This is an optimization exercise on Yosys and OpenROAD, whose aim is small area, not a production implementation. Only simulation tests tie the RTL to the original design; equivalence was not proved. Some runs may be left out. An edit can pass the tests and still lose a function that they never use. The clock cells of run 7 come from the design's own scripts or RTL, not from TritonCTS. The flow treats the clock pin as an ideal source. Dropping or thinning the clock tree relies on that and would not hold on a real chip. No activity file was given, so power comes from the tool's default toggle rates.

[design.v]
module mcasp_slaver(
					input clk,                 
					input rst,
					input dr,                  
					input fsx,
					input clkx,
					input transform_en,		   
					output reg rx_ready,
					output reg [31:0] rx_data_out, 
					output reg [11:0] data_cnt,
					output reg read_fh_num_en,     
					output fsx_risingedge
);
reg[2:0] fsx_r; 
always@(posedge clk or posedge rst)
	begin
		if(rst)
			begin
				fsx_r <= 3'b000;			
			end
		else
			begin
				fsx_r <={fsx_r[1:0],fsx};  
			end
	end
assign  fsx_risingedge  =  (fsx_r==3'b110); 
reg[5:0] clkx_r; 
always@(posedge clk or posedge rst)
	begin
		if(rst)
			begin
				clkx_r <= 6'd0;			
			end
		else
			begin
				clkx_r <={clkx_r[4:0],clkx};  
			end
	end
(*keep*) wire clkx_risingedge  =  (clkx_r[5:4]==2'b01);  	   
wire clkx_fallingedge =  (clkx_r[5:4]==2'b10);      
parameter rx_idle = 3'b001;
parameter rx_data = 3'b010;
parameter rx_end  = 3'b100;
reg[2:0] rx_state;
reg[7:0] rx_cnt;       
always@(posedge clk or posedge rst)
	begin
		if(rst)
			begin
				rx_state <= rx_idle;
				rx_cnt <= 8'd31;
				rx_ready <= 1'b0;
				data_cnt <= 12'd0;
				read_fh_num_en <= 1'b0;
			end
		else
			begin
				case(rx_state)
		rx_idle:
				begin
					if(transform_en)
						begin
							read_fh_num_en <= 1'b0;
							if(fsx_risingedge)
								rx_state <= rx_data;
							else
								rx_state <= rx_idle;
						end
					else
						begin
							rx_state <= rx_idle;
							read_fh_num_en <= 1'b1;
						end
				end
		rx_data:
				begin
				if(transform_en)
					if(clkx_risingedge)   
						begin
							if(rx_cnt == 8'd0)
								begin
									if(data_cnt == 12'd720)
										begin
											read_fh_num_en <= 1'b1;  
											rx_state <= rx_end;		 
											data_cnt <= 12'd0;
										end
									else
										begin
											rx_state <= rx_data;									
											data_cnt <= data_cnt + 12'd1;
										end
									rx_ready <= 1'b1;
									rx_cnt <= 8'd31;
								end
							else
								begin
									rx_cnt <= rx_cnt - 8'd1;
									rx_state <= rx_data;
									rx_ready <= 1'b0;
								end
						end
				if(!transform_en)
					begin
						rx_state <= rx_idle;
					end
			end	
		rx_end:
				begin
					read_fh_num_en <= 1'b1;
					rx_state <= rx_idle;
					rx_ready <= 1'b0;
				end
		default:
				begin
				    read_fh_num_en <= 1'b0;
					rx_state <= rx_idle;
					rx_ready <= 1'b0;
				end
				endcase			
			end	
	end
reg[31:0] rx_data_reg; 
always @(posedge clk or posedge rst)
begin
    if(rst)
        begin 
        rx_data_reg <= 32'd0; 
        rx_data_out <= 32'd0;
        end
    else
        begin
        case(rx_state)
        rx_data:
            begin
			if(clkx_risingedge)
				begin
				rx_data_reg[rx_cnt] <= dr;
					if(rx_cnt == 8'd31)
						rx_data_out	<= rx_data_reg;
					else
						rx_data_out <= rx_data_out;
					end
				end
        default:
            begin
            rx_data_reg <= 32'd0;
			rx_data_out <= rx_data_out;
            end
        endcase
        end
end
endmodule 
[config.mk]
export PLATFORM = sky130hd
export DESIGN_NAME = mcasp_slaver
export DESIGN_NICKNAME = mcasp_slaver
export VERILOG_FILES = /design/flow/design.v
export SDC_FILE = /design/flow/constraint.sdc
export NUM_CORES = 4
export LEC_CHECK = 0
export CAP_MARGIN = 20
export CORE_MARGIN = 2
export CORE_UTILIZATION = 40
export PLACE_DENSITY = 0.6
export SLEW_MARGIN = 20
[run.sh]
#!/bin/bash
# synth_recipe.tcl (not shown) runs the flow's synth.tcl, then flattens the netlist and writes it again
# the make line also repeats each setting of config.mk as NAME=value (left out here)
make -C /OpenROAD-flow-scripts/flow DESIGN_CONFIG=/design/flow/config.mk WORK_HOME=/design/flow/orfs CLKGATE_MAP_FILE= SYNTH_SCRIPT=/design/flow/synth_recipe.tcl finish
[constraint.sdc]
create_clock -name core_clock -period 5.0 [get_ports {clk}]
set_input_delay 1.0000 -clock core_clock [delete_from_list [all_inputs] [get_ports {clk}]]
set_output_delay 1.0000 -clock core_clock [all_outputs]
set_load 0.01 [all_outputs]
Fig. 1: run 1, the whole layout, all layers
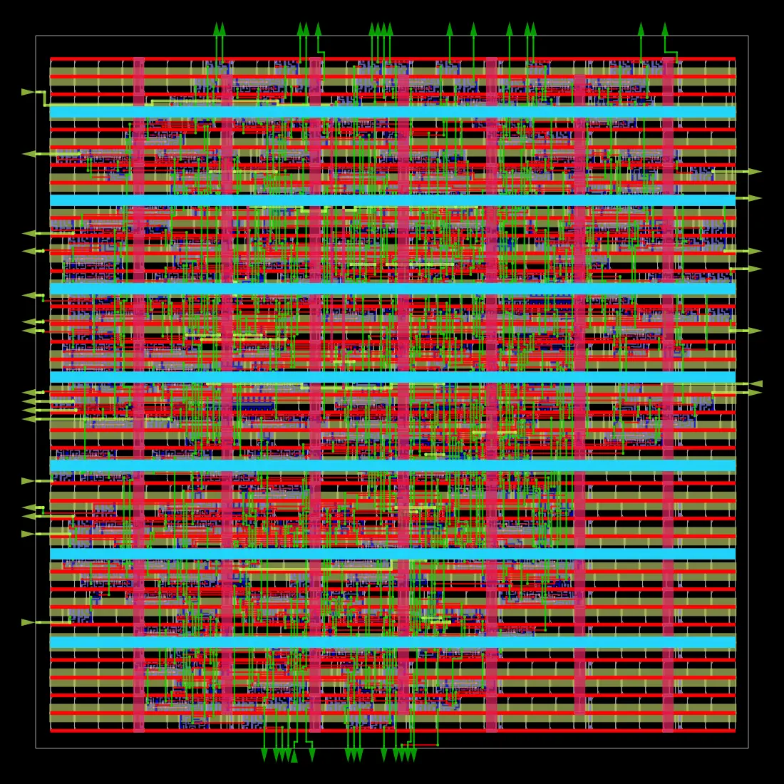
Routed Wire Length: 9564 µm
final instance area: 5335 µm²

Fig. 2: run 1, signal wires on met2
The bar under the picture is 20 µm long.
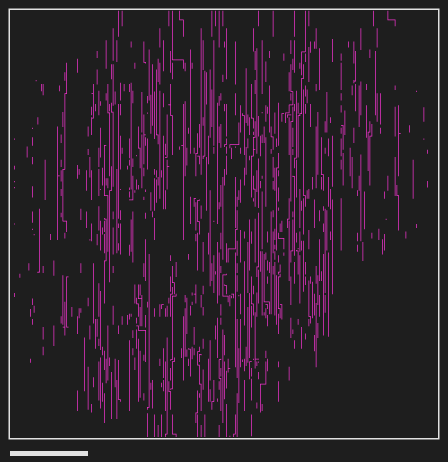
384 nets have wire on it. The longest straight run is 39.3 µm.
met2 Use GR: 24.65%
via count: 3088

Fig. 3: run 1, nets reached from selected ports
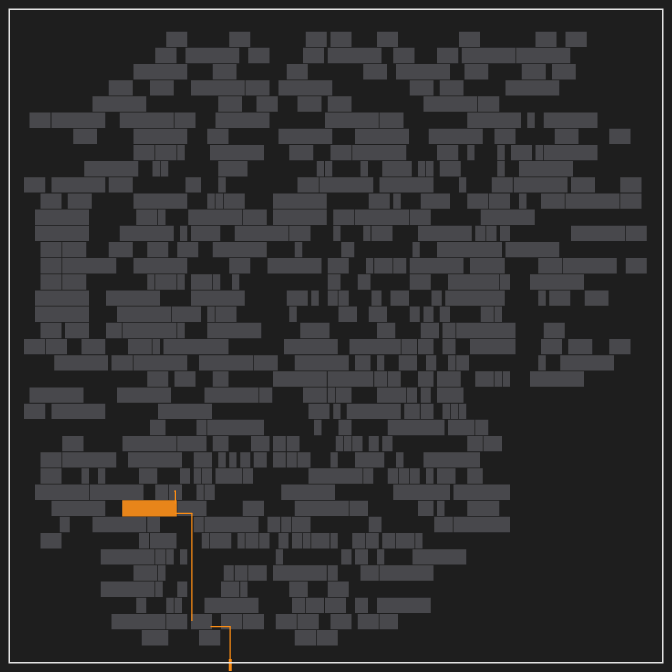
Orange marks rx_ready, bits 1, direction output, edge bottom, end cells 1, wire 31.8 µm.
IO Count: 53
Port Buffers: 52

==> results.json, run 1 <==
{
  "drcViolationCount": 0,
  "first_global_vias": 3010,
  "clock-root-buffer": "clkbuf_8",
  "async_reset_ff_share_pct": 100.0,
  "worst_pin_slew_ns": 0.9150,
  "highest_layer": "met4",
  "fin_nets": 435,
  "synth_largest_area_cell": "dfrtp_1",
  "antenna_left": 0,
  "fmax_mhz": 350.2,
  "finalHoldViolations": 0,
  "chipHeight_um": 109.7,
  "cts_resized": 0,
  "dp_hpwl_um": 6398,
  "cp.arrival_ns": 3.15,
  "ys.flop_type": "dfrtp_1",
  "p_leak_nw": 2.302,
  "p_comb_share_pct": 4.5,
  "setup_slack_ns": 2.144,
  "track_usage_pct": 17.11,
  "wl_met1_um": 4854,
  "synth_edf_count": 0,
  "layout-drive-gt1-share_pct": 15.58,
  "via_per_inst": 5.418,
  "worstPathCellList": "inv_1 -> ha_1 -> nor4b_2 -> nand4_1 -> or2_1 -> nor3_1 -> xor2_1",
  "initial_core_util_pct": 41.01,
  "holdWs_ns": 0.3538,
  "ys_top_cells_by_area": "dfrtp_1 (52%), mux2_2 (7.1%), a32o_1 (5.4%)",
  "maxSlewHeadroom_pct": 38.53,
  "yosys-top-cells-count": "dfrtp_1 (92), nand2_1 (46), mux2_2 (28), a32o_1 (24), nor2_1 (20)",
  "hold_class": "register to register",
  "period_needed_ns": 2.856,
  "wl_per_cell_um": 16.78,
  "antenna_cells": 0,
  "htree_num_levels": 3,
  "synth_cell_types": 52,
  "post_cts_buffers": 0,
  "crit_required_ns": 5.29,
  "power_density_nw_per_um2": 272.6,
  "fin_setup_tns_ns": 0,
  "cp-start-kind": "register",
  "cts_hold_buf": 0,
  "crit_path_top_delay_cell": "nor4b_2",
  "utilization_pct": 49.00,
  "synth_seq_cells": 98,
  "clock_sink_count": 98,
  "met3WireLength_um": 326,
  "overflow": 0,
  "route.met2.wl_um": 4306,
  "status": "complete, no violations",
  "path_clk_slew_ns": 0.09,
  "path_buf_inv": 1,
  "cp-end-kind": "register",
  "critPathMaxStageDelay_ns": 0.68,
  "clkPwrFrac_pct": 40.1,
  "path_max_fanout": 12,
  "worstSetupPathType": "register to register",
  "syn_to_final_growth_pct": 19.47,
  "synth.top_cell.area_share_pct": 51.56,
  "finalCritPeriodShare_pct": 57.12,
  "die_width_um": 109.7,
  "tritoncts": "built",
  "p_int_mw": 1.120,
  "ir_worst_vdd_mv": 0.1469,
  "swShare_pct": 23.03,
  "netlist_instances": 379,
  "gp_congestion": 0.8074,
  "sequentialPowerShare_pct": 55.4,
  "antenna_found_initial": 0,
  "maxCapViolations": 0,
  "synth-seq-area-share_pct": 55.09,
  "cts_buffers": 9,
  "place_ws_ns": 1.950,
  "skew_ns": 0.01382,
  "rsz0062_at_grt": "false",
  "grt_pass1_wl_um": 15650,
  "yosysWarnings": 1
}
## run 1: final cells by class
class / instances / area, µm²
fill: 1002 / 5553
clock inverter: 5 / 85.08
inverter: 8 / 31.28
multi-input combinational: 252 / 1892
sequential: 98 / 2460
timing repair buffer: 56 / 550.5
clock buffer: 11 / 141.4
tap: 140 / 175.2
## run 1: logic make-up after synthesis
kind of cell	after synthesis	share of synthesized area, %
AND/OR/NAND/NOR	138	17.18
flip-flops	98	55.09
AO/OA/AOI/OAI	55	10.84
multiplexers	42	10.37
buffers and inverters	29	2.858
XOR/XNOR	13	2.550
adder cells (fa/ha/maj)	4	1.121
## run 1: per-layer routing
| layer | vias up | track usage (%) |
|---|---|---|
| li1 | 1461 | - |
| met1 | 1558 | 25.70 |
| met3 | 6 | 4.090 |
| met2 | 63 | 24.65 |
| met5 | - | 0 |
| met4 | 0 | 4.702 |
## run 1: path summary, 6_finish.rpt
kind                                  end  cells past startpoint  startpoint  slack [ns]
max                          data_cnt[10]                      7   rx_cnt[0]        2.14
min                             clkx_r[4]                      0   clkx_r[3]        0.35
min reg2reg                     clkx_r[4]                      0   clkx_r[3]        0.35
max in group asynchronous  rx_data_out[5]                      3         rst        3.14
min in group asynchronous        fsx_r[1]                      2         rst        0.91
max reg2reg                  data_cnt[10]                      7   rx_cnt[0]        2.14
## run 1: placed cells by master, fill, tap and decap left out, types with 6 or more instances in the layout
master and instances:
nand2_1 46, xor2_1 8, o21ai_0 10, dfrtp_1 92, a32o_1 24, dfstp_2 6, a21oi_1 7, mux2_2 28
mux2i_1 8, inv_1 7, clkbuf_8 10, mux2_1 6, clkdlybuf4s50_1 52, nand3_1 10, and3_1 7, nor3_1 12
nor2_1 20
## run 1: per-stage QoR
step                cell area (µm²)  cells
CTS                            5335    570
finish                         5335    570
global placement               5109    554
global route                   5335    570
detailed placement             5109    554
floorplan                      4466    379
## run 1: power by group through the flow
stage	Combinational [mW]	Sequential [mW]	Clock, mW
floorplan	0.0485	0.818	0
CTS	0.0673	0.805	0.593
global placement	0.0666	0.820	0
detailed placement	0.0669	0.821	0
global route	0.0740	0.806	0.627
finish	0.0657	0.805	0.583
## Run 2: what changed since run 1
==> design.v (replaced) <==
module mcbsp_ao22(input a, input x, input b, input y, output o);
	assign o = (a & x) | (b & y);
endmodule
module mcbsp_ha(input a, input b, output s, output c);
	assign s = a ^ b;
	assign c = a & b;
endmodule
module mcasp_slaver(
					input clk,
					input rst,
					input dr,
					input fsx,
					input clkx,
					input transform_en,
					output reg rx_ready,
					output reg [31:0] rx_data_out,
					output [11:0] data_cnt,
					output reg read_fh_num_en,
					output fsx_risingedge
);
reg fsx_r0, fsx_r2;
reg fsx_r1;
always @(posedge clk or posedge rst)
	if (rst) begin
		fsx_r0 <= 1'b0;
		fsx_r2 <= 1'b0;
	end else begin
		fsx_r0 <= fsx;
		fsx_r2 <= fsx_r1;
	end
always @(posedge clk)
	fsx_r1 <= fsx_r0;
assign fsx_risingedge = fsx_r2 & fsx_r1 & ~fsx_r0;
reg [1:0] clkx_lo;
reg [5:2] clkx_hi;
always @(posedge clk or posedge rst)
	if (rst)
		clkx_lo <= 2'b00;
	else
		clkx_lo <= {clkx_lo[0], clkx};
always @(posedge clk)
	clkx_hi <= {clkx_hi[4:2], clkx_lo[1]};
wire clkx_risingedge = ~clkx_hi[5] & clkx_hi[4];
reg st_data, st_end;
reg [4:0] up_cnt;           
reg [9:0] cnt;              
assign data_cnt = {2'b00, cnt};
wire edge_d = st_data & clkx_risingedge;    
wire hold_d = st_data & ~clkx_risingedge;   
wire step   = edge_d & transform_en;        
wire [5:0] uc;
wire [4:0] up_nxt;
assign uc[0] = step;
genvar gi;
generate
	for (gi = 0; gi < 5; gi = gi + 1) begin : g_up
		mcbsp_ha u_ha (.a(up_cnt[gi]), .b(uc[gi]), .s(up_nxt[gi]), .c(uc[gi+1]));
	end
endgenerate
wire word_end = uc[5];
wire first_bit = ~|up_cnt;            
wire [10:0] cc;
wire [9:0] cnt_inc;
assign cc[0] = word_end;
generate
	for (gi = 0; gi < 10; gi = gi + 1) begin : g_cnt
		mcbsp_ha u_ha (.a(cnt[gi]), .b(cc[gi]), .s(cnt_inc[gi]), .c(cc[gi+1]));
	end
endgenerate
wire cnt_top = cnt[9] & cnt[7] & cnt[6] & cnt[4];    
wire wrap    = word_end & cnt_top;
wire [9:0] cnt_nxt = cnt_inc & ~({10{wrap}} & 10'b1011010001);
always @(posedge clk or posedge rst)
	if (rst) begin
		st_data <= 1'b0;
		st_end <= 1'b0;
		up_cnt <= 5'd0;
		cnt <= 10'd0;
		rx_ready <= 1'b0;
		read_fh_num_en <= 1'b0;
	end else begin
		st_end <= wrap;
		st_data <= transform_en & ~wrap & (st_data | (~st_end & fsx_risingedge));
		up_cnt <= up_nxt;
		cnt <= cnt_nxt;
		rx_ready <= word_end | (rx_ready & ~(step | st_end));
		read_fh_num_en <= wrap | ~(st_data | (transform_en & ~st_end));
	end
reg [31:0] sreg;
wire [31:0] sreg_nxt;
wire [31:0] sreg_in = {sreg[30:0], dr};
generate
	for (gi = 0; gi < 32; gi = gi + 1) begin : g_sreg
		mcbsp_ao22 u_ao (.a(edge_d), .x(sreg_in[gi]), .b(hold_d), .y(sreg[gi]), .o(sreg_nxt[gi]));
	end
endgenerate
always @(posedge clk)
	sreg <= sreg_nxt;
wire ld  = edge_d & first_bit;
wire nld = ~ld;
wire [31:0] out_nxt;
generate
	for (gi = 0; gi < 32; gi = gi + 1) begin : g_out
		mcbsp_ao22 u_ao (.a(ld), .x(sreg[gi]), .b(nld), .y(rx_data_out[gi]), .o(out_nxt[gi]));
	end
endgenerate
always @(posedge clk or posedge rst)
	if (rst)
		rx_data_out <= 32'd0;
	else
		rx_data_out <= out_nxt;
endmodule
==> flow/run.sh (new file) <==
#!/bin/bash
export BUFFER_PORTS_ARGS="-buffer_cell sky130_fd_sc_hd__buf_1"
bash standard.sh > standard.log 2>&1
==> standard.sh (new file) <==
#!/bin/bash
# synth_recipe.tcl (not shown) runs the flow's synth.tcl, then flattens the netlist and writes it again
# the make line also repeats each setting of config.mk as NAME=value (left out here)
make -C /OpenROAD-flow-scripts/flow DESIGN_CONFIG=/design/flow/config.mk WORK_HOME=/design/flow/orfs CLKGATE_MAP_FILE= SYNTH_SCRIPT=/design/flow/synth_recipe.tcl "${@:-finish}"
--- a/config.mk
+++ b/config.mk
@@ -12 +12,2 @@
 export SLEW_MARGIN = 20
+export SYNTH_HIERARCHICAL = 1
removed: run.sh
==> run 2 against run 1 <==
Compared with the run above: still clean; fmax decreased by 30%; flip-flop and latch count decreased by 6; register-to-register slack got worse by 0.86 ns; clock power decreased by 11%; wire length decreased by 42%; critical endpoint is now cnt[9]; largest power group unchanged.
==> results.json, run 2 <==
{
  "layout-drive-gt1-share_pct": 8.955,
  "vias": 1875,
  "layout_common_cells": "a22o_1 (65), dfrtp_1 (55), buf_1 (50)",
  "fin_nets": 284,
  "path_max_fanout": 3,
  "ir_worst_vdd_mv": 0.1580,
  "yosysWarnings": 7,
  "layout_commonest_cell": "a22o_1",
  "drcViolationCount": 0,
  "maxPowerGroup": "registers",
  "crit_required_ns": 5.23,
  "hold_class": "register to register",
  "portBuffers": 50,
  "worst_pin_slew_ns": 0.9710,
  "netlist_instances": 201,
  "finalCritPeriodShare_pct": 81.04,
  "seq_area_um2": 2117,
  "p_int_mw": 1.009,
  "ys.flop_type": "dfrtp_1",
  "post_cts_buffers": 0,
  "worstPathCellList": "buf_1 -> and4b_1 -> ha_1 -> ha_1 -> ha_1 -> ha_1 -> ha_1 -> ha_1 -> ha_1 -> ha_1 -> ha_1 -> ha_1 -> ha_1 -> ha_1 -> ha_1 -> ha_1 -> ha_1 -> a21boi_0",
  "p_leak_nw": 1.690,
  "routed_wl_um": 5572,
  "via_per_inst": 5.109,
  "grt_pass1_wl_um": 9390,
  "status": "complete, no violations",
  "overflow": 0,
  "htree_num_levels": 3,
  "ys_top_cells_by_area": "dfrtp_1 (45%), dfxtp_1 (24%), a22o_1 (19%)",
  "track_usage_pct": 14.32,
  "wl_per_cell_um": 15.18,
  "path_clk_slew_ns": 0.09,
  "period_needed_ns": 4.052,
  "skew_ns": 0.01663,
  "cts_hold_buf": 0,
  "finalHoldViolations": 0,
  "clock_sink_count": 92,
  "initial_core_util_pct": 41.75,
  "powerSeq_mw": 0.760,
  "multi_input_area_um2": 919.6,
  "power_density_nw_per_um2": 367.0,
  "async_reset_ff_share_pct": 59.78,
  "fin_setup_tns_ns": 0,
  "first_global_vias": 1841,
  "p_clk_mw": 0.518,
  "path_buf_inv": 1
}
[run 2: cells by family after synthesis]
logic type | count (synthesis) | share of synthesized area (%)
AND/OR/NAND/NOR | 12 | 2.821
AO/OA/AOI/OAI | 73 | 20.52
other | 1 | 0.1225
adder cells (fa/ha/maj) | 15 | 6.132
flip-flops | 92 | 69.17
buffers and inverters | 8 | 1.226
[run 2: routing by layer]
metal / track usage, % / routed length, µm / part of all wire (%)
met1: 19.58 / 2853 / 51
met3: 4.232 / 194 / 3.5
met2: 21.51 / 2444 / 44
met5: 0 / 0 / 0
met4: 5.303 / 80 / 1.4
[run 2: layout make-up]
type	instances	area share, %
inverter	5	0.5216
clock buffer	9	3.442
multi-input combinational	102	25.56
timing repair buffer	53	5.841
clock inverter	7	2.364
sequential	92	58.83
tap	99	3.442
[run 2: modules after synthesis (local to each module, per instance)]
module / area [µm²] / flops+latches / copies in the design
mcasp_slaver: 2312 / 92 / 1
mcbsp_ha: 12.51 / 0 / 15
mcbsp_ao22: 8.758 / 0 / 64
[run 2: path summary, 6_finish.rpt]
path | from | end | slack, ns | cells after the start
setup / recovery | transform_en | cnt[9] | 0.95 | 18
hold / removal | clkx_hi[2] | clkx_hi[3] | 0.33 | 0
setup reg to reg | st_data | cnt[9] | 1.28 | 17
hold reg to reg | clkx_hi[2] | clkx_hi[3] | 0.33 | 0
max in group asynchronous | rst | up_cnt[0] | 3.72 | 3
min in group asynchronous | rst | rx_data_out[21] | 0.80 | 3
[run 2: metrics by stage]
step / worst slack [ns] / total power [mW] / cell area, µm² / instances / util [%]
5_1_grt: 0.7383 / 1.381 / 3598 / 367 / 49.09
6_report: 0.9479 / 1.321 / 3598 / 367 / 49.09
2_1_floorplan: 0.8900 / 0.8034 / 3064 / 202 / -
3_3_place_gp: 0.6778 / 0.8194 / 3388 / 351 / 46.22
3_5_place_dp: 0.5533 / 0.8200 / 3388 / 351 / 46.22
4_1_cts: 0.9246 / 1.336 / 3597 / 367 / 49.07
[run 2: worst reg2reg max path, delay by kind of cell (launching register included)]
kind	cells	cell delay, ns
compound gates	1	0.12
simple gates	1	0.22
fa+ha+maj	15	2.86
flops	1	0.40
Fig. 4: run 2, signal wires on met2
The bar under the picture is 20 µm long.
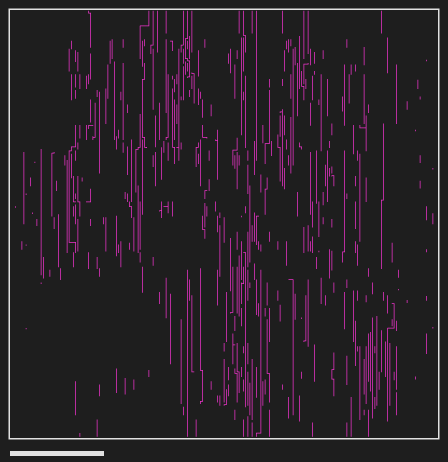
The wires run mostly vertical. 242 nets have wire on it. The layer holds 44% of the routed length. The layer carries 2440 µm of wire.

Fig. 5: run 2, nets reached from selected ports
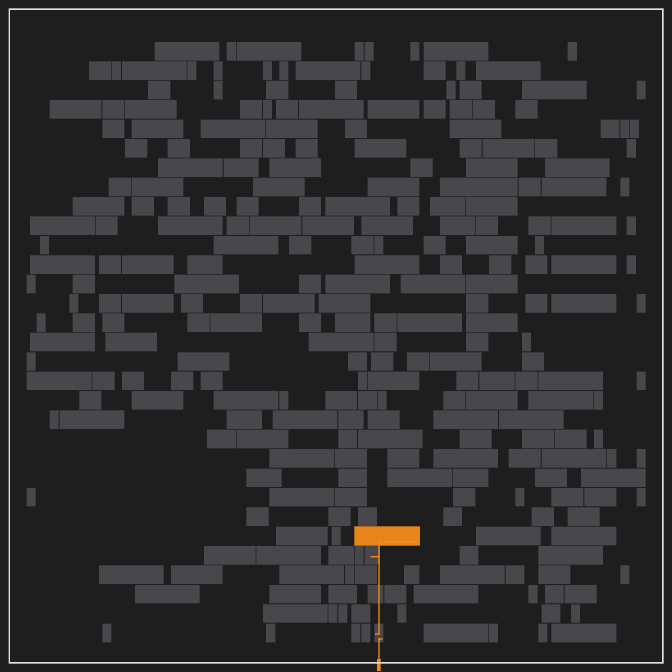
Orange marks rx_ready, bits 1, direction output, edge bottom, end cells 1, wire 23.3 µm.

Fig. 6: run 2, the whole layout, all layers
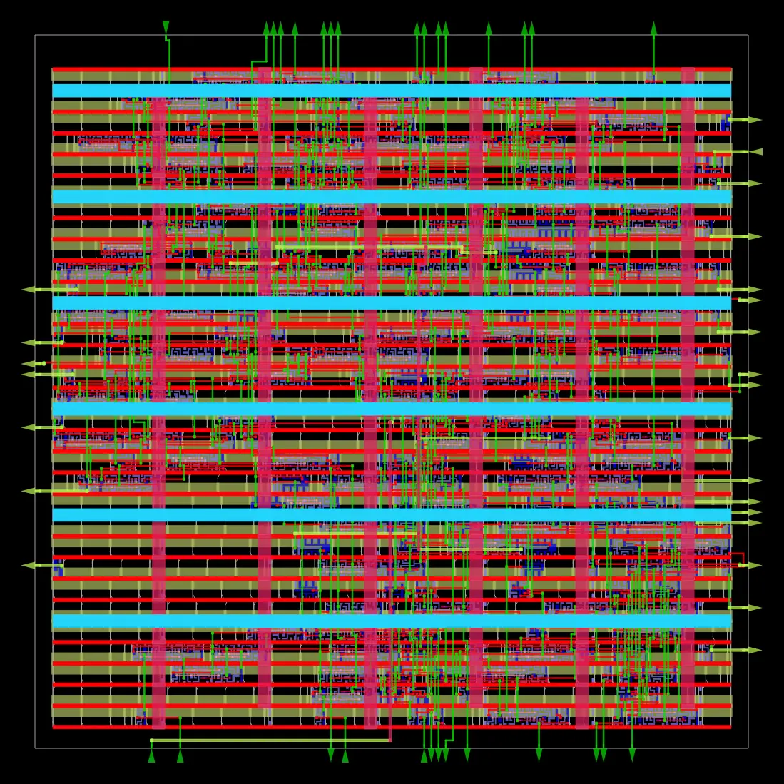
fin util: 49.09%
DIE AREA: 8367 µm²
cell row count: 31
Finished Layout Cells: 367

## Run 3: what changed since run 2
==> flow/run.sh (replaced) <==
#!/bin/bash
export BUFFER_PORTS_ARGS="-buffer_cell sky130_fd_sc_hd__buf_1"
export CTS_ARGS="-sink_clustering_enable -repair_clock_nets -dont_use_dummy_load"
bash standard.sh > standard.log 2>&1
==> run 3 against run 2 <==
Compared with the run above: count of clock-buffer cells in the layout did not move; die area did not move; combinational power barely moved; fmax fell by 0.63%; cell area fell by 2.4%; clock power fell by 28%; critical path type unchanged.
==> results.json, run 3 <==
{
  "status": "complete, no violations",
  "via_per_inst": 5.125,
  "skew_ns": 0.03701,
  "critPathMaxStageDelay_ns": 0.26,
  "dp_cells": 351,
  "async_reset_ff_share_pct": 59.78,
  "clock_sink_count": 92,
  "cts_buffers": 9,
  "yosysWarnings": 7,
  "wl_per_cell_um": 15.29,
  "crit_path_top_delay_cell": "ha_1",
  "finalHoldViolations": 0,
  "ys.flop_type": "dfrtp_1",
  "maxSlewHeadroom_pct": 35.15,
  "synth_seq_cells": 92,
  "drcViolationCount": 0,
  "rsz0062_at_grt": "false",
  "cts_hold_buf": 0,
  "hold_class": "register to register",
  "fmax_mhz": 245.2,
  "fin_setup_tns_ns": 0,
  "sequentialPowerShare_pct": 64.6,
  "gp_congestion": 0.6768,
  "finalCritPeriodShare_pct": 81.56,
  "globalRouteMet1Util_pct": 19.06,
  "worstPathCellList": "buf_1 -> and4b_1 -> ha_1 -> ha_1 -> ha_1 -> ha_1 -> ha_1 -> ha_1 -> ha_1 -> ha_1 -> ha_1 -> ha_1 -> ha_1 -> ha_1 -> ha_1 -> ha_1 -> ha_1 -> a21boi_0",
  "clkPwrFrac_pct": 31.8,
  "portBuffers": 50,
  "cts_resized": 0,
  "rows": 31,
  "clock-root-buffer": "clkbuf_8",
  "path_max_fanout": 3,
  "synth_largest_area_cell": "dfrtp_1",
  "syn_to_final_growth_pct": 14.80,
  "tritoncts": "built",
  "synth.top_cell.area_share_pct": 44.97,
  "p_comb_share_pct": 3.6,
  "maxCapViolations": 0,
  "cp-end-kind": "register",
  "antenna_left": 0,
  "synth_edf_count": 0,
  "p_leak_nw": 1.648,
  "fin_cells": 360,
  "cp-start-kind": "primary input",
  "pin_count": 53,
  "netlist_instances": 201,
  "layout_commonest_cell": "a22o_1",
  "layout-drive-gt1-share_pct": 6.513,
  "p_int_mw": 0.9285
}
## run 3: power groups by stage
stage / combinational (mW) / sequential [mW] / clock, mW
CTS: 0.0441 / 0.760 / 0.391
finish: 0.0425 / 0.760 / 0.374
global route: 0.0487 / 0.762 / 0.422
detailed placement: 0.0442 / 0.776 / 0
global placement: 0.0438 / 0.776 / 0
floorplan: 0.0283 / 0.775 / 0
## run 3: worst paths after layout
path / from / endpoint / slack (ns) / cells past startpoint
min in group asynchronous: rst / rx_data_out[24] / 0.80 / 3
max in group asynchronous: rst / rx_data_out[8] / 3.68 / 3
max reg2reg: st_data / cnt[9] / 1.29 / 17
min reg2reg: clkx_hi[2] / clkx_hi[3] / 0.33 / 0
min: clkx_hi[2] / clkx_hi[3] / 0.33 / 0
max: transform_en / cnt[9] / 0.92 / 18
## run 3: per-module statistics from Yosys, one instance, submodules excluded
module        flip-flops and latches  times used  cells inside  cell area, µm²
mcasp_slaver                      92           1           122            2312
mcbsp_ao22                         0          64             1           8.758
mcbsp_ha                           0          15             1           12.51
## run 3: routing by layer
metal / routed length, µm / share of wire [%]
met5: 0 / 0
met4: 72 / 1.3
met3: 188 / 3.4
met2: 2483 / 45
met1: 2758 / 50
## run 3: kinds of logic (layout without fill, tap and decap cells)
group                    count (synthesis)  in the layout  share of synthesized area, %
other                                    1              2                        0.1225
buffers and inverters                    8             67                         1.226
AND/OR/NAND/NOR                         12             12                         2.821
adder cells (fa/ha/maj)                 15             15                         6.132
flip-flops                              92             92                         69.17
AO/OA/AOI/OAI                           73             73                         20.52
## run 3: area by class of cell
cell class,instances,area [µm²]
fill,656,3817
sequential,92,2117
multi-input combinational,102,919.6
timing repair buffer,53,210.2
clock buffer,9,123.9
tap,99,123.9
inverter,5,18.77
## run 3: through the flow
step           utilization [%]  total power [mW]  instance area (µm²)  worst slack [ns]  hold slack (ns)
6_report                 47.93             1.177                 3513            0.9222           0.3270
3_3_place_gp             46.22            0.8194                 3388            0.6778           0.3135
3_5_place_dp             46.22            0.8200                 3388            0.5533           0.3146
2_1_floorplan                -            0.8034                 3064            0.8900           0.3096
5_1_grt                  47.93             1.233                 3513            0.7090           0.3466
4_1_cts                  47.91             1.196                 3512            0.9017           0.3294
Fig. 7: run 3, sequential cells grouped by signal name
Other sequential cells in the stronger gray, the rest of the logic in the fainter gray.
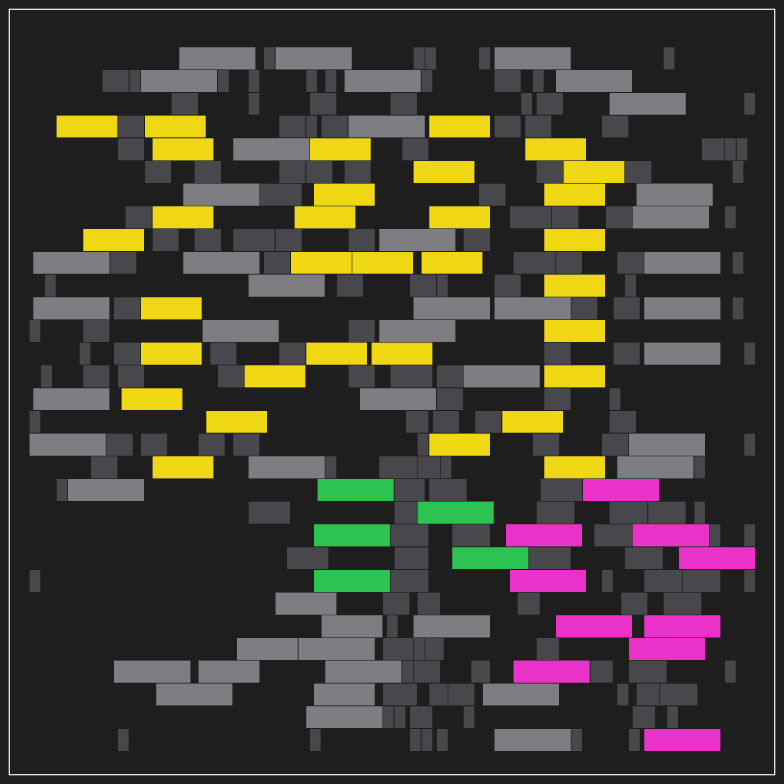
Yellow marks sreg, sequential cells 32. Magenta marks cnt, sequential cells 10, where lower right. Green marks up_cnt, sequential cells 5.
Another 45 sequential cells are not colored.

Fig. 8: run 3, nets reached from selected ports
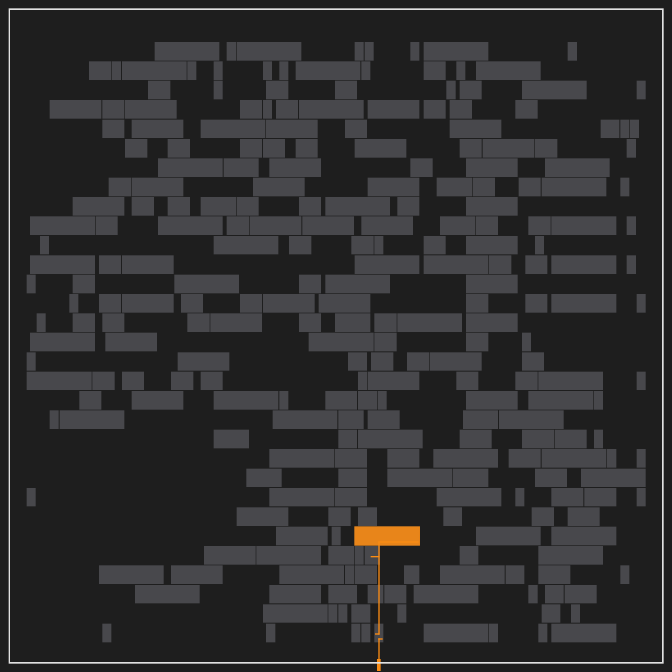
Orange marks rx_ready, bits 1, direction output, edge bottom, end cells 1, wire 23.3 µm.

Fig. 9: run 3, signal wires on met2
The bar under the picture is 20 µm long.
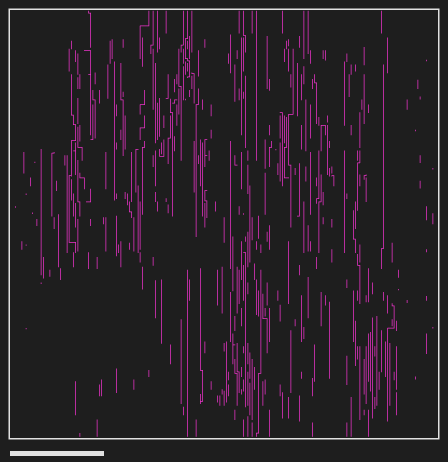
via count: 1845
Routed Wire Length: 5503 µm
met2 Use GR: 21.45%

## Run 4: what changed since run 3
==> flow/run.sh (replaced) <==
#!/bin/bash
export BUFFER_PORTS_ARGS="-buffer_cell sky130_fd_sc_hd__buf_1"
export CTS_ARGS="-sink_clustering_enable -repair_clock_nets -dont_use_dummy_load -buf_list sky130_fd_sc_hd__clkbuf_8 -sink_clustering_size 24"
bash standard.sh > standard.log 2>&1
Fig. 10: run 4, metal 3
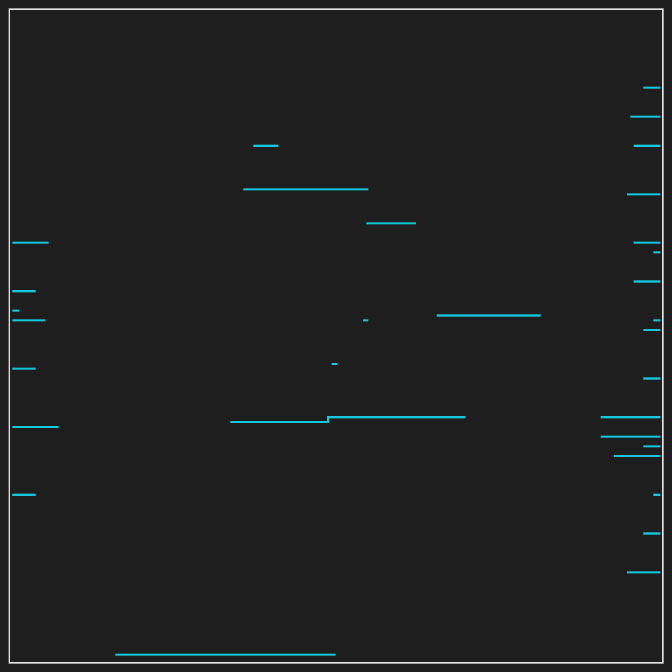
The layer holds 3.4% of the routed length. The wires run mostly horizontal. The longest straight run is 30.6 µm. 28 nets have wire on it.

==> run 4 against run 3 <==
Compared with the run above: cell area is the same; count of clock-buffer cells in the layout is the same; synthesized cell count is the same; final cell count is the same; setup slack is the same; flip-flop and latch count is the same; sequential power is essentially flat; register-to-register slack is essentially flat; critical endpoint unchanged; largest cell class unchanged; highest routed layer unchanged.
==> results.json, run 4 <==
{
  "status": "complete, no violations",
  "hold_class": "register to register",
  "clock_sink_count": 92,
  "post_cts_buffers": 0,
  "overflow": 0,
  "portBuffers": 50,
  "finalHoldViolations": 0,
  "synth-seq-area-share_pct": 69.17,
  "rr_endpoint": "cnt[9]",
  "worstRegToRegCells": 17,
  "synth_cell_types": 23,
  "clkPwrFrac_pct": 31.8,
  "fill_cells": 656,
  "antenna_found_initial": 0,
  "crit_start": "transform_en",
  "worstSetupPathType": "primary input to register",
  "antenna_cells": 0,
  "sequentialPowerShare_pct": 64.6,
  "layout_common_cells": "a22o_1 (65), dfrtp_1 (55), buf_1 (50)",
  "critPathMaxStageDelay_ns": 0.26,
  "holdPathEnd": "clkx_hi[3]",
  "cp.arrival_ns": 4.27,
  "rows": 31,
  "multi_input_area_um2": 919.6,
  "crit_required_ns": 5.20,
  "ys_top_cells_by_area": "dfrtp_1 (45%), dfxtp_1 (24%), a22o_1 (19%)",
  "vias": 1845,
  "layout_commonest_cell": "a22o_1",
  "power_density_nw_per_um2": 334.9,
  "hold_depth": 0,
  "worst_pin_slew_ns": 0.9717,
  "cts_buffers": 9,
  "fmax_mhz": 245.2,
  "p_comb_share_pct": 3.6,
  "async_reset_ff_share_pct": 59.78,
  "gp_congestion": 0.6768,
  "path_clk_slew_ns": 0.07,
  "power_mw": 1.177,
  "period_needed_ns": 4.078,
  "synth_largest_area_cell": "dfrtp_1",
  "path_max_fanout": 3,
  "htree_num_levels": 3,
  "netlist_instances": 201,
  "min_from": "clkx_hi[2]",
  "ys.flop_type": "dfrtp_1",
  "cts_hold_buf": 0,
  "seq_area_um2": 2117,
  "via_per_inst": 5.125,
  "yosys-top-cells-count": "a22o_1 (65), dfrtp_1 (55), dfxtp_1 (37), ha_1 (15)",
  "wl_per_cell_um": 15.29,
  "routed_wl_um": 5503,
  "synth.top_cell.area_share_pct": 44.97,
  "track_usage_pct": 13.97,
  "initial_core_util_pct": 41.75,
  "path_buf_inv": 1,
  "swShare_pct": 21.10,
  "maxCapViolations": 0,
  "worstPathCellList": "buf_1 -> and4b_1 -> ha_1 -> ha_1 -> ha_1 -> ha_1 -> ha_1 -> ha_1 -> ha_1 -> ha_1 -> ha_1 -> ha_1 -> ha_1 -> ha_1 -> ha_1 -> ha_1 -> ha_1 -> a21boi_0"
}
Fig. 11: run 4, the whole layout, all layers
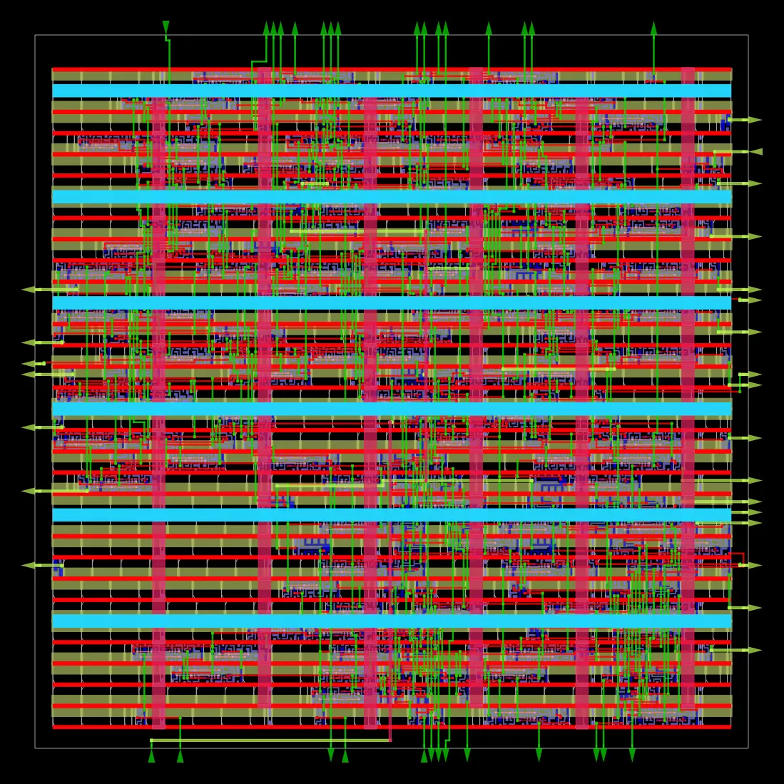
Finished Layout Cells: 360
fin util: 47.93%
Die Wd: 91.47 µm
final instance area: 3513 µm²

run 4: cell families (layout without fill, tap and decap cells):
family                     Yosys count  in the layout  synth area share, %
AOI/OAI and AO/OA                   73             73                20.52
adders and majority gates           15             15                6.132
buffers and inverters                8             67                1.226
DFF                                 92             92                69.17
other                                1              2               0.1225
and+or+nand+nor                     12             12                2.821
run 4: power groups by stage:
stage | combinational (mW) | sequential (mW) | clock (mW)
finish | 0.0425 | 0.760 | 0.374
global route | 0.0487 | 0.762 | 0.422
CTS | 0.0441 | 0.760 | 0.391
detailed placement | 0.0442 | 0.776 | 0
global placement | 0.0438 | 0.776 | 0
floorplan | 0.0283 | 0.775 | 0
run 4: area by class of cell:
cell class,instances,share of cell area [%]
inverter,5,0.5342
clock buffer,9,3.526
multi-input combinational,102,26.18
sequential,92,60.26
timing repair buffer,53,5.983
tap,99,3.526
run 4: stage by stage:
stage / hold slack (ns) / setup WS, ns / cell area (µm²) / instances
final: 0.3270 / 0.9222 / 3513 / 360
after global routing: 0.3466 / 0.7090 / 3513 / 360
after CTS: 0.3294 / 0.9017 / 3512 / 360
after detailed placement: 0.3146 / 0.5533 / 3388 / 351
after global placement: 0.3135 / 0.6778 / 3388 / 351
after floorplan: 0.3096 / 0.8900 / 3064 / 202
run 4: worst max path at each step:
stage / endpoint / depth (start not counted)
after detailed placement: cnt[9] / 18
after global routing: cnt[9] / 18
after global placement: cnt[9] / 18
after floorplan: cnt[9] / 17
after CTS: cnt[9] / 18
final: cnt[9] / 18
run 4: Yosys stat by module, one instance, submodules excluded:
| module | cells | times used |
|---|---|---|
| mcasp_slaver | 122 | 1 |
| mcbsp_ha | 1 | 15 |
| mcbsp_ao22 | 1 | 64 |
run 4: routing by layer:
layer	vias up	track usage [%]	share of wire (%)
met5	-	0	0
met4	0	4.924	1.3
met3	6	3.734	3.4
met2	36	21.45	45
met1	904	19.06	50
li1	899	-	-
## Run 5: what changed since run 4
==> flow/run.sh (replaced) <==
#!/bin/bash
export BUFFER_PORTS_ARGS="-buffer_cell sky130_fd_sc_hd__buf_1"
export CTS_ARGS="-sink_clustering_enable -repair_clock_nets -dont_use_dummy_load -buf_list sky130_fd_sc_hd__clkbuf_16"
bash standard.sh > standard.log 2>&1
Fig. 12: run 5, nets reached from selected ports
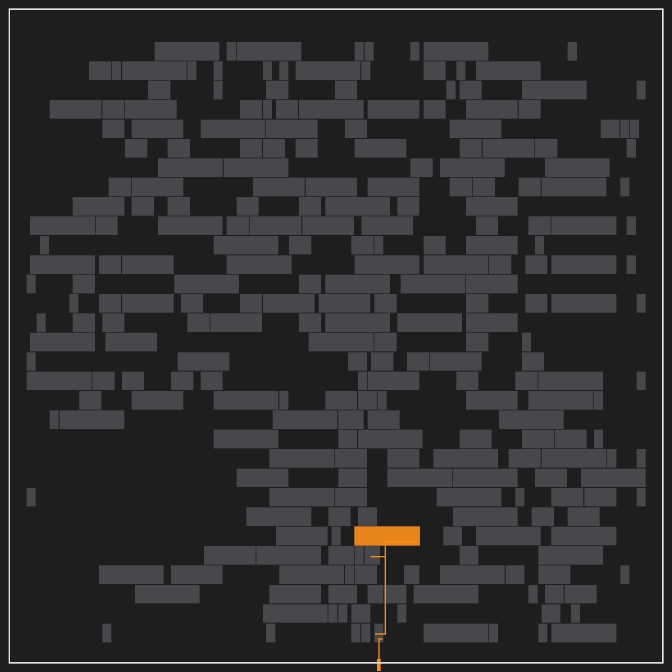
Orange marks rx_ready, bits 1, direction output, edge bottom, end cells 1, wire 24.2 µm.
Port Buffers: 50

Fig. 13: run 5, signal wires on met2
The bar under the picture is 20 µm long.
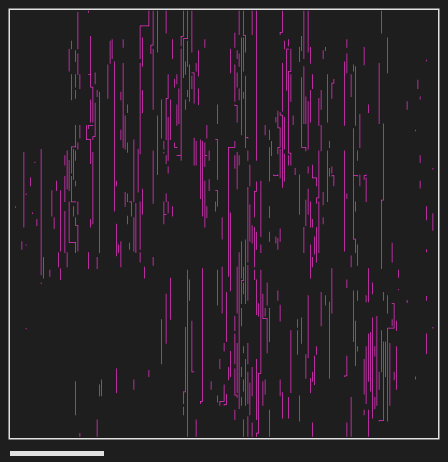
via count: 1881
met2 Use GR: 21.57%

==> run 5 against run 4 <==
Compared with the run above: still clean; wire length is essentially flat; cell area rose by 2.9%; combinational power about the same; clock power grew 47%; die area did not move; sequential power about the same; clock skew shrank 0.010 ns; via count grew 2.0%; critical endpoint unchanged; largest cell class unchanged; largest power group unchanged.
==> results.json, run 5 <==
{
  "htree_num_levels": 3,
  "reg2reg_slack_ns": 1.28,
  "via_per_inst": 5.225,
  "pin_count": 53,
  "worst_pin_slew_ns": 0.9674,
  "p_leak_nw": 1.694,
  "yosysWarnings": 7,
  "dieArea_um2": 8367,
  "fin_cells": 360,
  "antenna_cells": 0,
  "worstRegToRegCells": 17,
  "antenna_left": 0,
  "crit_required_ns": 5.18,
  "synth.top_cell.area_share_pct": 44.97,
  "die_width_um": 91.47,
  "place_ws_ns": 0.5533,
  "rows": 31,
  "rr_startpoint": "st_data",
  "netlist_instances": 201,
  "met3WireLength_um": 192,
  "maxCapViolations": 0,
  "highest_layer": "met4",
  "initial_core_util_pct": 41.75,
  "place_area_um2": 3388,
  "overflow": 0,
  "fmax_mhz": 244.2,
  "dp_hpwl_um": 3326,
  "route.met2.wl_um": 2502,
  "finalHoldViolations": 0,
  "finalCritPeriodShare_pct": 81.92,
  "rsz0062_at_grt": "false",
  "layout-drive-gt1-share_pct": 6.513,
  "hold_class": "register to register",
  "synth_seq_cells": 92,
  "ys.flop_type": "dfrtp_1",
  "cts_hold_buf": 0,
  "first_pass_iters": 4,
  "layout_commonest_cell": "a22o_1",
  "syn_to_final_growth_pct": 18.11,
  "track_usage_pct": 14.08,
  "clock-root-buffer": "clkbuf_16",
  "synth_cell_types": 23,
  "layout_common_cells": "a22o_1 (65), dfrtp_1 (55), buf_1 (50)",
  "async_reset_ff_share_pct": 59.78,
  "grt_pass1_wl_um": 9287,
  "chipHeight_um": 91.47,
  "drcViolationCount": 0,
  "synth-seq-area-share_pct": 69.17,
  "cts_resized": 0,
  "min_from": "clkx_hi[2]",
  "holdPathEnd": "clkx_hi[3]",
  "rr_endpoint": "cnt[9]",
  "ys_top_cells_by_area": "dfrtp_1 (45%), dfxtp_1 (24%), a22o_1 (19%)",
  "clock_sink_count": 92,
  "first_global_vias": 1856,
  "clock_path_buffers": 2,
  "post_cts_buffers": 0,
  "path_max_fanout": 3,
  "power_density_nw_per_um2": 374.2,
  "status": "complete, no violations",
  "gp_congestion": 0.6768,
  "setup_slack_ns": 0.9042,
  "avgSynthCellArea_um2": 15.23,
  "synth_largest_area_cell": "dfrtp_1",
  "ir_worst_vdd_mv": 0.1472,
  "fin_setup_tns_ns": 0,
  "hold_depth": 0,
  "skew_ns": 0.02660,
  "tritoncts": "built",
  "cts_buffers": 9,
  "maxSlewHeadroom_pct": 35.44,
  "path_clk_slew_ns": 0.05,
  "holdWs_ns": 0.3241,
  "fill_cells": 647,
  "wl_per_cell_um": 15.27,
  "routed_wl_um": 5498,
  "period_needed_ns": 4.096,
  "cp.arrival_ns": 4.28,
  "fin_nets": 284
}
Fig. 14: run 5, sequential cells grouped by signal name
Other sequential cells in the stronger gray, the rest of the logic in the fainter gray.
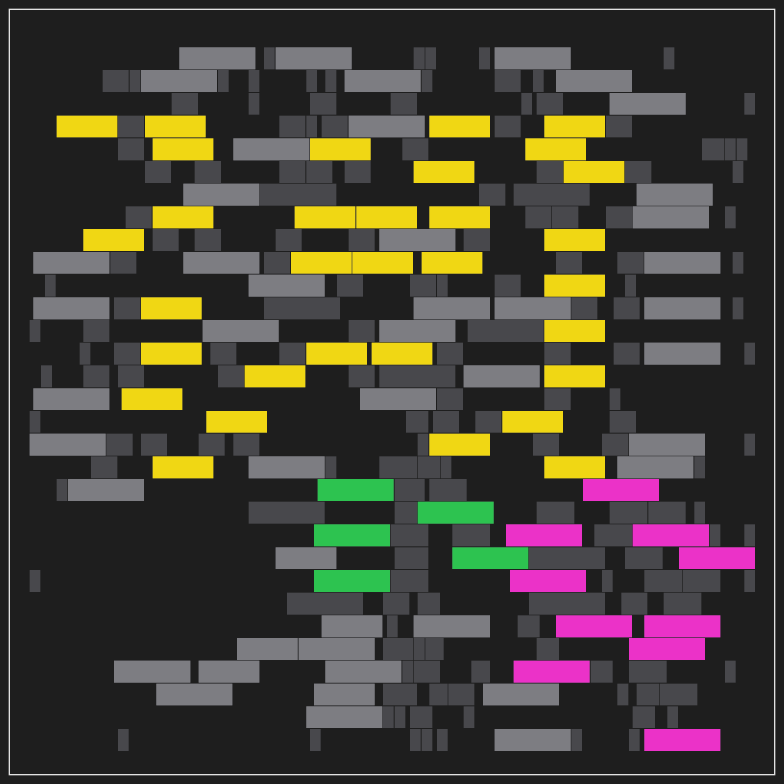
Magenta marks cnt, sequential cells 10, where lower right. Green marks up_cnt, sequential cells 5. Yellow marks sreg, sequential cells 32.
Another 45 sequential cells are not colored.
fraction of area in registers: 58.57%
fin util: 49.31%

[run 5: changes by cell type in the layout (fill, tap and decap cells not counted)]
cell / previous run / this run
clkbuf_16: 0 / 9
clkbuf_8: 9 / 0
[run 5: Yosys stat by module (local to each module, per instance)]
module / times used / area, µm² / flops+latches / cells
mcasp_slaver: 1 / 2312 / 92 / 122
mcbsp_ao22: 64 / 8.758 / 0 / 1
mcbsp_ha: 15 / 12.51 / 0 / 1
[run 5: through the flow]
| step | total power, mW | utilization (%) |
|---|---|---|
| 6_report | 1.353 | 49.31 |
| 5_1_grt | 1.408 | 49.31 |
| 4_1_cts | 1.370 | 49.29 |
| 3_5_place_dp | 0.8200 | 46.22 |
| 3_3_place_gp | 0.8194 | 46.22 |
| 2_1_floorplan | 0.8034 | - |
[run 5: layout make-up]
type	instances	area (µm²)	area share [%]
repair buffers	53	210.2	5.815
inverters	5	18.77	0.5192
clock buffers	9	225.2	6.231
flip-flops and latches	92	2117	58.57
multi-input cells	102	919.6	25.44
well taps	99	123.9	3.427
[run 5: critical path, cell delays in order]
cell and delay [ns]:
buf_1 0.10, and4b_1 0.21, ha_1 0.18, ha_1 0.18, ha_1 0.18, ha_1 0.18
ha_1 0.22, ha_1 0.20, ha_1 0.18, ha_1 0.17, ha_1 0.18, ha_1 0.18
ha_1 0.18, ha_1 0.19, ha_1 0.19, ha_1 0.18, ha_1 0.26, a21boi_0 0.12
[run 5: worst max path at each step]
stage                 startpoint     end  slack [ns]  cells past startpoint
floorplan           transform_en  cnt[9]        0.89                     17
global placement    transform_en  cnt[9]        0.68                     18
detailed placement  transform_en  cnt[9]        0.55                     18
CTS                 transform_en  cnt[9]        0.88                     18
global route        transform_en  cnt[9]        0.69                     18
finish              transform_en  cnt[9]        0.90                     18
[run 5: routing by layer]
metal,up-vias,GRT usage (%)
met5,-,0
met4,0,6.061
met3,7,3.237
met2,35,21.57
met1,943,19.12
li1,896,-
[run 5: logic make-up (layout without fill, tap and decap cells)]
kind of cell,Yosys count,count (layout),synth area share (%)
flip-flops,92,92,69.17
AO/OA/AOI/OAI,73,73,20.52
adder cells (fa/ha/maj),15,15,6.132
AND/OR/NAND/NOR,12,12,2.821
buffers and inverters,8,67,1.226
other,1,2,0.1225
[run 5: power by group]
part           internal, mW  switching [mW]  total, mW
clock                 0.316           0.232      0.549
sequential            0.754         0.00775      0.761
combinational        0.0142          0.0283     0.0425
## Run 6: what changed since run 5
==> design.v (replaced) <==
module mcasp_slaver(
					input clk,
					input rst,
					input dr,
					input fsx,
					input clkx,
					input transform_en,
					output reg rx_ready,
					output reg [31:0] rx_data_out,
					output [11:0] data_cnt,
					output reg read_fh_num_en,
					output fsx_risingedge
);
reg fsx_r0, fsx_r2;
reg fsx_r1;
always @(posedge clk or posedge rst)
	if (rst) begin
		fsx_r0 <= 1'b0;
		fsx_r2 <= 1'b0;
	end else begin
		fsx_r0 <= fsx;
		fsx_r2 <= fsx_r1;
	end
always @(posedge clk)
	fsx_r1 <= fsx_r0;
assign fsx_risingedge = fsx_r2 & fsx_r1 & ~fsx_r0;
reg [1:0] clkx_lo;
reg [5:2] clkx_hi;
always @(posedge clk or posedge rst)
	if (rst)
		clkx_lo <= 2'b00;
	else
		clkx_lo <= {clkx_lo[0], clkx};
always @(posedge clk)
	clkx_hi <= {clkx_hi[4:2], clkx_lo[1]};
wire clkx_risingedge = ~clkx_hi[5] & clkx_hi[4];
reg st_data, st_end;
reg [4:0] up_cnt;           
reg [9:0] cnt;              
assign data_cnt = {2'b00, cnt};
wire edge_d   = st_data & clkx_risingedge;
wire step     = edge_d & transform_en;
wire last_bit = &up_cnt;              
wire first_bit = ~|up_cnt;            
wire cnt_top  = cnt[9] & cnt[7] & cnt[6] & cnt[4];    
wire word_end = step & last_bit;
wire wrap     = word_end & cnt_top;
always @(posedge clk or posedge rst)
	if (rst) begin
		st_data <= 1'b0;
		st_end <= 1'b0;
		up_cnt <= 5'd0;
		cnt <= 10'd0;
		rx_ready <= 1'b0;
		read_fh_num_en <= 1'b0;
	end else begin
		st_end <= wrap;
		if (st_data)
			st_data <= transform_en & ~wrap;
		else
			st_data <= ~st_end & transform_en & fsx_risingedge;
		if (step)
			up_cnt <= up_cnt + 5'd1;
		if (word_end)
			cnt <= cnt_top ? 10'd0 : cnt + 10'd1;
		if (step)
			rx_ready <= last_bit;
		else if (st_end)
			rx_ready <= 1'b0;
		if (st_data)
			read_fh_num_en <= wrap;
		else if (!st_end)
			read_fh_num_en <= ~transform_en;
	end
reg [31:0] sreg;
always @(posedge clk)
	if (!st_data)
		sreg <= 32'd0;
	else if (clkx_risingedge)
		sreg <= {sreg[30:0], dr};
always @(posedge clk or posedge rst)
	if (rst)
		rx_data_out <= 32'd0;
	else if (edge_d & first_bit)
		rx_data_out <= sreg;
endmodule
==> run.sh (new file) <==
#!/bin/bash
# synth_recipe.tcl (not shown) runs the flow's synth.tcl, then flattens the netlist and writes it again
# the make line also repeats each setting of config.mk as NAME=value (left out here)
make -C /OpenROAD-flow-scripts/flow DESIGN_CONFIG=/design/flow/config.mk WORK_HOME=/design/flow/orfs CLKGATE_MAP_FILE= SYNTH_SCRIPT=/design/flow/synth_recipe.tcl finish
--- a/config.mk
+++ b/config.mk
@@ -12,2 +12 @@
 export SLEW_MARGIN = 20
-export SYNTH_HIERARCHICAL = 1
removed: flow/run.sh
removed: standard.sh
Fig. 15: run 6, close-up of the layout
Window x 15 to 35, y 15 to 35 µm. Cells in gray, sequential cells in the stronger gray; small squares are vias.
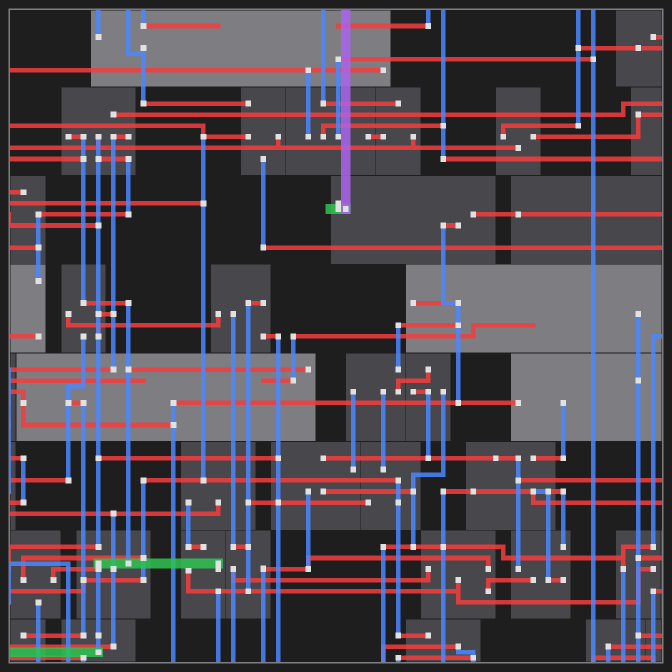
Green marks metal 3. Red marks metal 1. Blue marks metal 2. Purple marks metal 4.
Most frequent: nand2_1 (7), dfrtp_1 (4), o21ai_0 (3). Sequential cells in the window: 4. 27 logic cells have their middle in the window. Netlist names of flops here include cnt (3), st_end (1).

Fig. 16: run 6, sequential cells grouped by signal name
Other sequential cells in the stronger gray, the rest of the logic in the fainter gray.
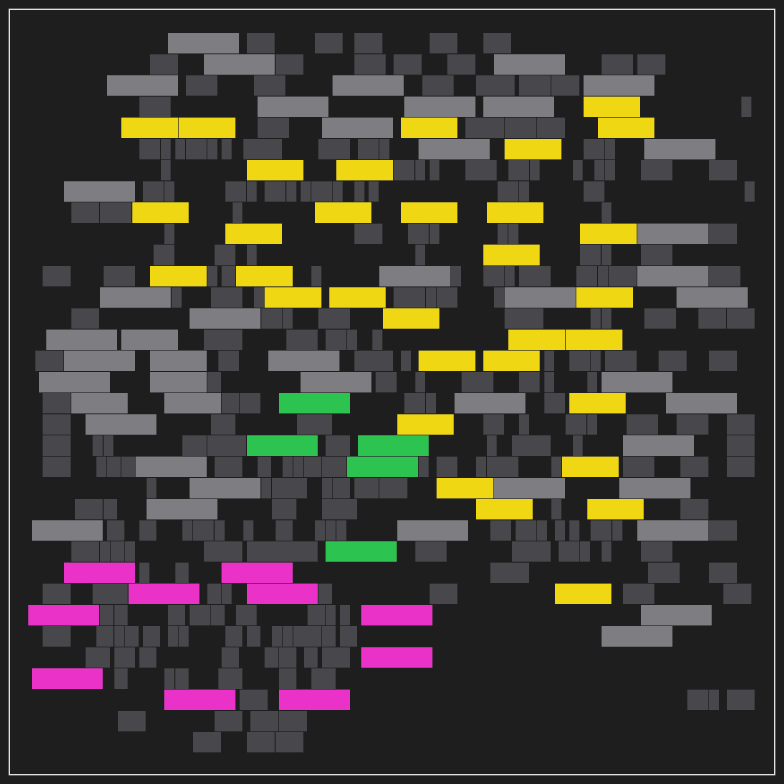
fin util: 49.93%
fraction of area in registers: 49.10%
Seq. pwr: 0.772 mW

==> run 6 against run 5 <==
Compared with the run above: power fell by 3.0%; die area is 15% higher; via count increased by 27%; area after synthesis is 16% higher; global-route usage increased by 0.13 points; critical path type is now register to register; highest routed layer unchanged.
==> results.json, run 6 <==
{
  "layout_commonest_cell": "nand2_1",
  "p_comb_share_pct": 4.4,
  "sequentialPowerShare_pct": 58.8,
  "async_reset_ff_share_pct": 59.78,
  "layout_common_cells": "nand2_1 (80), dfrtp_1 (55), clkdlybuf4s50_1 (50)",
  "core_um2": 8636,
  "netlist_instances": 323,
  "skew_ns": 0.01040,
  "finalSetupViolCount": 0,
  "via_per_inst": 4.948,
  "first_pass_iters": 4,
  "grt_start_max_net_pins": 56,
  "holdWs_ns": 0.3335,
  "power_density_nw_per_um2": 304.3,
  "clock_path_buffers": 2,
  "synth_edf_count": 0,
  "synth-adder-area-share_pct": 1.413,
  "clkPwrFrac_pct": 36.8,
  "use_met3_pct": 3.865,
  "hold_class": "register to register",
  "ys.flop_type": "dfrtp_1",
  "chipHeight_um": 98.10,
  "initialDrtViolationCount": 116,
  "clkLatencyLatePin_ns": 0.35,
  "p_int_mw": 1.017,
  "layout-drive-gt1-share_pct": 14.75,
  "synth_seq_cells": 92,
  "swShare_pct": 22.46,
  "path_clk_slew_ns": 0.08,
  "multi_input_area_um2": 1328,
  "yosysWarnings": 1,
  "cts_hold_buf": 0,
  "place_ws_ns": 2.109,
  "htree_num_levels": 3,
  "synth.top_cell.area_share_pct": 38.86,
  "fin_setup_tns_ns": 0,
  "synthXorXnorAreaFrac_pct": 0.7418,
  "cp.arrival_ns": 2.89,
  "rsz0062_at_grt": "false",
  "track_usage_pct": 14.21,
  "drv_slew": 0,
  "fill_cells": 799,
  "crit_required_ns": 5.23,
  "finalCritPeriodShare_pct": 53.12,
  "place_area_um2": 4114,
  "dieArea_um2": 9624,
  "synth_cell_types": 38,
  "status": "complete, no violations",
  "dp_hpwl_um": 3931,
  "grt_use_met2_pct": 20.71,
  "pin_count": 53,
  "seq_area_um2": 2117,
  "worstSetupPathType": "register to register",
  "finalHoldViolations": 0,
  "fmax_mhz": 376.5,
  "yosys.area_share.simple_pct": 14.34,
  "antenna_left": 0,
  "cts_buffers": 9,
  "grt-busiest-layer": "met2",
  "synth_top_family_by_area": "simple AND/OR/NAND/NOR gates",
  "portBuffers": 50,
  "rows": 34,
  "yosys-top-cells-count": "nand2_1 (80), dfrtp_1 (55), dfxtp_1 (37), a21boi_0 (32), mux2_2 (32)",
  "synth_mux_area_share_pct": 10.46,
  "power_mw": 1.312,
  "drcViolationCount": 0,
  "maxCapViolations": 0,
  "ys_top_cells_by_area": "dfrtp_1 (39%), dfxtp_1 (21%), mux2_2 (10%)",
  "cp-end-kind": "register",
  "synth-seq-area-share_pct": 59.77,
  "antenna_cells": 0,
  "synth_largest_area_cell": "dfrtp_1",
  "worst_pin_slew_ns": 0.9887,
  "cts_resized": 0,
  "globalRouteMet1Util_pct": 19.75,
  "wl_per_cell_um": 13.11,
  "path_max_fanout": 37,
  "maxSlewHeadroom_pct": 34.09,
  "vias": 2380,
  "clock-root-buffer": "clkbuf_8",
  "synth_compound_area_share_pct": 10.10,
  "antenna_found_initial": 0,
  "syn_to_final_growth_pct": 21.72,
  "die_width_um": 98.10,
  "p_leak_nw": 1.773,
  "synth_most_common_cell": "nand2_1",
  "first_global_vias": 2279,
  "syn_area_um2": 3542,
  "tritoncts": "built",
  "routed_wl_um": 6307,
  "cp-start-kind": "register",
  "fin_nets": 378,
  "design_area_um2": 4312,
  "initial_core_util_pct": 41.02,
  "setup_slack_ns": 2.344,
  "post_cts_buffers": 0,
  "avgSynthCellArea_um2": 10.97,
  "overflow": 0,
  "gp_congestion": 0.8264,
  "grt_pass1_wl_um": 10960,
  "p_switching_mw": 0.2946,
  "clock_sink_count": 92,
  "period_needed_ns": 2.656,
  "ir_worst_vdd_mv": 0.1822
}
Fig. 17: run 6, nets reached from selected ports
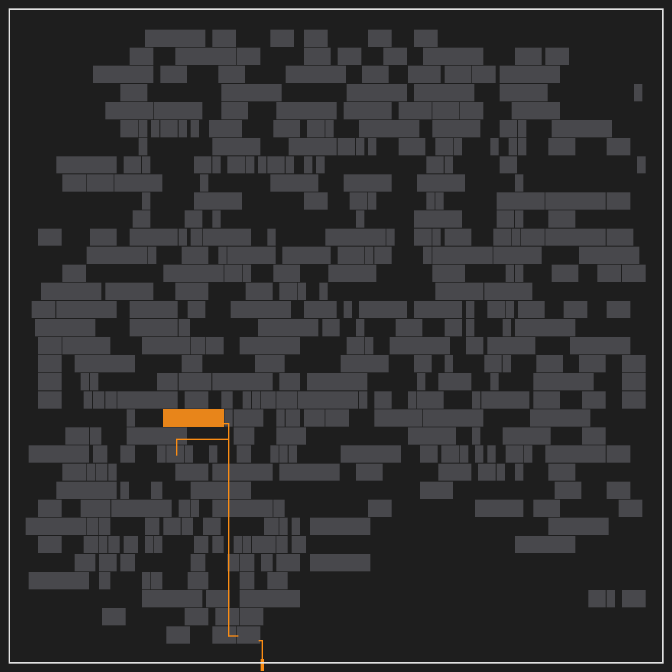
Orange marks rx_ready, bits 1, direction output, edge bottom, end cells 1, wire 47.8 µm.

==> run 6: per-layer routing <==
metal | share of wire, % | up-vias
met5 | 0 | -
met4 | 2.0 | 0
met3 | 3.9 | 10
met2 | 44 | 49
met1 | 50 | 1151
li1 | - | 1170
==> run 6: critical path, cell delays in order, from the launching register on <==
cell and delay (ns):
dfrtp_1 1.00, nand3_2 0.95, mux2_2 0.57
==> run 6: cell type report <==
type | instances | area share (%)
timing repair buffer | 53 | 12.13
multi-input combinational | 209 | 30.79
inverter | 3 | 0.2612
clock buffer | 13 | 4.179
sequential | 92 | 49.10
tap | 108 | 3.134
clock inverter | 3 | 0.4063
==> run 6: logic make-up after synthesis <==
family          after synthesis
simple gates                116
flops                        92
compound gates               51
mux                          33
buf+inv                      23
fa+ha+maj                     4
xor+xnor                      3
other cells                   1
==> run 6: worst paths after layout <==
kind | from | end | slack, ns | cells past startpoint
setup / recovery | st_data | rx_data_out[26] | 2.34 | 2
hold / removal | clkx_hi[2] | clkx_hi[3] | 0.33 | 0
setup reg to reg | st_data | rx_data_out[26] | 2.34 | 2
hold reg to reg | clkx_hi[2] | clkx_hi[3] | 0.33 | 0
max in group asynchronous | rst | rx_ready | 3.36 | 3
min in group asynchronous | rst | rx_data_out[31] | 1.17 | 3
==> run 6: power by group through the flow <==
stage,Combinational (mW),Sequential [mW],Clock [mW]
2_1_floorplan,0.0465,0.781,0
3_3_place_gp,0.0594,0.788,0
3_5_place_dp,0.0599,0.787,0
4_1_cts,0.0600,0.772,0.501
5_1_grt,0.0681,0.775,0.534
6_report,0.0578,0.772,0.482
==> run 6: per-stage QoR <==
stage,cells,utilization (%)
after floorplan,324,-
after global placement,465,47.64
after detailed placement,465,47.64
after CTS,481,49.93
after global routing,481,49.93
final,481,49.93
==> run 7: a larger rewrite; changed files in full <==
removed: run.sh
==> design.v <==
module mcbsp_ao22(input a, input x, input b, input y, output o);
	assign o = (a & x) | (b & y);
endmodule
module mcbsp_ha(input a, input b, output s, output c);
	assign s = a ^ b;
	assign c = a & b;
endmodule
module mcasp_slaver(
					input clk,
					input rst,
					input dr,
					input fsx,
					input clkx,
					input transform_en,
					output reg rx_ready,
					output reg [31:0] rx_data_out,
					output [11:0] data_cnt,
					output reg read_fh_num_en,
					output fsx_risingedge
);
reg fsx_r0, fsx_r2;
reg fsx_r1;
always @(posedge clk or posedge rst)
	if (rst) begin
		fsx_r0 <= 1'b0;
		fsx_r2 <= 1'b0;
	end else begin
		fsx_r0 <= fsx;
		fsx_r2 <= fsx_r1;
	end
always @(posedge clk)
	fsx_r1 <= fsx_r0;
assign fsx_risingedge = fsx_r2 & fsx_r1 & ~fsx_r0;
reg [1:0] clkx_lo;
reg [5:2] clkx_hi;
always @(posedge clk or posedge rst)
	if (rst)
		clkx_lo <= 2'b00;
	else
		clkx_lo <= {clkx_lo[0], clkx};
always @(posedge clk)
	clkx_hi <= {clkx_hi[4:2], clkx_lo[1]};
wire clkx_risingedge = ~clkx_hi[5] & clkx_hi[4];
reg st_data, st_end;
reg [4:0] up_cnt;           
reg [9:0] cnt;              
assign data_cnt = {2'b00, cnt};
wire edge_d = st_data & clkx_risingedge;    
wire hold_d = st_data & ~clkx_risingedge;   
wire step   = edge_d & transform_en;        
wire [5:0] uc;
wire [4:0] up_nxt;
assign uc[0] = step;
genvar gi;
generate
	for (gi = 0; gi < 5; gi = gi + 1) begin : g_up
		mcbsp_ha u_ha (.a(up_cnt[gi]), .b(uc[gi]), .s(up_nxt[gi]), .c(uc[gi+1]));
	end
endgenerate
wire word_end = uc[5];
wire first_bit = ~|up_cnt;            
wire [10:0] cc;
wire [9:0] cnt_inc;
assign cc[0] = word_end;
generate
	for (gi = 0; gi < 10; gi = gi + 1) begin : g_cnt
		mcbsp_ha u_ha (.a(cnt[gi]), .b(cc[gi]), .s(cnt_inc[gi]), .c(cc[gi+1]));
	end
endgenerate
wire cnt_top = cnt[9] & cnt[7] & cnt[6] & cnt[4];    
wire wrap    = word_end & cnt_top;
wire [9:0] cnt_nxt = cnt_inc & ~({10{wrap}} & 10'b1011010001);
always @(posedge clk or posedge rst)
	if (rst) begin
		st_data <= 1'b0;
		st_end <= 1'b0;
		up_cnt <= 5'd0;
		cnt <= 10'd0;
		rx_ready <= 1'b0;
		read_fh_num_en <= 1'b0;
	end else begin
		st_end <= wrap;
		st_data <= transform_en & ~wrap & (st_data | (~st_end & fsx_risingedge));
		up_cnt <= up_nxt;
		cnt <= cnt_nxt;
		rx_ready <= word_end | (rx_ready & ~(step | st_end));
		read_fh_num_en <= wrap | ~(st_data | (transform_en & ~st_end));
	end
reg [31:0] sreg;
wire [31:0] sreg_nxt;
wire [31:0] sreg_in = {sreg[30:0], dr};
generate
	for (gi = 0; gi < 32; gi = gi + 1) begin : g_sreg
		mcbsp_ao22 u_ao (.a(edge_d), .x(sreg_in[gi]), .b(hold_d), .y(sreg[gi]), .o(sreg_nxt[gi]));
	end
endgenerate
always @(posedge clk)
	sreg <= sreg_nxt;
wire ld  = edge_d & first_bit;
wire nld = ~ld;
wire [31:0] out_nxt;
generate
	for (gi = 0; gi < 32; gi = gi + 1) begin : g_out
		mcbsp_ao22 u_ao (.a(ld), .x(sreg[gi]), .b(nld), .y(rx_data_out[gi]), .o(out_nxt[gi]));
	end
endgenerate
always @(posedge clk or posedge rst)
	if (rst)
		rx_data_out <= 32'd0;
	else
		rx_data_out <= out_nxt;
endmodule
==> flow/run.sh <==
#!/bin/bash
here=$(pwd)
export BUFFER_PORTS_ARGS="-buffer_cell sky130_fd_sc_hd__buf_1"
export PRE_CTS_TCL=$here/flow/clock_tree.tcl
export CLK_BUF=${CLK_BUF:-sky130_fd_sc_hd__clkbuf_8}
export CLK_GROUPS=${CLK_GROUPS:-4}
export CLK_BUF_LADDER=${CLK_BUF_LADDER:-"sky130_fd_sc_hd__clkbuf_8 sky130_fd_sc_hd__buf_8 sky130_fd_sc_hd__buf_12 sky130_fd_sc_hd__clkbuf_16"}
export POST_CTS_TCL=$here/flow/clock_size.tcl
export CLK_SLEW_LIMIT=${CLK_SLEW_LIMIT:-0.118}
bash standard.sh > standard.log 2>&1
==> flow/clock_size.tcl <==
# After cts.tcl's placement and repair: give each clock group buffer the
# smallest cell of CLK_BUF_LADDER whose estimated clock-pin slew is at most
# CLK_SLEW_LIMIT (ns), then legalize again.
set block [ord::get_db_block]
set db [ord::get_db]
set limit $::env(CLK_SLEW_LIMIT)
set_propagated_clock [all_clocks]
proc grp_slew {j} {
  set w 0
  foreach p [get_pins -of_objects [get_nets clk_grp_$j]] {
    set s [get_property $p slew_max]
    if {$s > $w} { set w $s }
  }
  return $w
}
for {set j 0} {$j < $::env(CLK_GROUPS)} {incr j} {
  set inst [$block findInst "clkbuf_grp_$j"]
  foreach m $::env(CLK_BUF_LADDER) {
    $inst swapMaster [$db findMaster $m]
    estimate_parasitics -placement
    set w [grp_slew $j]
    puts "clock_size.tcl: group $j $m estimated slew $w"
    if {$w <= $limit} { break }
  }
}
unset_propagated_clock [all_clocks]
detailed_placement
check_placement -verbose
estimate_parasitics -placement
==> flow/clock_tree.tcl <==
# Clock tree made here instead of by clock_tree_synthesis: the flip-flops
# are split into CLK_GROUPS clusters by position (k-means), and each
# cluster is driven by one CLK_BUF buffer placed at its centre, fed
# straight from the clock port. The buffers are legalized by the detailed
# placement that cts.tcl runs next.
set clk_buf $::env(CLK_BUF)
set k $::env(CLK_GROUPS)
set block [ord::get_db_block]
set db [ord::get_db]
set master [$db findMaster $clk_buf]
set clk_net [$block findNet clk]

set sinks {}
foreach it [$clk_net getITerms] {
  lappend sinks $it
}
set n [llength $sinks]
puts "clock_tree.tcl: $n sinks, $k groups of $clk_buf"

# sink positions
set xs {}
set ys {}
foreach it $sinks {
  set inst [$it getInst]
  set bb [$inst getBBox]
  lappend xs [expr {([$bb xMin] + [$bb xMax]) / 2.0}]
  lappend ys [expr {([$bb yMin] + [$bb yMax]) / 2.0}]
}

# initial centres: spread along the longer side of the sinks' bounding box
set xmin [tcl::mathfunc::min {*}$xs]
set xmax [tcl::mathfunc::max {*}$xs]
set ymin [tcl::mathfunc::min {*}$ys]
set ymax [tcl::mathfunc::max {*}$ys]
set cx {}
set cy {}
if {$k == 4} {
  foreach fx {0.25 0.75} {
    foreach fy {0.25 0.75} {
      lappend cx [expr {$xmin + $fx * ($xmax - $xmin)}]
      lappend cy [expr {$ymin + $fy * ($ymax - $ymin)}]
    }
  }
} else {
  for {set j 0} {$j < $k} {incr j} {
    set f [expr {($j + 0.5) / $k}]
    if {($xmax - $xmin) >= ($ymax - $ymin)} {
      lappend cx [expr {$xmin + $f * ($xmax - $xmin)}]
      lappend cy [expr {($ymin + $ymax) / 2.0}]
    } else {
      lappend cx [expr {($xmin + $xmax) / 2.0}]
      lappend cy [expr {$ymin + $f * ($ymax - $ymin)}]
    }
  }
}

# balanced k-means: each group holds at most ceil(n / k) sinks
set cap [expr {($n + $k - 1) / $k}]
for {set iter 0} {$iter < 50} {incr iter} {
  # all (distance, sink, group) pairs, nearest first
  set pairs {}
  for {set i 0} {$i < $n} {incr i} {
    for {set j 0} {$j < $k} {incr j} {
      set d [expr {abs([lindex $xs $i] - [lindex $cx $j]) + abs([lindex $ys $i] - [lindex $cy $j])}]
      lappend pairs [list $d $i $j]
    }
  }
  set pairs [lsort -real -index 0 $pairs]
  set assign [lrepeat $n -1]
  set count [lrepeat $k 0]
  foreach p $pairs {
    lassign $p d i j
    if {[lindex $assign $i] >= 0} { continue }
    if {[lindex $count $j] >= $cap} { continue }
    lset assign $i $j
    lset count $j [expr {[lindex $count $j] + 1}]
  }
  set ncx {}
  set ncy {}
  for {set j 0} {$j < $k} {incr j} {
    set sx 0.0
    set sy 0.0
    set m 0
    for {set i 0} {$i < $n} {incr i} {
      if {[lindex $assign $i] == $j} {
        set sx [expr {$sx + [lindex $xs $i]}]
        set sy [expr {$sy + [lindex $ys $i]}]
        incr m
      }
    }
    if {$m > 0} {
      lappend ncx [expr {$sx / $m}]
      lappend ncy [expr {$sy / $m}]
    } else {
      lappend ncx [lindex $cx $j]
      lappend ncy [lindex $cy $j]
    }
  }
  set cx $ncx
  set cy $ncy
}

for {set j 0} {$j < $k} {incr j} {
  set inst [odb::dbInst_create $block $master "clkbuf_grp_$j"]
  set net [odb::dbNet_create $block "clk_grp_$j"]
  $net setSigType CLOCK
  set w [$master getWidth]
  set h [$master getHeight]
  $inst setLocation [expr {int([lindex $cx $j] - $w / 2)}] [expr {int([lindex $cy $j] - $h / 2)}]
  $inst setPlacementStatus PLACED
  [$inst findITerm A] connect $clk_net
  [$inst findITerm X] connect $net
  set m 0
  for {set i 0} {$i < $n} {incr i} {
    if {[lindex $assign $i] == $j} {
      set it [lindex $sinks $i]
      $it disconnect
      $it connect $net
      incr m
    }
  }
  puts "clock_tree.tcl: group $j at ([lindex $cx $j], [lindex $cy $j]) drives $m sinks"
}
global_connect

# clock_tree_synthesis is replaced by the tree above
proc clock_tree_synthesis {args} {
  puts "clock_tree.tcl: clock_tree_synthesis skipped"
}
==> standard.sh <==
#!/bin/bash
# synth_recipe.tcl (not shown) runs the flow's synth.tcl, then flattens the netlist and writes it again
# the make line also repeats each setting of config.mk as NAME=value (left out here)
make -C /OpenROAD-flow-scripts/flow DESIGN_CONFIG=/design/flow/config.mk WORK_HOME=/design/flow/orfs CLKGATE_MAP_FILE= SYNTH_SCRIPT=/design/flow/synth_recipe.tcl "${@:-finish}"
==> config.mk <==
export PLATFORM = sky130hd
export DESIGN_NAME = mcasp_slaver
export DESIGN_NICKNAME = mcasp_slaver
export VERILOG_FILES = /design/flow/design.v
export SDC_FILE = /design/flow/constraint.sdc
export NUM_CORES = 4
export LEC_CHECK = 0
export CAP_MARGIN = 20
export CORE_MARGIN = 2
export CORE_UTILIZATION = 65
export PLACE_DENSITY = 0.75
export SLEW_MARGIN = 20
export SYNTH_HIERARCHICAL = 1
Fig. 18: run 7, close-up of the layout
Window x 8 to 28, y 8 to 28 µm. Cells in gray, sequential cells in the stronger gray; small squares are vias.
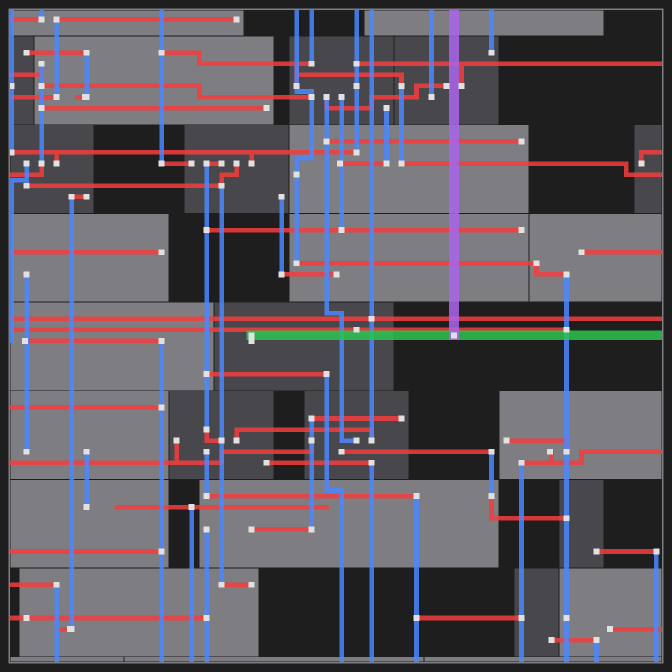

Fig. 19: run 7, sequential cells grouped by signal name
Other sequential cells in the stronger gray, the rest of the logic in the fainter gray.
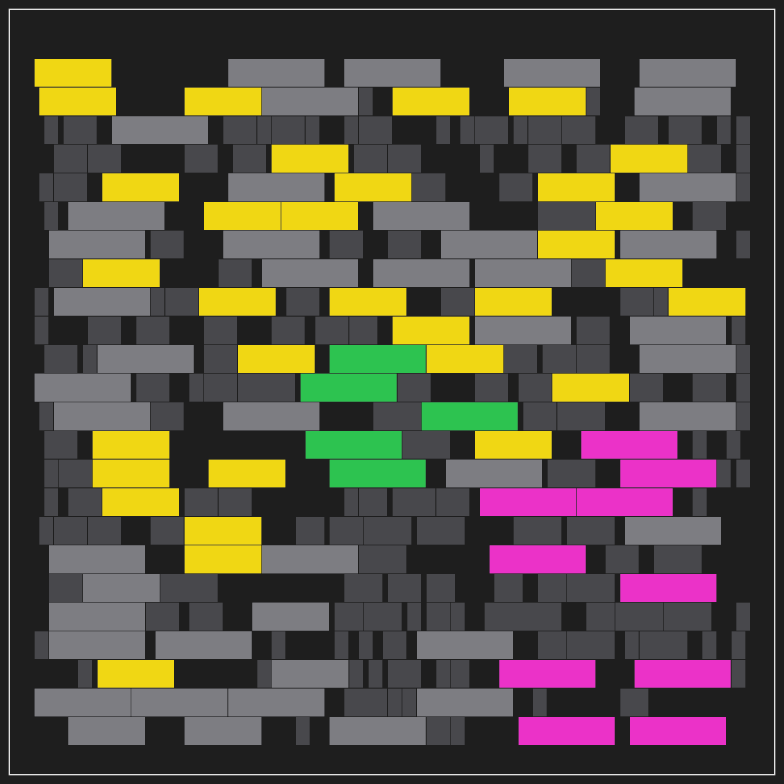
Magenta marks cnt, sequential cells 10. Green marks up_cnt, sequential cells 5, where center. Yellow marks sreg, sequential cells 32.
Another 45 sequential cells are not colored.
fraction of area in registers: 62.46%
fin util: 76.27%
Seq. pwr: 0.761 mW
area occupied by registers: 2117 µm²

==> run 7 against run 6 <==
Compared with the run above: core utilization is 26 points higher; clock skew up 0.0012 ns; highest routed layer unchanged; still clean on timing, DRC and antenna; global-route usage up 6.6 points; largest cell class unchanged; clock power is 43% lower; setup slack worse by 1.6 ns; area after synthesis shrank 14%.
==> results.json, run 7 <==
{
  "status": "complete, no violations",
  "overflow": 0,
  "synth_largest_area_cell": "dfrtp_1",
  "cp.arrival_ns": 4.28,
  "routed_wl_um": 5362,
  "via_per_inst": 6.205,
  "p_leak_nw": 1.610,
  "crit_required_ns": 5.00,
  "syn_to_final_growth_pct": 10.75,
  "power_density_nw_per_um2": 317.8,
  "holdPathEnd": "clkx_hi[4]",
  "ir_worst_vdd_mv": 0.3060,
  "async_reset_ff_share_pct": 59.78,
  "reg2reg_slack_ns": 1.24,
  "portBuffers": 50,
  "path_clk_slew_ns": 0.11,
  "maxSlewHeadroom_pct": 36.56,
  "synth_edf_count": 0,
  "synth_top_family_by_area": "compound AO/OA/AOI/OAI gates",
  "drcViolationCount": 0,
  "gp_congestion": 0.7475,
  "grt_pass1_wl_um": 8963,
  "grt_start_max_net_pins": 56,
  "worstPathCellList": "buf_1 -> and4b_1 -> ha_1 -> ha_1 -> ha_1 -> ha_1 -> ha_1 -> ha_1 -> ha_1 -> ha_1 -> ha_1 -> ha_1 -> ha_1 -> ha_1 -> ha_1 -> ha_1 -> ha_1 -> a21boi_0",
  "finalHoldViolations": 0,
  "holdWs_ns": 0.3540,
  "place_ws_ns": 0.5693,
  "initial_core_util_pct": 68.86,
  "fill_cells": 307,
  "synth_seq_cells": 92,
  "crit_start": "transform_en",
  "layout-drive-gt1-share_pct": 4.314,
  "drv_slew": 0,
  "vias": 1905,
  "synth_mux_area_share_pct": 0,
  "finalCritPeriodShare_pct": 85.46,
  "skew_ns": 0.01158,
  "yosys.area_share.simple_pct": 2.821,
  "cp-start-kind": "primary input",
  "rows": 24,
  "worstRegToRegCells": 17,
  "critPathMaxStageDelay_ns": 0.27,
  "layout_common_cells": "a22o_1 (65), dfrtp_1 (55), buf_1 (50)",
  "finalSetupViolCount": 0,
  "fin_setup_tns_ns": 0,
  "rr_endpoint": "cnt[9]",
  "fin_nets": 278,
  "syn_area_um2": 3060,
  "crit_path_top_delay_cell": "ha_1",
  "ys_top_cells_by_area": "dfrtp_1 (45%), dfxtp_1 (24%), a22o_1 (19%)",
  "yosys-top-cells-count": "a22o_1 (65), dfrtp_1 (55), dfxtp_1 (37), ha_1 (15)",
  "synthXorXnorAreaFrac_pct": 0,
  "first_global_vias": 1852,
  "critPathMostFrequentCell": "ha_1",
  "pin_count": 53,
  "avgSynthCellArea_um2": 15.23,
  "die_width_um": 72.62,
  "fmax_mhz": 234.0,
  "antenna_left": 0,
  "synth_most_common_cell": "a22o_1",
  "path_max_fanout": 3,
  "maxCapViolations": 0,
  "netlist_instances": 201,
  "min_from": "clkx_hi[3]",
  "worst_pin_slew_ns": 0.9506,
  "synth.top_cell.area_share_pct": 44.97,
  "initialDrtViolationCount": 114,
  "dp_hpwl_um": 3399,
  "layout_commonest_cell": "a22o_1",
  "synth-seq-area-share_pct": 69.17,
  "worstSetupPathType": "primary input to register",
  "cp-end-kind": "register",
  "antenna_found_initial": 0,
  "setup_slack_ns": 0.7269,
  "antenna_cells": 0,
  "chipHeight_um": 72.62,
  "multi_input_area_um2": 919.6,
  "period_needed_ns": 4.273,
  "hold_depth": 0
}
Fig. 20: run 7, nets reached from selected ports
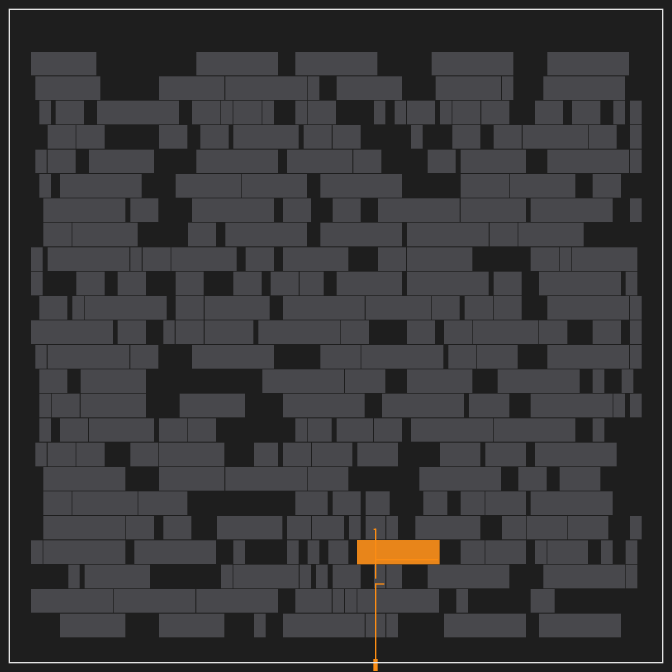
Orange marks rx_ready, bits 1, direction output, edge bottom, end cells 1, wire 21.7 µm.

-- run 7: cell count changes after synthesis, moves of 7 or more --
cell      change
nand2_1      -79
a22o_1       +65
mux2_2       -32
a21boi_0     -27
ha_1         +11
o21ai_0       -9
clkbuf_1      -8
nand3_1       -8
nor2_1        -7
-- run 7: worst max-delay path by stage --
| stage | slack [ns] | depth (start not counted) | to |
|---|---|---|---|
| global route | 0.54 | 18 | cnt[9] |
| finish | 0.73 | 18 | cnt[9] |
| global placement | 0.69 | 18 | cnt[9] |
| detailed placement | 0.57 | 18 | cnt[9] |
| floorplan | 0.89 | 17 | cnt[9] |
-- run 7: layout make-up --
class / instances / share of cell area (%)
Sequential cell: 92 / 62.46
Multi-Input combinational cell: 102 / 27.13
Tap cell: 52 / 1.920
Buffer: 4 / 1.920
Inverter: 5 / 0.5906
Timing Repair Buffer: 52 / 5.980
-- run 7: cells by family (layout without fill, tap and decap cells) --
| family | count (synthesis) | count (layout) |
|---|---|---|
| other cells | 1 | 2 |
| fa+ha+maj | 15 | 15 |
| buf+inv | 8 | 61 |
| simple gates | 12 | 12 |
| flops | 92 | 92 |
| compound gates | 73 | 73 |
-- run 7: per-module statistics from Yosys, one instance, submodules excluded --
module	times used	cells	flip-flops and latches	cell area (µm²)
mcasp_slaver	1	122	92	2312
mcbsp_ha	15	1	0	12.51
mcbsp_ao22	64	1	0	8.758
-- run 7: metal layers --
metal | track usage, % | wire length (µm) | share of wire (%) | vias to the layer above
li1 | - | - | - | 876
met4 | 1.646 | 40 | 0.75 | 0
met2 | 34.34 | 2543 | 47 | 56
met3 | 2.072 | 246 | 4.6 | 4
met1 | 31.81 | 2532 | 47 | 969
met5 | 0 | 0 | 0 | -
-- run 7: worst max-delay path, delay by kind of cell --
family	cells	cell delay [ns]
AOI/OAI and AO/OA	1	0.12
adders and majority gates	15	2.86
buffers and inverters	1	0.09
and+or+nand+nor	1	0.20
-- run 7: metrics by stage --
stage / util, % / area, µm² / instances
floorplan: - / 3064 / 202
global placement: 74.75 / 3322 / 303
detailed placement: 74.75 / 3322 / 303
global route: 76.27 / 3390 / 307
finish: 76.27 / 3390 / 307
-- run 7: power breakdown --
part | internal, mW | switching [mW] | total (mW)
Combinational | 0.0139 | 0.0286 | 0.0425
Sequential | 0.752 | 0.00833 | 0.761
Clock | 0.102 | 0.173 | 0.274

## Gallery

The whole layout, all layers.
picture 1
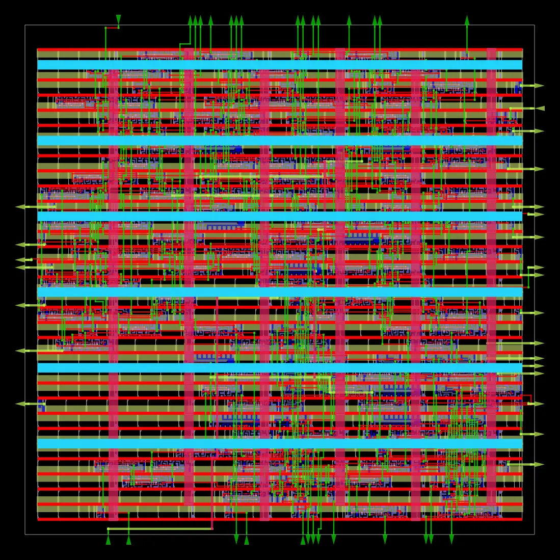
picture 2
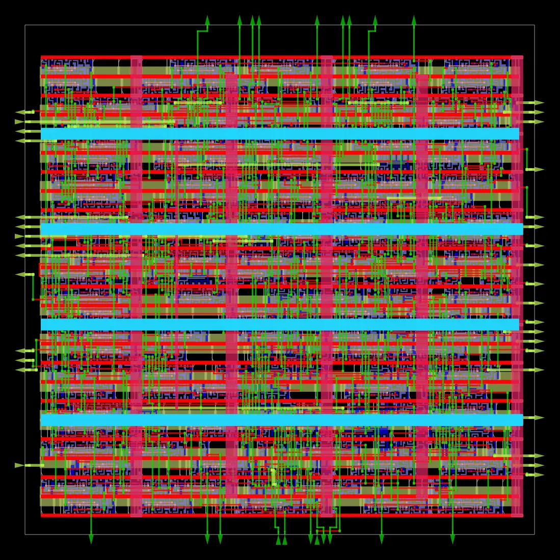
picture 3
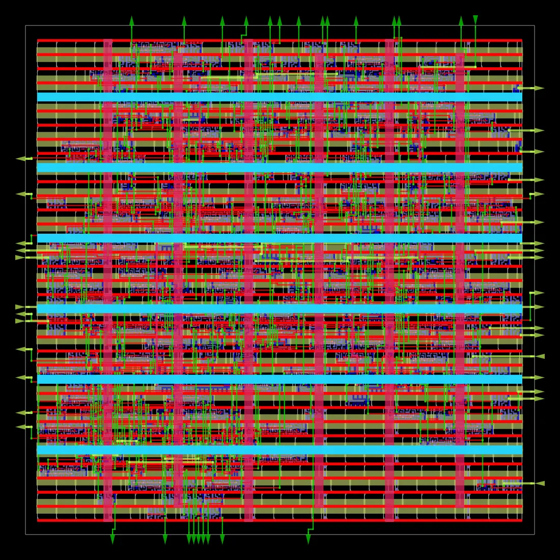
- run 5 = picture 1
- run 6 = picture 3
- run 7 = picture 2
Of these, smallest die: picture 2
Of these, fewest cells: picture 2

## what the ideal ports hide
How much do the figures lean on ideal ports? The routed layouts below were timed once more, with nothing changed but the port constraints. Step 1 (the two cells are an assumption about what drives the block):
set clk [get_ports {clk}]
set_driving_cell -lib_cell sky130_fd_sc_hd__clkbuf_16 $clk
set_driving_cell -lib_cell sky130_fd_sc_hd__buf_2 [delete_from_list [all_inputs] $clk]
Step 2, shift: input delay + t, output delay - t, t = (earliest + latest rising clock arrival at the registers) / 2. This alone moves slack from input paths to output paths. Slacks: no drivers / after step 1 / after step 2; pairs: no drivers / after step 1.
| run | shift t [ns] | slack for setup (ns) | worst setup path after step 2 | worst data-port slew with drivers (ns) |
|---|---|---|---|---|
| run 1 | 0.398 | 2.144 / 2.144 / 1.906 | input to register | 0.04 |
| run 2 | 0.379 | 0.948 / 0.957 / 0.578 | input to register | 0.03 |
| run 3 | 0.362 | 0.922 / 0.931 / 0.570 | input to register | 0.03 |
| run 4 | 0.362 | 0.922 / 0.931 / 0.570 | input to register | 0.03 |
| run 5 | 0.355 | 0.904 / 0.917 / 0.562 | input to register | 0.03 |
| run 6 | 0.381 | 2.344 / 2.344 / 2.113 | input to register | 0.03 |
| run 7 | 0.203 | 0.727 / 0.771 / 0.568 | input to register | 0.04 |
After both steps every run listed still meets setup and hold. For run 2, which loses most, drivers alone change the setup slack by +0.009 ns; drivers and shift together by -0.370 ns.
